Background: an optimization exercise with open tools, aiming at small area, a short achievable clock period and few clock cycles per item. Do not read the settings as production practice. Where RTL was checked, it was by simulation tests only, not by an equivalence proof against the original. Not every run is shown, and edits may drop behaviour that the tests do not exercise. No functional check of the RTL was part of runs 1 to 6 and 8.

==> run_1/m1.png <==
Supply wires on this layer in gray.
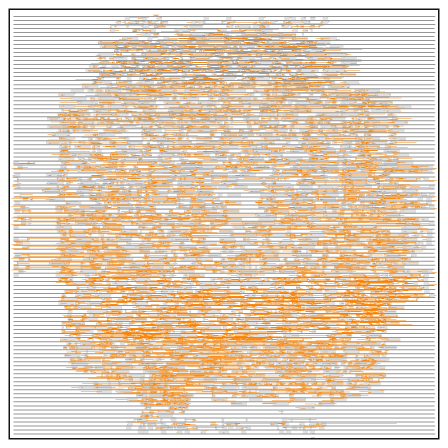
==> run_1/m2.png <==
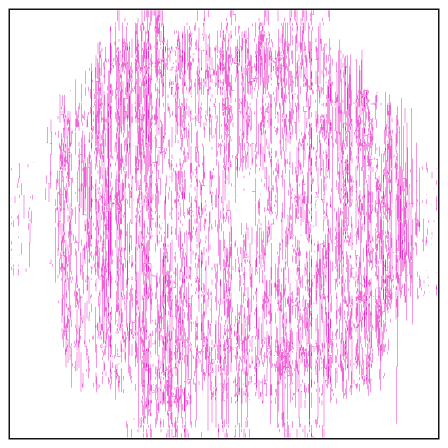
==> run_1/m3.png <==
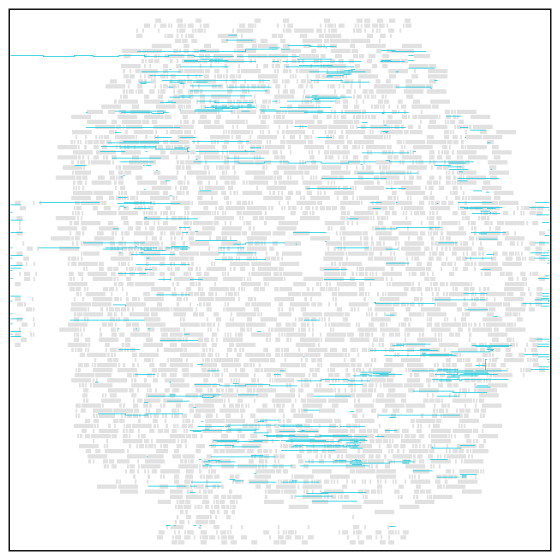
<file path="flow/run.sh">
#!/bin/bash
# synth_recipe.tcl (not shown) runs the flow's synth.tcl, then flattens the netlist and writes it again
# the make line also repeats each setting of config.mk as NAME=value (left out here)
make -C /OpenROAD-flow-scripts/flow DESIGN_CONFIG=/design/flow/config.mk WORK_HOME=/design/flow/orfs CLKGATE_MAP_FILE= SYNTH_SCRIPT=/design/flow/synth_recipe.tcl finish
</file>
<file path="flow/config.mk">
export PLATFORM = sky130hd
export DESIGN_NAME = simon2share
export DESIGN_NICKNAME = simon2share
export VERILOG_FILES = /design/flow/design.v
export SDC_FILE = /design/flow/constraint.sdc
export NUM_CORES = 4
export LEC_CHECK = 0
export CAP_MARGIN = 20
export CORE_MARGIN = 2
export CORE_UTILIZATION = 40
export PLACE_DENSITY = 0.6
export SLEW_MARGIN = 20
</file>
<file path="flow/constraint.sdc">
create_clock -name core_clock -period 5.0 [get_ports {clk}]
set_input_delay 1.0000 -clock core_clock [delete_from_list [all_inputs] [get_ports {clk}]]
set_output_delay 1.0000 -clock core_clock [all_outputs]
set_load 0.01 [all_outputs]
</file>
<file path="flow/design.v">
module p_datapath
	(clk, counter, data_ina, data_inb, data_rdy,key_ina, key_inb, cipher_out);
input clk, data_ina, data_inb;
input [1:0] data_rdy;
input [7:0] counter;
input [63:0] key_ina, key_inb;	
output [127:0] cipher_out;
wire [63:0] Xout_a, Xout_b, Yout_a, Yout_b;
data_share2 share_a(.clk(clk), .data_rdy(data_rdy), .counter(counter[0]), .data_in(data_ina), 
						 .key_in(key_ina), .X_out(Xout_a), .Y_out(Yout_a), .Y_in(Yout_b));				 
data_share2 share_b(.clk(clk), .data_rdy(data_rdy), .counter(counter[0]), .data_in(data_inb), 
						 .key_in(key_inb), .X_out(Xout_b), .Y_out(Yout_b), .Y_in(Yout_a));
wire [127:0] res1, res2;
reg sel1, sel2;
always @(*) begin
	if (134 <= counter) begin
		sel1 <= 1;
		sel2 <= 1;
	end
	else begin		
		sel1 <= 0;
		sel2 <= 0;
	end
end
quick_mux_128 SHARE_A_OUT_MUX_128( .in1({Xout_a, Yout_a}), .in2(128'd0), .out(res1), .sel(sel1) );
quick_mux_128 SHARE_B_OUT_MUX_128( .in1({Xout_b, Yout_b}), .in2(128'd0), .out(res2), .sel(sel2) );
assign cipher_out = res1 ^ res2;
endmodule  
module data_share2(clk, data_rdy, counter, data_in,key_in, X_out, Y_out, Y_in);
input clk, counter, data_in;
input [63:0] key_in;
input [1:0] data_rdy;	
input [63:0] Y_in;
output [63:0] X_out, Y_out;
reg [63:0] X, Y;
wire [63:0] XL1_1, XL2_1, XL8_1;
assign XL1_1 = {X[62:0], X[63]}; 
assign XL2_1 = {X[61:0], X[63:62]}; 
assign XL8_1 = {X[55:0], X[63:56]}; 
wire [63:0] YL1_1, YL8_2;
assign YL1_1 = {Y[62:0], Y[63]}; 
assign YL8_2 = {Y_in[55:0], Y_in[63:56]}; 
wire [63:0] sout1, sout2;
sub1 s1(Y, XL2_1, XL8_1, XL1_1, sout1);
sub1 s2(X, key_in, YL1_1, YL8_2, sout2);
always@(posedge clk)
begin
   if(data_rdy ==1) begin
		{X, Y} <= {data_in, X, Y[63:1]};
	end
	else if(data_rdy ==3) begin			
		if (counter == 1'b0) begin							
			X <= sout1 ;
			Y <= X;
		end
		else begin
			X <= sout2;
		end
	end
end
assign X_out = X;
assign Y_out = Y;
endmodule
module sub1(i1, i2, i3, i4, o1);
input [63:0] i1, i2, i3, i4;
output [63:0] o1;
wire [63:0] andout;
and4 a1(i3[3:0], i4[3:0], andout[3:0]);
and4 a2(i3[7:4], i4[7:4], andout[7:4]);
and4 a3(i3[11:8], i4[11:8], andout[11:8]);
and4 a4(i3[15:12], i4[15:12], andout[15:12]);
and4 a5(i3[19:16], i4[19:16], andout[19:16]);
and4 a6(i3[23:20], i4[23:20], andout[23:20]);
and4 a7(i3[27:24], i4[27:24], andout[27:24]);
and4 a8(i3[31:28], i4[31:28], andout[31:28]);
and4 a9(i3[35:32], i4[35:32], andout[35:32]);
and4 a10(i3[39:36], i4[39:36], andout[39:36]);
and4 a11(i3[43:40], i4[43:40], andout[43:40]);
and4 a12(i3[47:44], i4[47:44], andout[47:44]);
and4 a13(i3[51:48], i4[51:48], andout[51:48]);
and4 a14(i3[55:52], i4[55:52], andout[55:52]);
and4 a15(i3[59:56], i4[59:56], andout[59:56]);
and4 a16(i3[63:60], i4[63:60], andout[63:60]);
assign o1 = i1 ^ i2 ^ andout;
endmodule
module and4(a1, a2, andout);
input [3:0] a1,a2;
output [3:0] andout;
assign andout = a1 & a2;
endmodule
module quick_mux_128(in1, in2, out, sel);
input [127:0] in1,in2;
input sel;
output [127:0] out;
assign out = sel?(in1):in2;
endmodule	
`timescale 1ns / 1ps
module p_keysch10(clk, counter, data_in, data_rdy, key_out);
input clk, data_in;
input [1:0] data_rdy;
input [7:0] counter;
output [63:0] key_out;
reg [63:0] KX, KY;
localparam [0:67] Z = 68'b10101111011100000011010010011000101000010001111110010110110011101011;
localparam [63:0] c = 64'hfffffffffffffffc;
always@(posedge clk)
begin
	if(data_rdy == 2) begin
		{KX, KY} <= {data_in, KX, KY[63:1]};
	end
	else if(data_rdy == 3) begin
		if(counter[0] == 1'b1) begin
			KX <= c ^ Z[counter[7:1]] ^ KY ^ {KX[2:0],KX[63:3]} ^ {KX[3:0],KX[63:4]};
			KY <= KX;
		end
	end
end
assign key_out = KY ;
endmodule
`timescale 1ns / 1ps
module p_keysch11(clk, counter, data_in, data_rdy, key_out);
input clk, data_in;
input [1:0] data_rdy;
input [7:0] counter;
output [63:0] key_out;
reg [63:0] KX, KY;
always@(posedge clk)
begin
	if(data_rdy ==2) begin
		{KX, KY} <= {data_in, KX, KY[63:1]};
	end
	else if(data_rdy ==3) begin
		if(counter[0] == 1'b1) begin
			KX <= KY ^ {KX[2:0],KX[63:3]} ^ {KX[3:0],KX[63:4]};
			KY <= KX;
		end
	end
end
assign key_out = KY ;
endmodule
`timescale 1ns / 1ps
module simon2share(clk, data_ina, data_inb, data_rdy, cipher_out, Done);
input clk;
input data_ina, data_inb;
input [1:0] data_rdy;
output [127:0] cipher_out;
output reg Done;
reg [7:0] counter;
wire [63:0] keya, keyb;
always@(posedge clk)
begin
	if(data_rdy==0) begin
		counter <= 0;
	end
	else if(data_rdy ==3) begin			
		counter <= counter + 1;
	end
end
always @(posedge clk) begin
	if(data_rdy == 3 && (counter == 135))
		Done <= 1;			
	else
		Done <= 0;
end
p_datapath mydatapath(.clk(clk), .counter(counter), 
							 .data_ina(data_ina), .data_inb(data_inb),
							 .data_rdy(data_rdy), 
							 .key_ina(keya), .key_inb(keyb), 
							 .cipher_out(cipher_out));
p_keysch10 mykeysch_a(.clk(clk), .counter(counter), 
							 .data_in(data_ina), .data_rdy(data_rdy), .key_out(keya));
p_keysch11 mykeysch_b(.clk(clk), .counter(counter), 
							 .data_in(data_inb), .data_rdy(data_rdy), .key_out(keyb));						 
endmodule
</file>
==> impl_metrics.env, run 1 <==
export IMPL_path_cells="inv_1 -> ha_1 -> o21ai_0 -> nand2_1 -> nand2_4 -> buf_12 -> nor2_1 -> clkdlybuf4s50_1"
export IMPL_crit_path_start="counter[0]"
export IMPL_area_delta_synth_final_pct=12.1
export IMPL_seq_area_um2=15600
export IMPL_cts_root_buffer="clkbuf_16"
export IMPL_critPathTopFamily="buffers and inverters"
export IMPL_clk_share_pct=4.80
export IMPL_cts_tree="done"
export IMPL_gp_congestion=0.834
export IMPL_seq_cell_share_pct=42.5
export IMPL_min_to="mykeysch_a.KY[48]"
export IMPL_layout_drive_gt1_share_pct=7.16
export IMPL_clock_path_buffers=3
export IMPL_wl_met3_mm=5.25
export IMPL_max_freq_mhz=224
export IMPL_core_area_um2=80700
export IMPL_synth_cells=3439
export IMPL_path_max_fanout=69
export IMPL_final_cell_mix="842 x nand2_1, 708 x xnor2_1, 512 x edfxtp_1"
export IMPL_synthXorXnorAreaFrac_pct=24.2
export IMPL_synth_common_cells="843 x nand2_1, 708 x xnor2_1, 512 x edfxtp_1"
export IMPL_wirelength_mm=89.2
export IMPL_finalHoldViolations=0
export IMPL_synthAdderAreaFrac_pct=0.153
export IMPL_synthTopCellsByArea="edfxtp_1 47%, xnor2_1 19%, nand2_1 9.7%, xor2_1 5.2%, mux2_2 4.4%"
export IMPL_worstPathArrival_ns=3.47
export IMPL_drv_slew=0
export IMPL_setup_violations=0
export IMPL_path_clk_slew_ns=0.06
export IMPL_fin_ws_ns=0.533
export IMPL_final_min_clock_period_ns=4.47
export IMPL_yosysWarnings=5
export IMPL_rsz0062_at_grt="false"
export IMPL_multi_input_area_share_pct=44.0
export IMPL_reg2reg_depth=7
export IMPL_dp_hpwl_mm=61.9
export IMPL_grt_use_total_pct=20.8
export IMPL_finalNonFillerCells=4496
export IMPL_clkLatencyLatePin_ns=0.62
export IMPL_start_util_pct=40.5
export IMPL_rows=104
export IMPL_status="finished clean"
export IMPL_dr_wl_met2_mm=41.6
export IMPL_cts_hold_buf=0
export IMPL_grt_use_met1_pct=29.2
About m1.png:
The layer holds 45% of the routed length. The wires run mostly horizontal. 3126 nets have wire on it.

About m2.png:
The layer holds 47% of the routed length. 2478 nets have wire on it. The layer carries 41.6 mm of wire.

About m3.png:
The layer holds 5.9% of the routed length. 263 nets have wire on it. The layer carries 5250 um of wire. The longest straight run is 58.2 um.

==> run_1/congestion_map.png <==
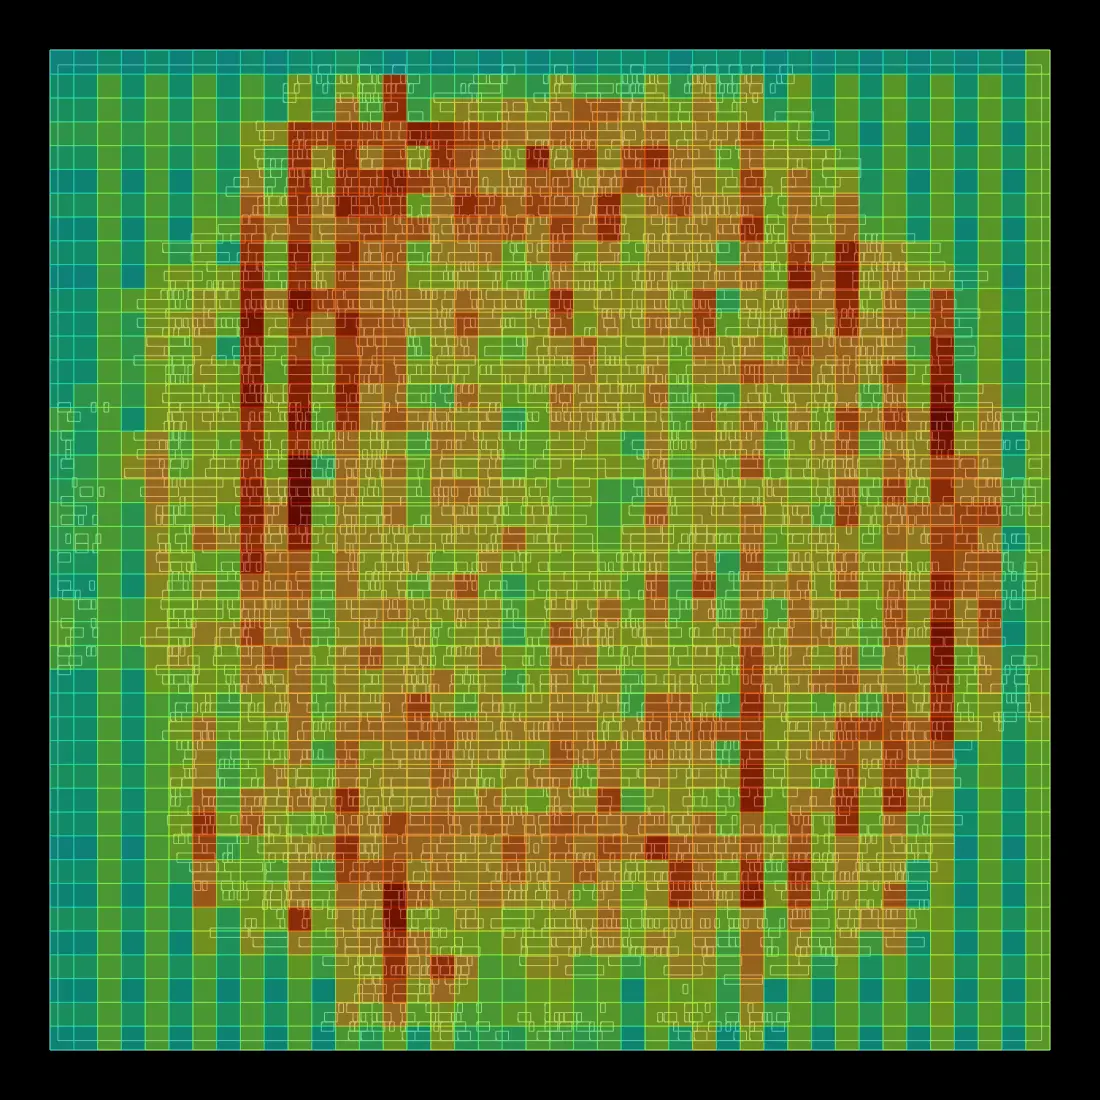

==> run 1 -> run 2 <==
==> flow/design.v (replaced) <==
`timescale 1ns / 1ps
module p_datapath(clk, comp, Done, data_ina, data_inb, key_ina, key_inb, cipher_out);
input clk, comp, Done, data_ina, data_inb;
input [63:0] key_ina, key_inb;
output [127:0] cipher_out;
wire [63:0] Xout_a, Xout_b, Yout_a, Yout_b;
data_share2 share_a(.clk(clk), .comp(comp), .data_in(data_ina), .key_in(key_ina),
		    .X_out(Xout_a), .Y_out(Yout_a), .X_in(Xout_b));
data_share2 share_b(.clk(clk), .comp(comp), .data_in(data_inb), .key_in(key_inb),
		    .X_out(Xout_b), .Y_out(Yout_b), .X_in(Xout_a));
wire [127:0] res1 = {Xout_a, Yout_a} & {128{Done}};
wire [127:0] res2 = {Xout_b, Yout_b} & {128{Done}};
assign cipher_out = res1 ^ res2;
endmodule
module data_share2(clk, comp, data_in, key_in, X_out, Y_out, X_in);
input clk, comp, data_in;
input [63:0] key_in;
input [63:0] X_in;
output [63:0] X_out, Y_out;
reg [63:0] X, Y;
wire [63:0] XL1 = {X[62:0], X[63]};
wire [63:0] XL2 = {X[61:0], X[63:62]};
wire [63:0] XL8 = {X[55:0], X[63:56]};
wire [63:0] XoL8 = {X_in[55:0], X_in[63:56]};
wire [63:0] own = XL1 & XL8;
wire [63:0] xprod = XL1 & XoL8;
always@(posedge clk)
begin
	if (comp) begin
		X <= Y ^ XL2 ^ own ^ xprod ^ key_in;
		Y <= X;
	end
	else begin
		{X, Y} <= {data_in, X, Y[63:1]};
	end
end
assign X_out = X;
assign Y_out = Y;
endmodule
`timescale 1ns / 1ps
module p_keysch10(clk, comp, load_key, z, data_in, key_out);
input clk, comp, load_key, z, data_in;
output [63:0] key_out;
reg [63:0] KX, KY;
localparam [63:0] c = 64'hfffffffffffffffc;
always@(posedge clk)
begin
	if (comp) begin
		KX <= c ^ {63'd0, z} ^ KY ^ {KX[2:0],KX[63:3]} ^ {KX[3:0],KX[63:4]};
		KY <= KX;
	end
	else begin
		{KX, KY} <= {load_key ? data_in : KY[0], KX, KY[63:1]};
	end
end
assign key_out = KY;
endmodule
`timescale 1ns / 1ps
module p_keysch11(clk, comp, load_key, data_in, key_out);
input clk, comp, load_key, data_in;
output [63:0] key_out;
reg [63:0] KX, KY;
always@(posedge clk)
begin
	if (comp) begin
		KX <= KY ^ {KX[2:0],KX[63:3]} ^ {KX[3:0],KX[63:4]};
		KY <= KX;
	end
	else begin
		{KX, KY} <= {load_key ? data_in : KY[0], KX, KY[63:1]};
	end
end
assign key_out = KY;
endmodule
`timescale 1ns / 1ps
module simon2share(clk, data_ina, data_inb, data_rdy, cipher_out, Done);
input clk;
input data_ina, data_inb;
input [1:0] data_rdy;
output [127:0] cipher_out;
output reg Done;
localparam [0:127] Z = {68'b10101111011100000011010010011000101000010001111110010110110011101011, 60'd0};
reg [6:0] counter;	 
reg comp;		 
wire load_key = (data_rdy == 2);
always @(posedge clk)
begin
	if (data_rdy == 0 || data_rdy == 2)
		counter <= 0;
	else
		counter <= counter + 1;
end
always @(posedge clk)
begin
	comp <= (data_rdy == 1 && counter == 127) || (data_rdy == 3 && comp);
	Done <= (data_rdy == 3) && comp && (counter == 67);
end
wire z = Z[counter];
wire [63:0] keya, keyb;
p_datapath mydatapath(.clk(clk), .comp(comp), .Done(Done),
		      .data_ina(data_ina), .data_inb(data_inb),
		      .key_ina(keya), .key_inb(keyb),
		      .cipher_out(cipher_out));
p_keysch10 mykeysch_a(.clk(clk), .comp(comp), .load_key(load_key), .z(z),
		      .data_in(data_ina), .key_out(keya));
p_keysch11 mykeysch_b(.clk(clk), .comp(comp), .load_key(load_key),
		      .data_in(data_inb), .key_out(keyb));
endmodule
==> run_2/congestion_map.png <==
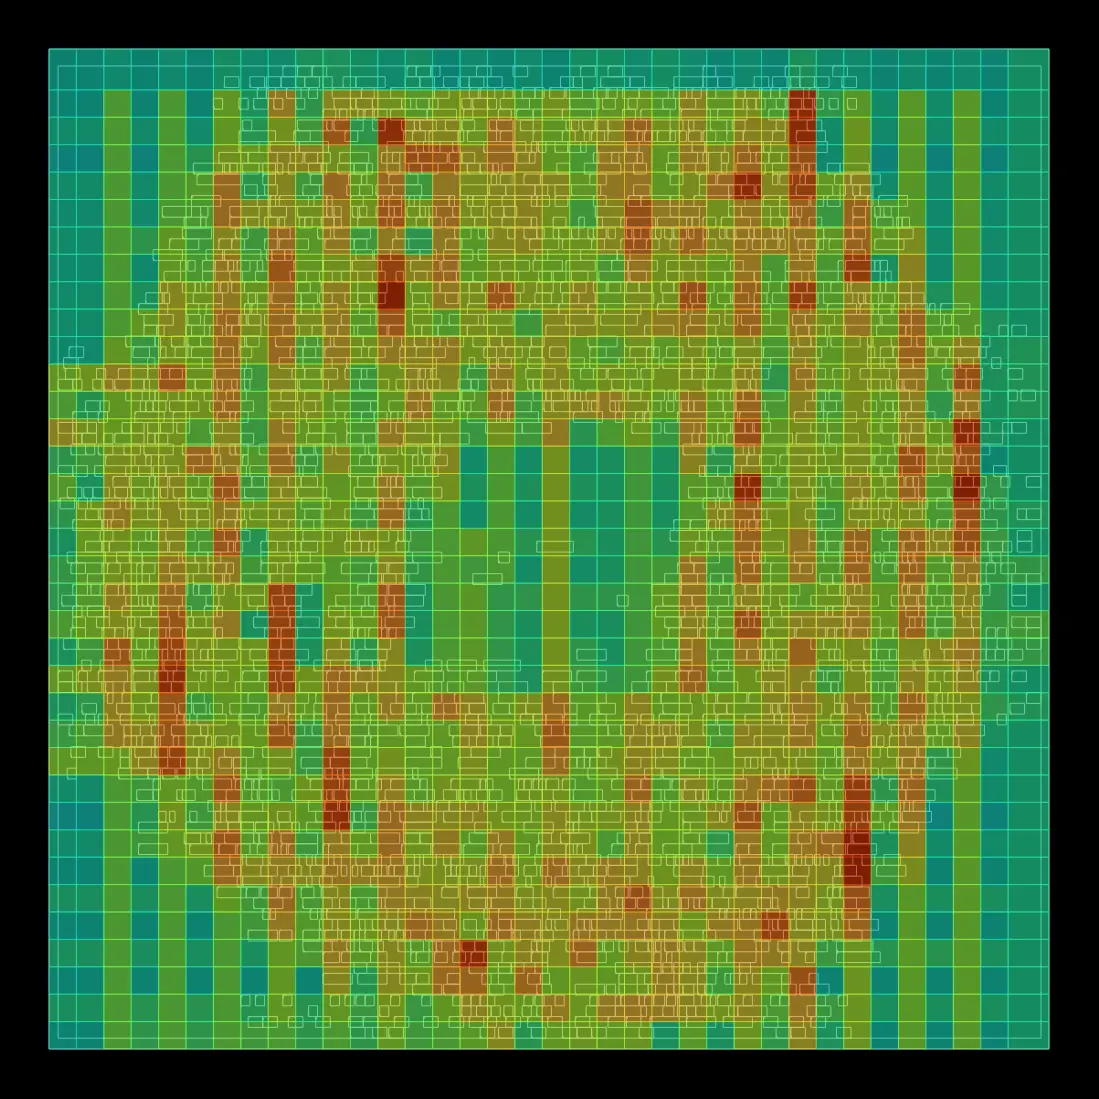
M2 GR Usage: 27.0%
met1 global-route usage: 22.8%

==> run_2/m1.png <==
Supply wires on this layer in gray.
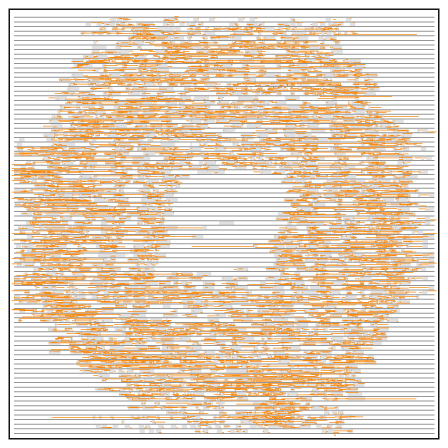
The wires run mostly horizontal. The longest straight run is 81.9 um. The layer holds 49% of the routed length. 2381 nets have wire on it. The layer carries 25.6 mm of wire.

==> run 2 against run 1 <==
Compared with the run above: fmax is 33% higher; wire length fell by 41%; non-clock buffer count is 28 lower; design area down 22%; die area shrank 25%; via count decreased by 32%; first-iteration DRC count decreased by 71%; utilization rose by 1.7 points; register-to-register slack gained 0.30 ns; clock-buffer cell count fell by 2.
==> impl_metrics.env, run 2 <==
export IMPL_status="finished clean"
export IMPL_path_clk_slew_ns=0.06
export IMPL_placedCellCount=3235
export IMPL_synth_cells=2407
export IMPL_cts_root_buffer="clkbuf_16"
export IMPL_finalHoldViolations=0
export IMPL_holdPathStages=2
export IMPL_yosys_register_bits=521
export IMPL_antenna_found_initial=0
export IMPL_gp_congestion=0.795
export IMPL_overflow=0
export IMPL_reg2reg_depth=2
export IMPL_clkLatencyLatePin_ns=0.60
export IMPL_die_h_um=252
export IMPL_grt_start_max_net_pins=130
export IMPL_multi_input_area_share_pct=48.1
export IMPL_cts_tree="done"
export IMPL_path_buf_inv=1
export IMPL_dp_hpwl_mm=37.0
export IMPL_drv_slew=0
export IMPL_path_cells="xor2_1 -> and2_1 -> clkdlybuf4s50_1"
export IMPL_ys_types=35
export IMPL_netlist_area_um2=24600
export IMPL_core_area_um2=60600
export IMPL_cts_hold_buf=0
export IMPL_wl_met3_mm=1.50
export IMPL_layout_drive_gt1_share_pct=16.5
export IMPL_crit_path_start_kind="flop"
export IMPL_path_max_fanout=5
export IMPL_drtIter0Drc=720
export IMPL_dr_max_layer_used="met4"
export IMPL_min_to="Done"
export IMPL_final_cell_mix="519 x dfxtp_1, 513 x xnor2_1, 320 x mux2_2"
export IMPL_hp_start="counter[6]"
export IMPL_wirelength_mm=52.5
export IMPL_crit_path_start="mydatapath.share_b.X[18]"
export IMPL_worstPathArrival_ns=2.36
export IMPL_setup_violations=0
export IMPL_finalNonFillerCells=3334
export IMPL_synthTopCellsByArea="dfxtp_1 42%, xnor2_1 18%, mux2_2 15%, xor2_1 9.2%, a21oi_1 3.9%"
export IMPL_fin_ws_ns=1.64
export IMPL_crit_slowest_cell="xor2_1"
export IMPL_final_min_clock_period_ns=3.36
export IMPL_area_delta_synth_final_pct=16.2
export IMPL_fin_skew_ns=0.0217
export IMPL_grt_use_total_pct=16.5
export IMPL_critPathTopFamily="XOR/XNOR gates"
export IMPL_dpl_cell_area_um2=26600
export IMPL_rows=90
export IMPL_wl_met1_mm=25.6
export IMPL_dr_wl_met2_mm=24.4
export IMPL_yosysWarnings=4
export IMPL_synthXorXnorAreaFrac_pct=27.5
export IMPL_synth_common_cells="521 x dfxtp_1, 513 x xnor2_1, 320 x mux2_2"
export IMPL_seq_area_um2=10400
export IMPL_rsz0062_at_grt="false"
export IMPL_fillers=5683
export IMPL_synthAdderAreaFrac_pct=0.408
export IMPL_max_freq_mhz=297
export IMPL_clock_path_buffers=3
export IMPL_start_util_pct=40.5
export IMPL_seq_cell_share_pct=36.6
export IMPL_multi_input_area_um2=13700
export IMPL_worst_pin_slew_ns=0.878
export IMPL_clk_share_pct=6.64
==> run_2/m4.png <==
Supply wires on this layer in gray.
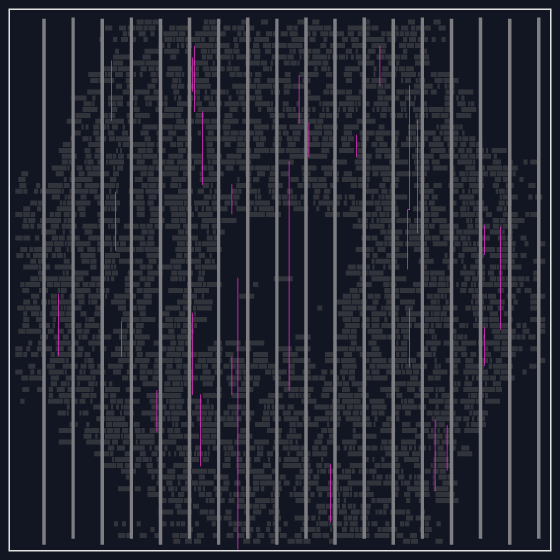

==> run 2 -> run 3 <==
--- a/flow/config.mk
+++ b/flow/config.mk
@@ -9,4 +9,5 @@
 export CORE_MARGIN = 2
 export CORE_UTILIZATION = 40
 export PLACE_DENSITY = 0.6
+export SETUP_SLACK_MARGIN = 2.6
 export SLEW_MARGIN = 20
==> run_3/m4.png <==
Supply wires on this layer in gray.
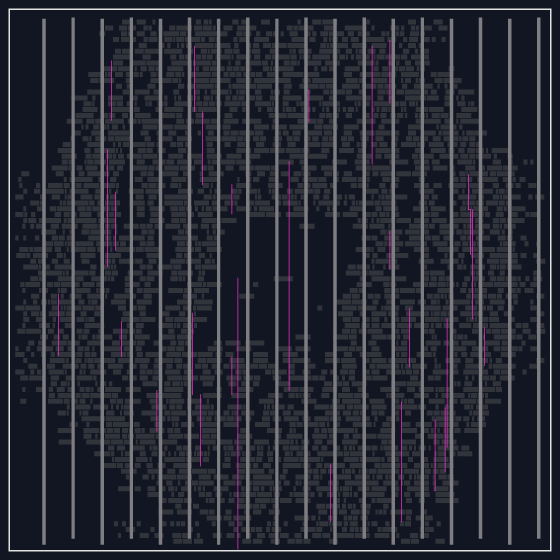
The layer carries 1030 um of wire. The wires run mostly vertical.

==> run_3/m3.png <==
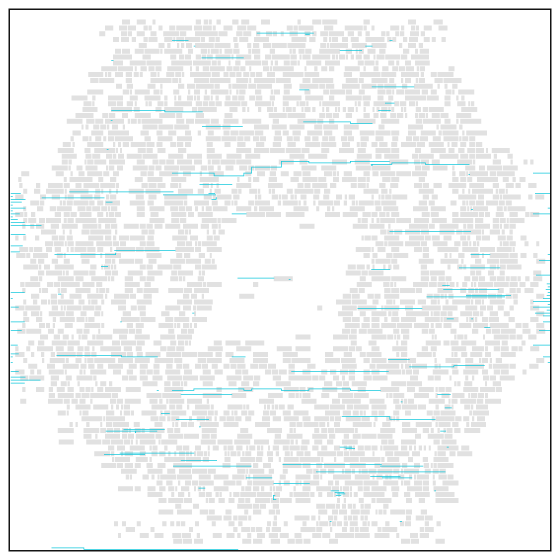
The wires run mostly horizontal. 100 nets have wire on it. The layer holds 3.0% of the routed length.

==> run 3 against run 2 <==
Compared with the run above: still clean on timing, DRC and antenna; design area is 8.0% higher; fmax up 24%; via count grew 3.9%; largest cell class unchanged.
==> impl_metrics.env, run 3 <==
export IMPL_finalHoldViolations=0
export IMPL_cts_tree="done"
export IMPL_grt_start_max_net_pins=117
export IMPL_setup_violations=0
export IMPL_max_cap_viol_count=0
export IMPL_synth_top_family_by_area="XOR/XNOR gates"
export IMPL_antenna_found_initial=2
export IMPL_yosys_register_bits=521
export IMPL_clk_share_pct=6.15
export IMPL_min_to="mydatapath.share_b.Y[38]"
export IMPL_clock_path_buffers=3
export IMPL_overflow=0
export IMPL_drtIter0Drc=857
export IMPL_worstPathArrival_ns=1.71
export IMPL_core_area_um2=60600
export IMPL_holdPathStages=1
export IMPL_yosysWarnings=4
export IMPL_num_tap_cells=782
export IMPL_seq_cell_share_pct=34.6
export IMPL_cts_resized=238
export IMPL_worstPathRequired_ns=4.00
export IMPL_final_min_clock_period_ns=2.71
export IMPL_dr_max_layer_used="met4"
export IMPL_placedCellCount=3235
export IMPL_critPathTopFamily="buffers and inverters"
export IMPL_synth_cells=2407
export IMPL_crit_path_start_kind="flop"
export IMPL_final_cell_mix="513 x xnor2_1, 408 x dfxtp_1, 320 x mux2_2"
export IMPL_path_cells="buf_12 -> clkbuf_16 -> buf_12 -> and2_4 -> buf_6"
export IMPL_rows=90
export IMPL_hp_start="mydatapath.share_b.Y[39]"
export IMPL_grt_use_met2_pct=28.8
export IMPL_finalNonFillerCells=3446
export IMPL_fin_skew_ns=0.0229
export IMPL_path_buf_inv=4
export IMPL_max_freq_mhz=369
export IMPL_cts_root_buffer="clkbuf_16"
export IMPL_path_clk_slew_ns=0.06
export IMPL_synth_common_cells="521 x dfxtp_1, 513 x xnor2_1, 320 x mux2_2"
export IMPL_grt_use_total_pct=17.3
export IMPL_die_area_um2=63400
export IMPL_crit_slowest_cell="dfxtp_4"
export IMPL_rsz0062_at_grt="true"
export IMPL_grt_use_met1_pct=23.7
export IMPL_worst_pin_slew_ns=0.875
export IMPL_synthTopCellsByArea="dfxtp_1 42%, xnor2_1 18%, mux2_2 15%, xor2_1 9.2%, a21oi_1 3.9%"
export IMPL_reg2reg_depth=2
export IMPL_cts_hold_buf=0
export IMPL_gp_congestion=0.795
export IMPL_ys_types=35
export IMPL_synthXorXnorAreaFrac_pct=27.5
export IMPL_clkLatencyLatePin_ns=0.61
export IMPL_die_h_um=252
export IMPL_synthMuxAreaShare_pct=14.8
export IMPL_fin_ws_ns=2.29
export IMPL_dp_hpwl_mm=37.0
export IMPL_netlist_area_um2=24600
export IMPL_seq_area_um2=10700
export IMPL_fin_area_um2=30800
export IMPL_multi_input_area_share_pct=47.6
export IMPL_fillers=5449
export IMPL_dpl_cell_area_um2=26600
export IMPL_area_delta_synth_final_pct=25.4
export IMPL_wl_met3_mm=1.78
export IMPL_cts_max_level=2
export IMPL_status="finished clean"
export IMPL_holdCritPathClass="flop to flop"
export IMPL_multi_input_area_um2=14700
export IMPL_drv_slew=0
export IMPL_critPathCaptureType="output port"
export IMPL_layout_drive_gt1_share_pct=30.8
export IMPL_path_max_fanout=7
export IMPL_wl_met1_mm=27.7
export IMPL_first_pass_iters=5
export IMPL_wirelength_mm=58.4
export IMPL_start_util_pct=40.5
export IMPL_grt_busiest_layer="met2"
export IMPL_dr_wl_met2_mm=27.9
export IMPL_synthAdderAreaFrac_pct=0.408
==> run_3/m2.png <==
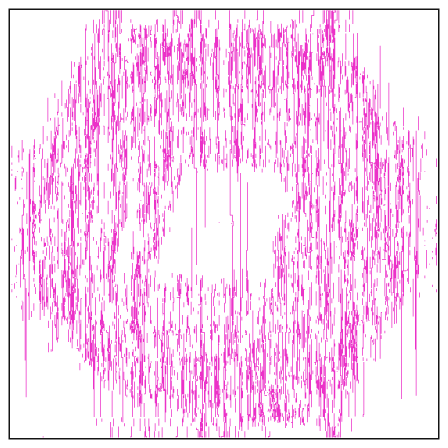

==> run 3 -> run 4 <==
--- a/flow/config.mk
+++ b/flow/config.mk
@@ -9,5 +9,5 @@
 export CORE_MARGIN = 2
 export CORE_UTILIZATION = 40
 export PLACE_DENSITY = 0.6
-export SETUP_SLACK_MARGIN = 2.6
+export SETUP_SLACK_MARGIN = 2.0
 export SLEW_MARGIN = 20
==> run_4/m2.png <==
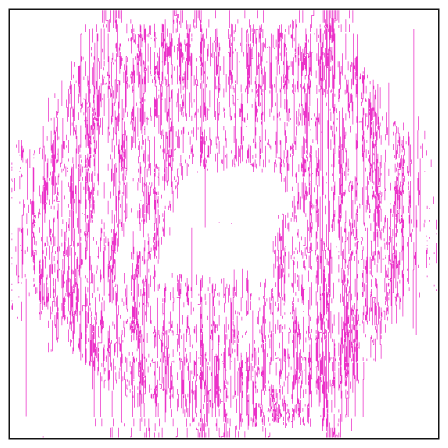
The longest straight run is 122 um. 2155 nets have wire on it. The layer holds 47% of the routed length.

==> run 4 against run 3 <==
Compared with the run above: via count shrank 1.9%; non-clock buffer count fell by 46; clock skew hardly changed; worst hold slack lost 0.00097 ns; die area is the same; critical endpoint is now cipher_out[99]; still clean on timing, DRC and antenna; wire length is 4.5% lower; design area decreased by 2.3%; critical path depth is 2 lower.
==> impl_metrics.env, run 4 <==
export IMPL_area_delta_synth_final_pct=22.5
export IMPL_cts_root_buffer="clkbuf_16"
export IMPL_path_max_fanout=36
export IMPL_yosys_register_bits=521
export IMPL_rsz0062_at_grt="true"
export IMPL_overflow=0
export IMPL_fin_area_um2=30100
export IMPL_ys_types=35
export IMPL_worstPathArrival_ns=1.98
export IMPL_first_pass_iters=7
export IMPL_fillers=5509
export IMPL_hp_start="counter[6]"
export IMPL_grt_use_met1_pct=24.1
export IMPL_placedCellCount=3235
export IMPL_max_cap_viol_count=0
export IMPL_dp_hpwl_mm=37.0
export IMPL_critPathTopFamily="buffers and inverters"
export IMPL_grt_busiest_layer="met2"
export IMPL_path_cells="buf_12 -> and2_1 -> clkdlybuf4s50_1"
export IMPL_fin_ws_ns=2.02
export IMPL_multi_input_area_share_pct=48.3
export IMPL_holdPathStages=2
export IMPL_core_area_um2=60600
export IMPL_seq_area_um2=10600
export IMPL_clk_share_pct=6.30
export IMPL_reg2reg_depth=2
export IMPL_dpl_cell_area_um2=26600
export IMPL_wl_met1_mm=26.7
export IMPL_multi_input_area_um2=14500
export IMPL_start_util_pct=40.5
export IMPL_worstPathRequired_ns=4.00
export IMPL_num_tap_cells=782
export IMPL_synth_common_cells="521 x dfxtp_1, 513 x xnor2_1, 320 x mux2_2"
export IMPL_path_buf_inv=2
export IMPL_status="finished clean"
export IMPL_die_area_um2=63400
export IMPL_synthXorXnorAreaFrac_pct=27.5
export IMPL_synth_cells=2407
export IMPL_synthAdderAreaFrac_pct=0.408
export IMPL_gp_congestion=0.795
export IMPL_final_cell_mix="513 x xnor2_1, 431 x dfxtp_1, 320 x mux2_2"
export IMPL_cts_hold_buf=0
export IMPL_fin_skew_ns=0.0226
export IMPL_cts_resized=246
export IMPL_final_min_clock_period_ns=2.98
export IMPL_drtIter0Drc=729
export IMPL_antenna_found_initial=2
export IMPL_layout_drive_gt1_share_pct=24.4
export IMPL_max_freq_mhz=335
export IMPL_wirelength_mm=55.8
export IMPL_critPathCaptureType="output port"
export IMPL_rows=90
export IMPL_min_to="Done"
==> run_4/m4.png <==
Supply wires on this layer in gray.
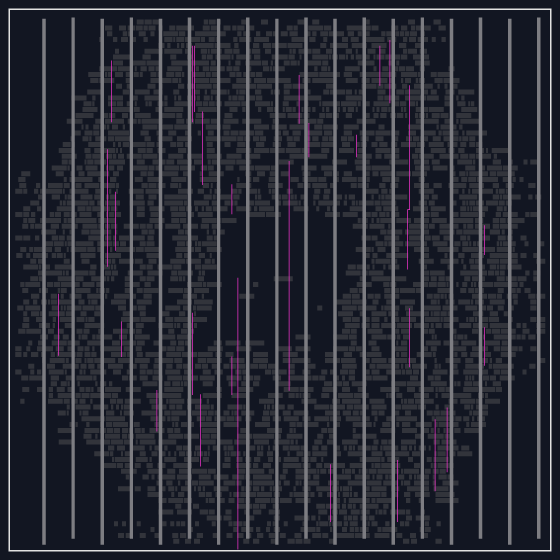
11 nets have wire on it. The layer holds 1.7% of the routed length. The layer carries 969 um of wire. The longest straight run is 127 um. The wires run mostly vertical.

==> run_4/m3.png <==
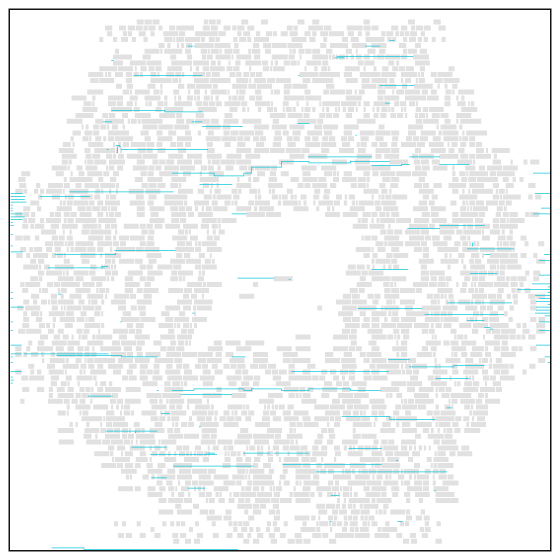

==> run 4 -> run 5 <==
--- a/flow/design.v
+++ b/flow/design.v
@@ -1,6 +1,6 @@
 `timescale 1ns / 1ps
-module p_datapath(clk, comp, Done, data_ina, data_inb, key_ina, key_inb, cipher_out);
-input clk, comp, Done, data_ina, data_inb;
+module p_datapath(clk, comp, gate_x, gate_y, data_ina, data_inb, key_ina, key_inb, cipher_out);
+input clk, comp, gate_x, gate_y, data_ina, data_inb;
 input [63:0] key_ina, key_inb;
 output [127:0] cipher_out;
 wire [63:0] Xout_a, Xout_b, Yout_a, Yout_b;
@@ -8,8 +8,9 @@
 		    .X_out(Xout_a), .Y_out(Yout_a), .X_in(Xout_b));
 data_share2 share_b(.clk(clk), .comp(comp), .data_in(data_inb), .key_in(key_inb),
 		    .X_out(Xout_b), .Y_out(Yout_b), .X_in(Xout_a));
-wire [127:0] res1 = {Xout_a, Yout_a} & {128{Done}};
-wire [127:0] res2 = {Xout_b, Yout_b} & {128{Done}};
+wire [127:0] gate = {{64{gate_x}}, {64{gate_y}}};
+wire [127:0] res1 = {Xout_a, Yout_a} & gate;
+wire [127:0] res2 = {Xout_b, Yout_b} & gate;
 assign cipher_out = res1 ^ res2;
 endmodule
 module data_share2(clk, comp, data_in, key_in, X_out, Y_out, X_in);
@@ -82,6 +83,7 @@
 localparam [0:127] Z = {68'b10101111011100000011010010011000101000010001111110010110110011101011, 60'd0};
 reg [6:0] counter;	 
 reg comp;		 
+reg last;		 
 wire load_key = (data_rdy == 2);
 always @(posedge clk)
 begin
@@ -94,10 +96,11 @@
 begin
 	comp <= (data_rdy == 1 && counter == 127) || (data_rdy == 3 && comp);
 	Done <= (data_rdy == 3) && comp && (counter == 67);
+	last <= (data_rdy == 3) && ((comp && counter == 66) || last);
 end
 wire z = Z[counter];
 wire [63:0] keya, keyb;
-p_datapath mydatapath(.clk(clk), .comp(comp), .Done(Done),
+p_datapath mydatapath(.clk(clk), .comp(comp), .gate_x(last), .gate_y(Done),
 		      .data_ina(data_ina), .data_inb(data_inb),
 		      .key_ina(keya), .key_inb(keyb),
 		      .cipher_out(cipher_out));
--- a/flow/config.mk
+++ b/flow/config.mk
@@ -5,9 +5,10 @@
 export SDC_FILE = /design/flow/constraint.sdc
 export NUM_CORES = 4
 export LEC_CHECK = 0
+export ABC_AREA = 1
 export CAP_MARGIN = 20
 export CORE_MARGIN = 2
 export CORE_UTILIZATION = 40
 export PLACE_DENSITY = 0.6
-export SETUP_SLACK_MARGIN = 2.0
+export SETUP_SLACK_MARGIN = 2.6
 export SLEW_MARGIN = 20
==> run_5/m3.png <==
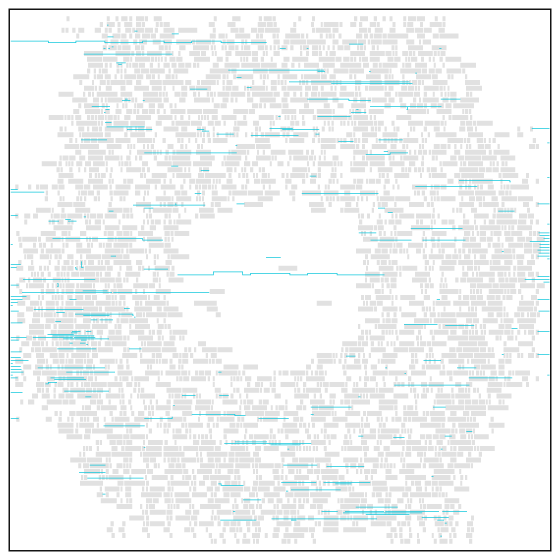
The layer carries 2420 um of wire. The longest straight run is 56.1 um.

==> run_5/m2.png <==
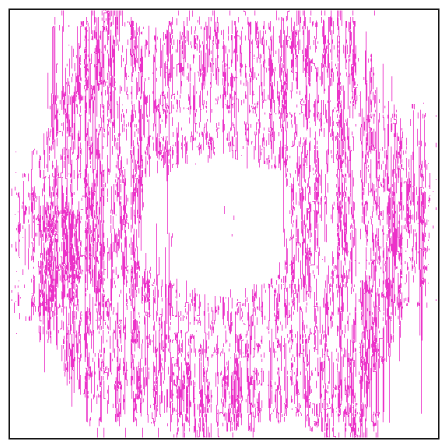
2648 nets have wire on it. The layer carries 31.9 mm of wire.

==> run 5 against run 4 <==
Compared with the run above: non-clock buffer count up 46; worst hold slack worse by 0.044 ns; synthesized cell count up 31%; critical path type unchanged.
==> impl_metrics.env, run 5 <==
export IMPL_status="finished clean"
export IMPL_die_area_um2=64000
export IMPL_final_min_clock_period_ns=2.90
export IMPL_area_delta_synth_final_pct=24.8
export IMPL_setup_violations=0
export IMPL_crit_path_start="last"
export IMPL_synthXorXnorAreaFrac_pct=19.1
export IMPL_clk_share_pct=6.20
export IMPL_dp_hpwl_mm=42.6
export IMPL_core_area_um2=61500
export IMPL_fin_area_um2=30900
export IMPL_antenna_found_initial=0
export IMPL_path_buf_inv=7
export IMPL_nets=3361
export IMPL_ys_types=28
export IMPL_seq_area_um2=10600
export IMPL_buf_share_pct=7.78
export IMPL_yosysWarnings=4
export IMPL_worstPathArrival_ns=1.90
export IMPL_cts_hold_buf=0
export IMPL_path_max_fanout=7
export IMPL_clkLatencyLatePin_ns=0.61
export IMPL_seq_cell_share_pct=34.1
export IMPL_dr_wl_met2_mm=31.9
export IMPL_synth_top_area_cell="dfxtp_1"
export IMPL_path_cells="buf_12 -> inv_16 -> buf_16 -> buf_4 -> buf_8 -> buf_6 -> nor2_4 -> buf_6"
export IMPL_holdPathStages=1
export IMPL_grt_start_max_net_pins=247
export IMPL_critPathTopFamily="buffers and inverters"
export IMPL_fillers=5787
export IMPL_hp_start="mykeysch_a.KX[57]"
export IMPL_dpl_cell_area_um2=26300
export IMPL_max_freq_mhz=345
export IMPL_fp_dieW_um=253
export IMPL_first_pass_iters=7
export IMPL_multi_input_area_um2=14000
export IMPL_final_cell_mix="723 x nand2_1, 448 x dfxtp_1, 387 x o21ai_0"
export IMPL_worstPathRequired_ns=4.00
export IMPL_final_common_cell="nand2_1"
export IMPL_rows=91
export IMPL_overflow=0
export IMPL_placedCellCount=3969
export IMPL_synthAdderAreaFrac_pct=0.404
export IMPL_multi_input_cells=2253
export IMPL_rsz0062_at_grt="true"
export IMPL_critPathCaptureType="output port"
export IMPL_syn_nets=3178
export IMPL_synth_common_cells="723 x nand2_1, 522 x dfxtp_1, 448 x o21ai_0"
export IMPL_cts_resized=665
export IMPL_drtIter0Drc=1293
export IMPL_max_cap_viol_count=0
export IMPL_wl_met1_mm=32.3
export IMPL_fin_ws_ns=2.10
export IMPL_grt_use_met1_pct=28.0
export IMPL_grt_pass1_wl_mm=104
export IMPL_min_to="mykeysch_a.KX[54]"
export IMPL_layout_drive_gt1_share_pct=18.1
export IMPL_yosys_register_bits=522
export IMPL_period_share_pct=58.0
export IMPL_start_util_pct=40.3
export IMPL_fin_skew_ns=0.0149
export IMPL_synth_cells=3165
export IMPL_wirelength_mm=68.5
export IMPL_reg2reg_depth=6
export IMPL_multi_input_area_share_pct=45.3
export IMPL_drv_slew=0
export IMPL_gp_congestion=0.839
export IMPL_cts_root_buffer="clkbuf_16"
export IMPL_grt_busiest_layer="met2"
export IMPL_num_tap_cells=790
==> run_5/congestion_map.png <==
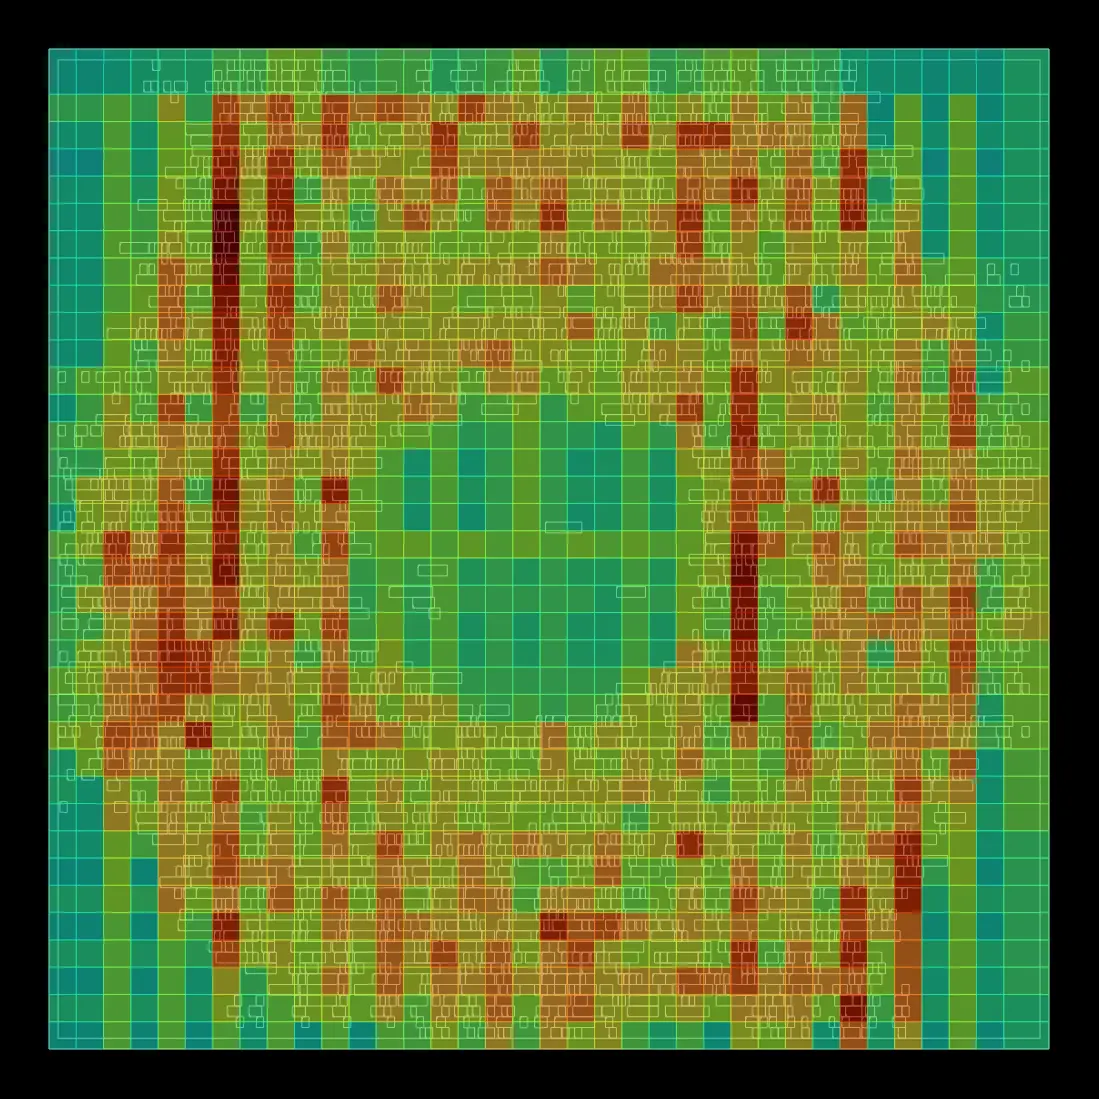

==> run 5 -> run 6 <==
==> flow/config.mk (replaced) <==
export PLATFORM = sky130hd
export DESIGN_NAME = simon2share
export DESIGN_NICKNAME = simon2share
export VERILOG_FILES = /design/flow/design.v
export SDC_FILE = /design/flow/constraint.sdc
export NUM_CORES = 4
export LEC_CHECK = 0
export CAP_MARGIN = 20
export CORE_MARGIN = 2
export CORE_UTILIZATION = 65
export PLACE_DENSITY = 0.75
export SETUP_SLACK_MARGIN = 2.6
export SLEW_MARGIN = 20
==> run_6/congestion_map.png <==
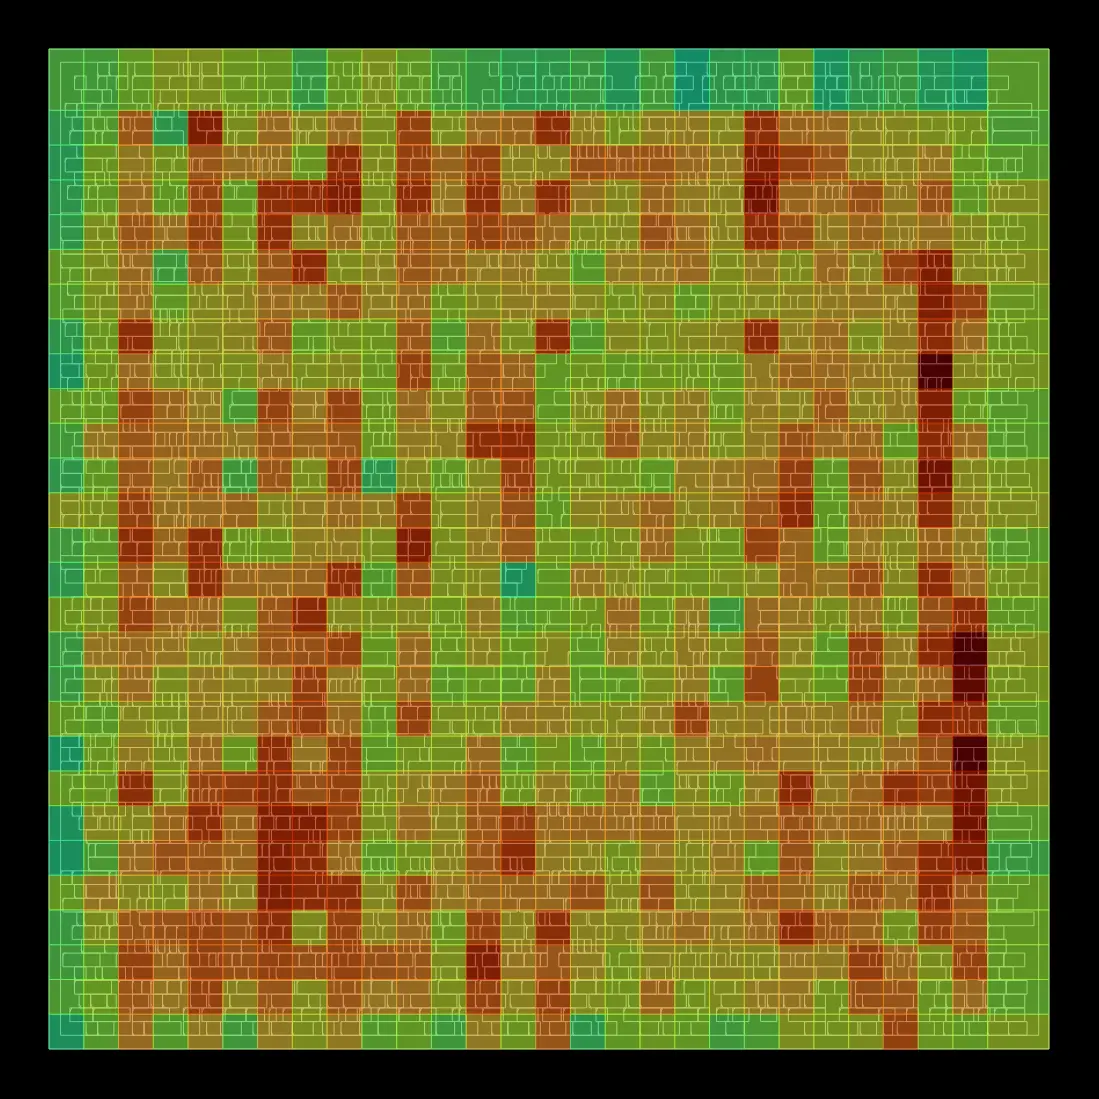
M2 GR Usage: 52.0%
Total Routing Usage GR: 30.3%

==> run 6 against run 5 <==
Compared with the run above: non-clock buffer count increased by 5; register-to-register slack about the same; worst hold slack improved by 0.046 ns; global-route usage increased by 9.9 points; sequential cell count unchanged; die area decreased by 38%; cell count decreased by 24%; design area decreased by 1.2%; clock-buffer cell count decreased by 5; critical path depth decreased by 5.
==> impl_metrics.env, run 6 <==
export IMPL_final_cell_mix="514 x xnor2_1, 378 x dfxtp_1, 320 x mux2_2"
export IMPL_yosysWarnings=4
export IMPL_crit_path_start="Done"
export IMPL_buf_share_pct=8.73
export IMPL_synth_cells=2407
export IMPL_antenna_found_initial=0
export IMPL_synthXorXnorAreaFrac_pct=27.5
export IMPL_start_util_pct=65.6
export IMPL_wl_met1_mm=26.6
export IMPL_hp_start="mydatapath.share_b.Y[38]"
export IMPL_fin_skew_ns=0.0107
export IMPL_first_pass_iters=5
export IMPL_holdPathStages=1
export IMPL_multi_input_cells=1783
export IMPL_cts_hold_buf=0
export IMPL_synth_common_cells="522 x dfxtp_1, 514 x xnor2_1, 320 x mux2_2"
export IMPL_drtIter0Drc=762
export IMPL_path_max_fanout=4
export IMPL_grt_start_max_net_pins=163
export IMPL_period_share_pct=57.9
export IMPL_seq_area_um2=10800
export IMPL_worstPathArrival_ns=1.89
export IMPL_synthAdderAreaFrac_pct=0.407
export IMPL_wirelength_mm=60.5
export IMPL_final_min_clock_period_ns=2.89
export IMPL_die_area_um2=39400
export IMPL_min_to="mydatapath.share_b.Y[37]"
export IMPL_placedCellCount=2962
export IMPL_fillers=2317
export IMPL_seq_cell_share_pct=35.4
export IMPL_overflow=0
export IMPL_reg2reg_depth=2
export IMPL_grt_busiest_layer="met2"
export IMPL_cts_root_buffer="clkbuf_16"
export IMPL_rows=71
export IMPL_grt_pass1_wl_mm=93.4
export IMPL_rsz0062_at_grt="true"
export IMPL_gp_congestion=0.807
export IMPL_multi_input_area_um2=14800
export IMPL_fin_area_um2=30600
export IMPL_critPathTopFamily="buffers and inverters"
export IMPL_grt_use_met1_pct=40.1
export IMPL_drv_slew=0
export IMPL_ys_types=33
export IMPL_clk_share_pct=5.40
export IMPL_dr_wl_met2_mm=29.6
export IMPL_yosys_register_bits=522
export IMPL_status="finished clean"
export IMPL_max_freq_mhz=345
export IMPL_area_delta_synth_final_pct=24.4
export IMPL_path_cells="buf_4 -> and2_1 -> clkdlybuf4s50_1"
export IMPL_worstPathRequired_ns=4.00
export IMPL_fp_dieW_um=198
export IMPL_setup_violations=0
export IMPL_num_tap_cells=511
==> run_6/m1.png <==
Supply wires on this layer in gray.
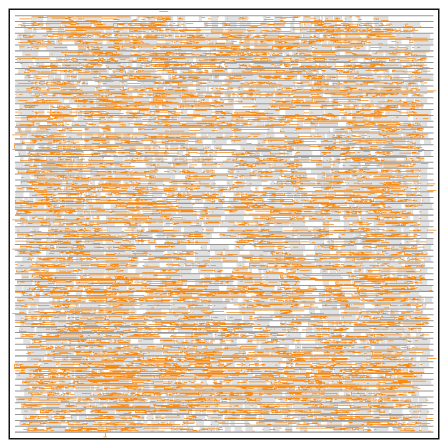
The longest straight run is 50.1 um. The layer holds 44% of the routed length. 2463 nets have wire on it.

==> run_6/m2.png <==
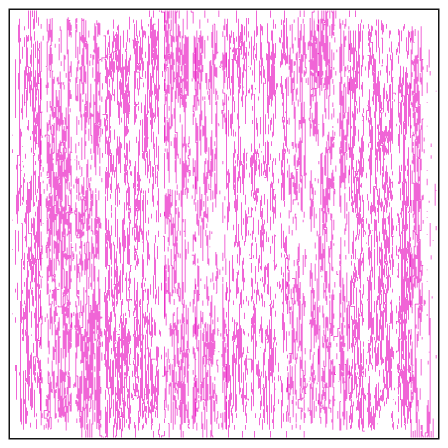

==> run 6 -> run 7 <==
--- a/flow/design.v
+++ b/flow/design.v
@@ -80,7 +80,7 @@
 input [1:0] data_rdy;
 output [127:0] cipher_out;
 output reg Done;
-localparam [0:127] Z = {68'b10101111011100000011010010011000101000010001111110010110110011101011, 60'd0};
+localparam [0:127] ZN = {67'b0101111011100000011010010011000101000010001111110010110110011101011, 60'd0, 1'b1};
 reg [6:0] counter;	 
 reg comp;		 
 reg last;		 
@@ -98,7 +98,9 @@
 	Done <= (data_rdy == 3) && comp && (counter == 67);
 	last <= (data_rdy == 3) && ((comp && counter == 66) || last);
 end
-wire z = Z[counter];
+reg z;
+always @(posedge clk)
+	z <= ZN[counter];
 wire [63:0] keya, keyb;
 p_datapath mydatapath(.clk(clk), .comp(comp), .gate_x(last), .gate_y(Done),
 		      .data_ina(data_ina), .data_inb(data_inb),
--- a/flow/config.mk
+++ b/flow/config.mk
@@ -7,7 +7,7 @@
 export LEC_CHECK = 0
 export CAP_MARGIN = 20
 export CORE_MARGIN = 2
-export CORE_UTILIZATION = 65
-export PLACE_DENSITY = 0.75
+export CORE_UTILIZATION = 40
+export PLACE_DENSITY = 0.6
 export SETUP_SLACK_MARGIN = 2.6
 export SLEW_MARGIN = 20
==> run_7/m2.png <==
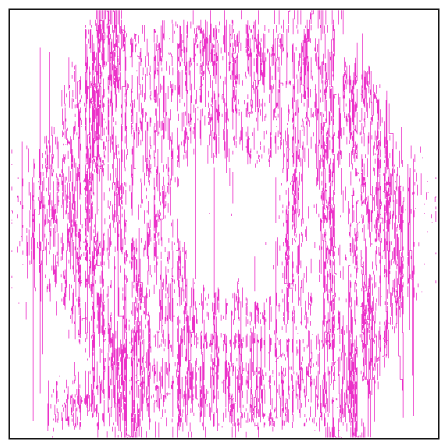
The longest straight run is 151 um. The wires run mostly vertical. 2255 nets have wire on it. The layer holds 48% of the routed length.

==> run 7 against run 6 <==
Compared with the run above: design area is 4.6% higher; non-clock buffer count is 54 higher; sequential share of layout area is 1.3 points lower; sequential cell count is 1 higher; global-route usage is 12 points lower; still clean on timing, DRC and antenna; critical path type unchanged; wire length is 1.5% higher; die area is 61% higher; critical path depth is 3 higher.
==> impl_metrics.env, run 7 <==
export IMPL_status="finished clean"
export IMPL_r2r_start="comp"
export IMPL_min_to="mydatapath.share_a.Y[9]"
export IMPL_clkLatencyLatePin_ns=0.60
export IMPL_vias_per_cell=4.74
export IMPL_clock_sinks=523
export IMPL_yosysWarnings=4
export IMPL_gp_congestion=0.776
export IMPL_synth_cells=2401
export IMPL_grt_use_met1_pct=25.1
export IMPL_cts_resized=675
export IMPL_clk_share_pct=5.97
export IMPL_async_flop_share_pct=0
export IMPL_reg2reg_depth=2
export IMPL_cts_made_buffers=57
export IMPL_cts_tree="done"
export IMPL_die_area_um2=63600
export IMPL_synthAdderAreaFrac_pct=0.254
export IMPL_overflow=0
export IMPL_rows=90
export IMPL_fin_area_um2=32000
export IMPL_finalNonFillerCells=3505
export IMPL_grt_pass1_wl_mm=94.1
export IMPL_holdPathStages=1
export IMPL_holdCritPathClass="flop to flop"
export IMPL_final_min_clock_period_ns=2.82
export IMPL_ys_types=28
export IMPL_grt_start_max_net_pins=117
export IMPL_area_delta_synth_final_pct=29.9
export IMPL_path_cells="buf_12 -> buf_12 -> buf_16 -> buf_6 -> and2_4 -> buf_6"
export IMPL_cts_root_buffer="clkbuf_16"
export IMPL_worst_pin_slew_ns=0.967
export IMPL_yosys_most_used_dff="dfxtp_1"
export IMPL_critPathCaptureType="output port"
export IMPL_grt_use_met2_pct=31.2
export IMPL_max_freq_mhz=355
export IMPL_placedCellCount=3229
export IMPL_worstPathRequired_ns=4.00
export IMPL_setup_violations=0
export IMPL_max_cap_viol_count=0
export IMPL_crit_slowest_cell="dfxtp_4"
export IMPL_inv_count=2
export IMPL_synthXorXnorAreaFrac_pct=27.6
export IMPL_yosys_register_bits=523
export IMPL_fp_dieW_um=252
export IMPL_num_tap_cells=782
export IMPL_synthTopCellsByArea="dfxtp_1 43%, xnor2_1 18%, mux2_2 15%, xor2_1 9.2%, a21oi_1 3.9%"
export IMPL_fillers=5289
export IMPL_drv_slew=0
export IMPL_final_cell_mix="517 x xnor2_1, 369 x dfxtp_1, 320 x mux2_2"
export IMPL_synth_common_cells="523 x dfxtp_1, 517 x xnor2_1, 320 x mux2_2"
export IMPL_drtIter0Drc=750
export IMPL_pre_cts_ws_ns=2.02
export IMPL_seq_cell_share_pct=34.1
export IMPL_r2r_slack_ns=2.94
export IMPL_crit_path_start="Done"
export IMPL_wirelength_mm=61.4
export IMPL_multi_input_area_um2=14900
export IMPL_dr_wl_met2_mm=29.3
export IMPL_hp_start="mydatapath.share_a.Y[10]"
export IMPL_period_share_pct=56.3
export IMPL_netlist_area_um2=24600
export IMPL_seq_area_um2=10900
export IMPL_setup_tns_ns=0
export IMPL_path_max_fanout=6
export IMPL_critPathTopFamily="buffers and inverters"
export IMPL_num_vias=16600
export IMPL_rsz0062_at_grt="true"
export IMPL_dr_max_layer_used="met4"
export IMPL_wl_met1_mm=28.9
export IMPL_seq_cell_count=523
export IMPL_post_route_util_pct=52.8
export IMPL_first_pass_iters=4
export IMPL_antenna_found_initial=1
export IMPL_start_util_pct=40.6
export IMPL_postCtsSetupRepairBufs=125
export IMPL_buf_share_pct=10.4
export IMPL_fin_skew_ns=0.0139
export IMPL_crit_path_start_kind="flop"
export IMPL_cts_hold_buf=0
export IMPL_synthSimpleGateAreaFrac_pct=8.76
export IMPL_multi_input_cells=1781
export IMPL_cts_max_level=2
export IMPL_synth_top_family_by_area="XOR/XNOR gates"
export IMPL_synth_edff_count=0
export IMPL_worstPathArrival_ns=1.82
Testbench counts for the RTL of run 7, summed over its fixed seeds: cycles 20,800, items 64.
==> run_7/congestion_map.png <==
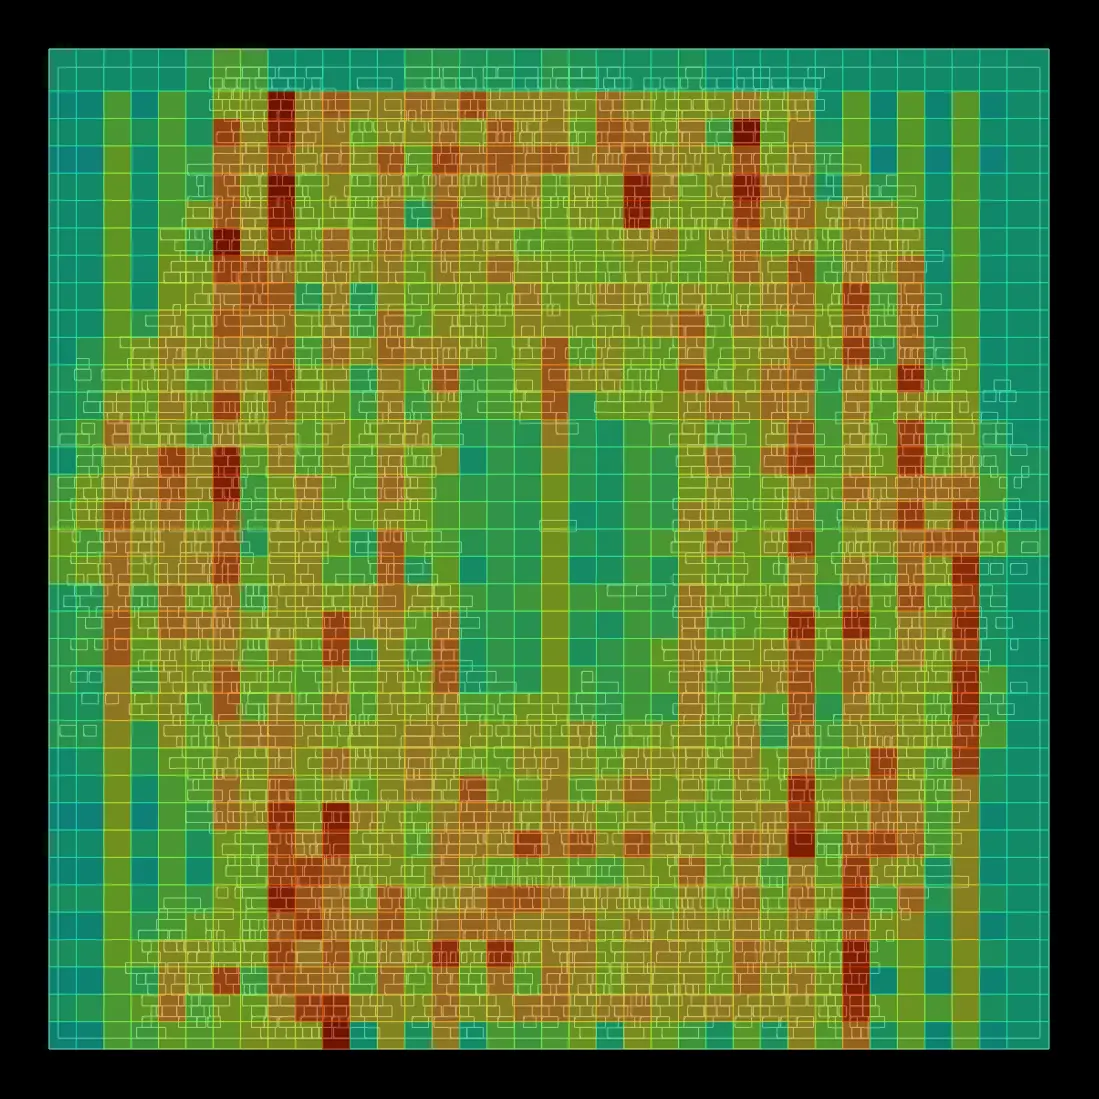
met3 Track Usage GR: 2.51%
Total Routing Usage GR: 18.6%
global routing's busiest layer: met2

==> run_7/m4.png <==
Supply wires on this layer in gray.
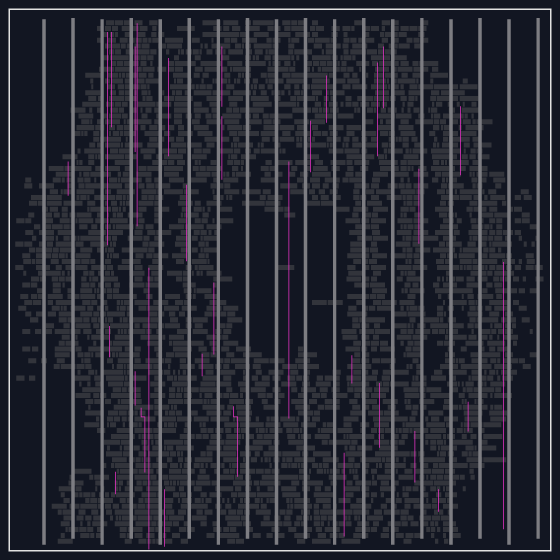

==> run 7 -> run 8 <==
--- a/flow/design.v
+++ b/flow/design.v
@@ -80,7 +80,7 @@
 input [1:0] data_rdy;
 output [127:0] cipher_out;
 output reg Done;
-localparam [0:127] ZN = {67'b0101111011100000011010010011000101000010001111110010110110011101011, 60'd0, 1'b1};
+localparam [0:127] Z = {68'b10101111011100000011010010011000101000010001111110010110110011101011, 60'd0};
 reg [6:0] counter;	 
 reg comp;		 
 reg last;		 
@@ -98,9 +98,7 @@
 	Done <= (data_rdy == 3) && comp && (counter == 67);
 	last <= (data_rdy == 3) && ((comp && counter == 66) || last);
 end
-reg z;
-always @(posedge clk)
-	z <= ZN[counter];
+wire z = Z[counter];
 wire [63:0] keya, keyb;
 p_datapath mydatapath(.clk(clk), .comp(comp), .gate_x(last), .gate_y(Done),
 		      .data_ina(data_ina), .data_inb(data_inb),
==> flow/flow/run.sh (new file) <==
#!/bin/bash
# Standard ORFS layout with two changes to how buffers are made:
#  - ports get a buf_2 instead of the default port buffer cell;
#  - before placement repair, high-fanout nets (the output gates, the
#    round/shift select) are split into buffer trees by repair_design.
# make's full output goes to standard.log; ORFS keeps per-step logs in orfs/logs.
set -uo pipefail
here=$(pwd)
export BUFFER_PORTS_ARGS="-buffer_cell sky130_fd_sc_hd__buf_2"
export PRE_RESIZE_TCL="$here/flow/pre_resize.tcl"
bash standard.sh > standard.log 2>&1
==> flow/flow/pre_resize.tcl (new file) <==
# Limit fanout so repair_design builds balanced buffer trees for wide nets.
set_max_fanout 16 [current_design]
==> flow/standard.sh (new file) <==
#!/bin/bash
# synth_recipe.tcl (not shown) runs the flow's synth.tcl, then flattens the netlist and writes it again
# the make line also repeats each setting of config.mk as NAME=value (left out here)
make -C /OpenROAD-flow-scripts/flow DESIGN_CONFIG=/design/flow/config.mk WORK_HOME=/design/flow/orfs CLKGATE_MAP_FILE= SYNTH_SCRIPT=/design/flow/synth_recipe.tcl "${@:-finish}"
removed: flow/run.sh
==> run_8/m4.png <==
Supply wires on this layer in gray.
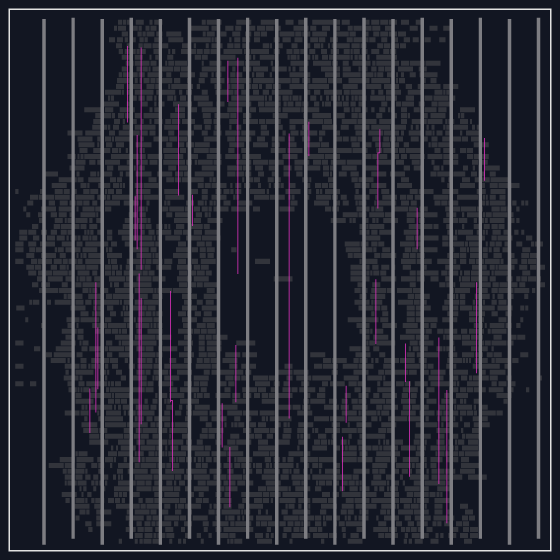
The layer carries 1330 um of wire. The wires run mostly vertical.

==> run_8/m3.png <==
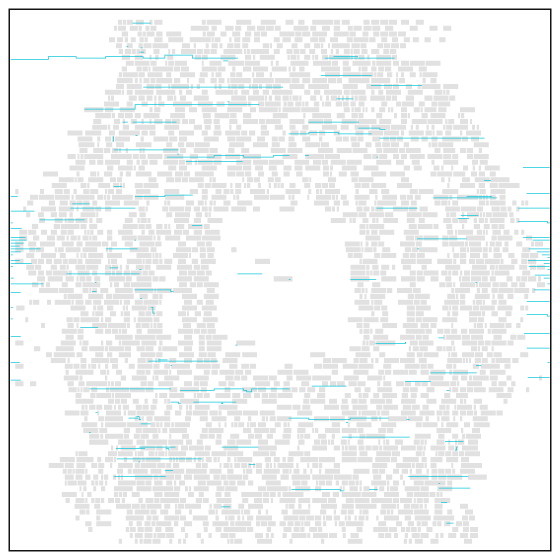
The layer carries 1760 um of wire. The wires run mostly horizontal.

==> run 8 against run 7 <==
Compared with the run above: worst hold slack lost 0.018 ns; synthesized cell count increased by 0.25%; utilization down 1.8 points; fmax fell by 3.5%.
==> impl_metrics.env, run 8 <==
export IMPL_inv_count=6
export IMPL_rows=90
export IMPL_synth_edff_count=0
export IMPL_yosys_most_used_dff="dfxtp_1"
export IMPL_num_vias=16400
export IMPL_wirelength_mm=58.6
export IMPL_clock_sinks=522
export IMPL_fin_area_um2=30900
export IMPL_worstPathRequired_ns=4.00
export IMPL_rsz0062_at_grt="true"
export IMPL_clkLatencyLatePin_ns=0.60
export IMPL_fin_skew_ns=0.0191
export IMPL_num_tap_cells=782
export IMPL_clk_share_pct=5.41
export IMPL_drv_slew=0
export IMPL_hp_start="mydatapath.share_b.Y[18]"
export IMPL_synth_common_cells="522 x dfxtp_1, 514 x xnor2_1, 320 x mux2_2"
export IMPL_seq_cell_share_pct=34.4
export IMPL_max_freq_mhz=343
export IMPL_area_delta_synth_final_pct=25.7
export IMPL_worst_pin_slew_ns=0.637
export IMPL_grt_start_max_net_pins=17
export IMPL_crit_path_start="Done"
export IMPL_netlist_area_um2=24600
export IMPL_synthAdderAreaFrac_pct=0.407
export IMPL_synth_top_family_by_area="XOR/XNOR gates"
export IMPL_async_flop_share_pct=0
export IMPL_crit_slowest_cell="dfxtp_4"
export IMPL_synth_cells=2407
export IMPL_pre_cts_ws_ns=-1.46
export IMPL_cts_root_buffer="clkbuf_16"
export IMPL_grt_use_met1_pct=23.6
export IMPL_cts_made_buffers=54
export IMPL_post_route_util_pct=51.0
export IMPL_min_to="mydatapath.share_b.Y[17]"
export IMPL_finalNonFillerCells=3481
export IMPL_buf_share_pct=9.25
export IMPL_synthTopCellsByArea="dfxtp_1 43%, xnor2_1 18%, mux2_2 15%, xor2_1 9.2%, a21oi_1 3.9%"
export IMPL_setup_violations=0
export IMPL_worstPathArrival_ns=1.92
export IMPL_placedCellCount=3296
export IMPL_cts_tree="done"
export IMPL_period_share_pct=58.4
export IMPL_die_area_um2=63500
export IMPL_fillers=5403
export IMPL_first_pass_iters=5
export IMPL_reg2reg_depth=6
export IMPL_setup_tns_ns=0
export IMPL_final_cell_mix="514 x xnor2_1, 443 x dfxtp_1, 320 x mux2_2"
export IMPL_synthSimpleGateAreaFrac_pct=8.90
export IMPL_r2r_slack_ns=2.71
export IMPL_r2r_start="comp"
export IMPL_gr_usage_met3_pct=2.68
export IMPL_cts_max_level=2
export IMPL_dr_wl_met2_mm=28.5
export IMPL_status="finished clean"
export IMPL_fp_dieW_um=252
export IMPL_grt_use_total_pct=17.9
export IMPL_yosysWarnings=4
export IMPL_cts_hold_buf=0
export IMPL_overflow=0
export IMPL_gp_congestion=0.770
export IMPL_antenna_found_initial=0
export IMPL_seq_cell_count=522
export IMPL_cts_resized=339
export IMPL_grt_busiest_layer="met2"
export IMPL_synthXorXnorAreaFrac_pct=27.5
export IMPL_holdCritPathClass="flop to flop"
export IMPL_yosys_register_bits=522
export IMPL_max_cap_viol_count=0
export IMPL_path_max_fanout=8

## Gallery

M3 wires.
Plate I
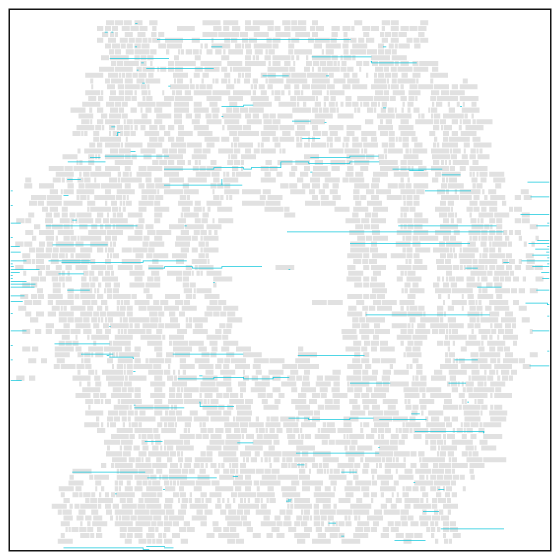
Plate II
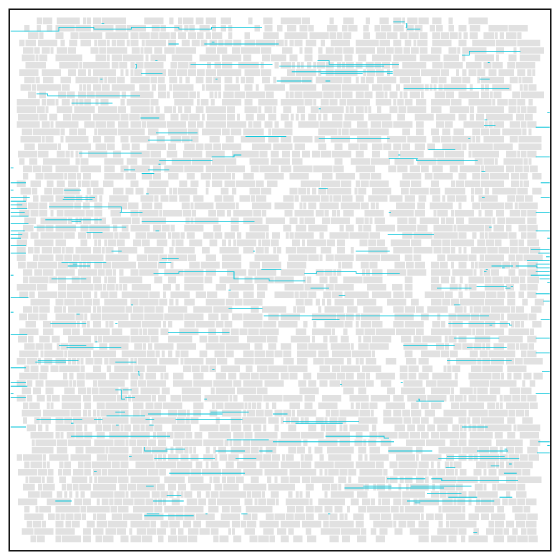
Plate III
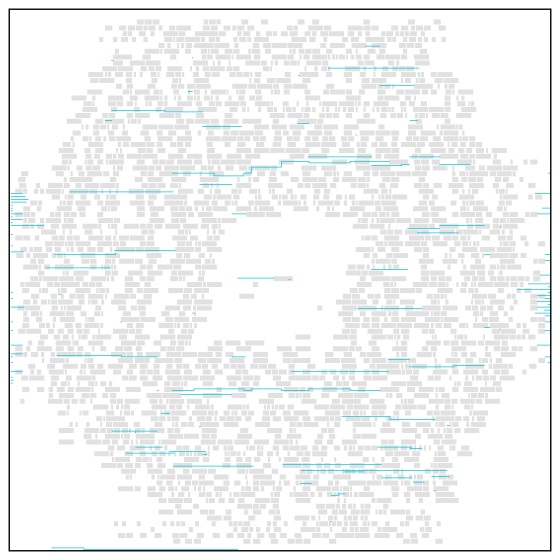
| picture | from |
|---|---|
| Plate III | run 2 |
| Plate I | run 7 |
| Plate II | run 6 |

-- port drivers added, routing unchanged --
The results above use ideal ports. As a check the final layouts listed here were re-extracted and re-timed, cells and wires unchanged. Step 1 sets driving cells, clkbuf_16 on the clock port and buf_2 on the other inputs (assumed; they add their load-dependent delay and slew). Step 2 moves the port delays by t, midway between the first and last clock arrival at a register: inputs arrive t later, outputs are due t later. That takes back most of the time a late clock gives input paths. Three values: ideal, step 1, step 2; two values: the first two.
run | shift t [ns] | setup slack, ns | worst setup path at the end
run 1 | 0.677 | 0.533 / 0.470 / 1.147 | register to output
run 2 | 0.642 | 1.637 / 1.583 / 2.225 | register to output
run 3 | 0.649 | 2.291 / 2.237 / 2.563 | input to register
run 4 | 0.643 | 2.017 / 1.963 / 2.577 | input to register
run 5 | 0.661 | 2.102 / 2.041 / 2.557 | input to register
run 6 | 0.632 | 2.105 / 2.049 / 2.474 | input to register
run 7 | 0.655 | 2.183 / 2.124 / 2.480 | input to register
run 8 | 0.649 | 2.080 / 2.021 / 2.670 | register to output
After both steps setup and hold are still met in every run listed.
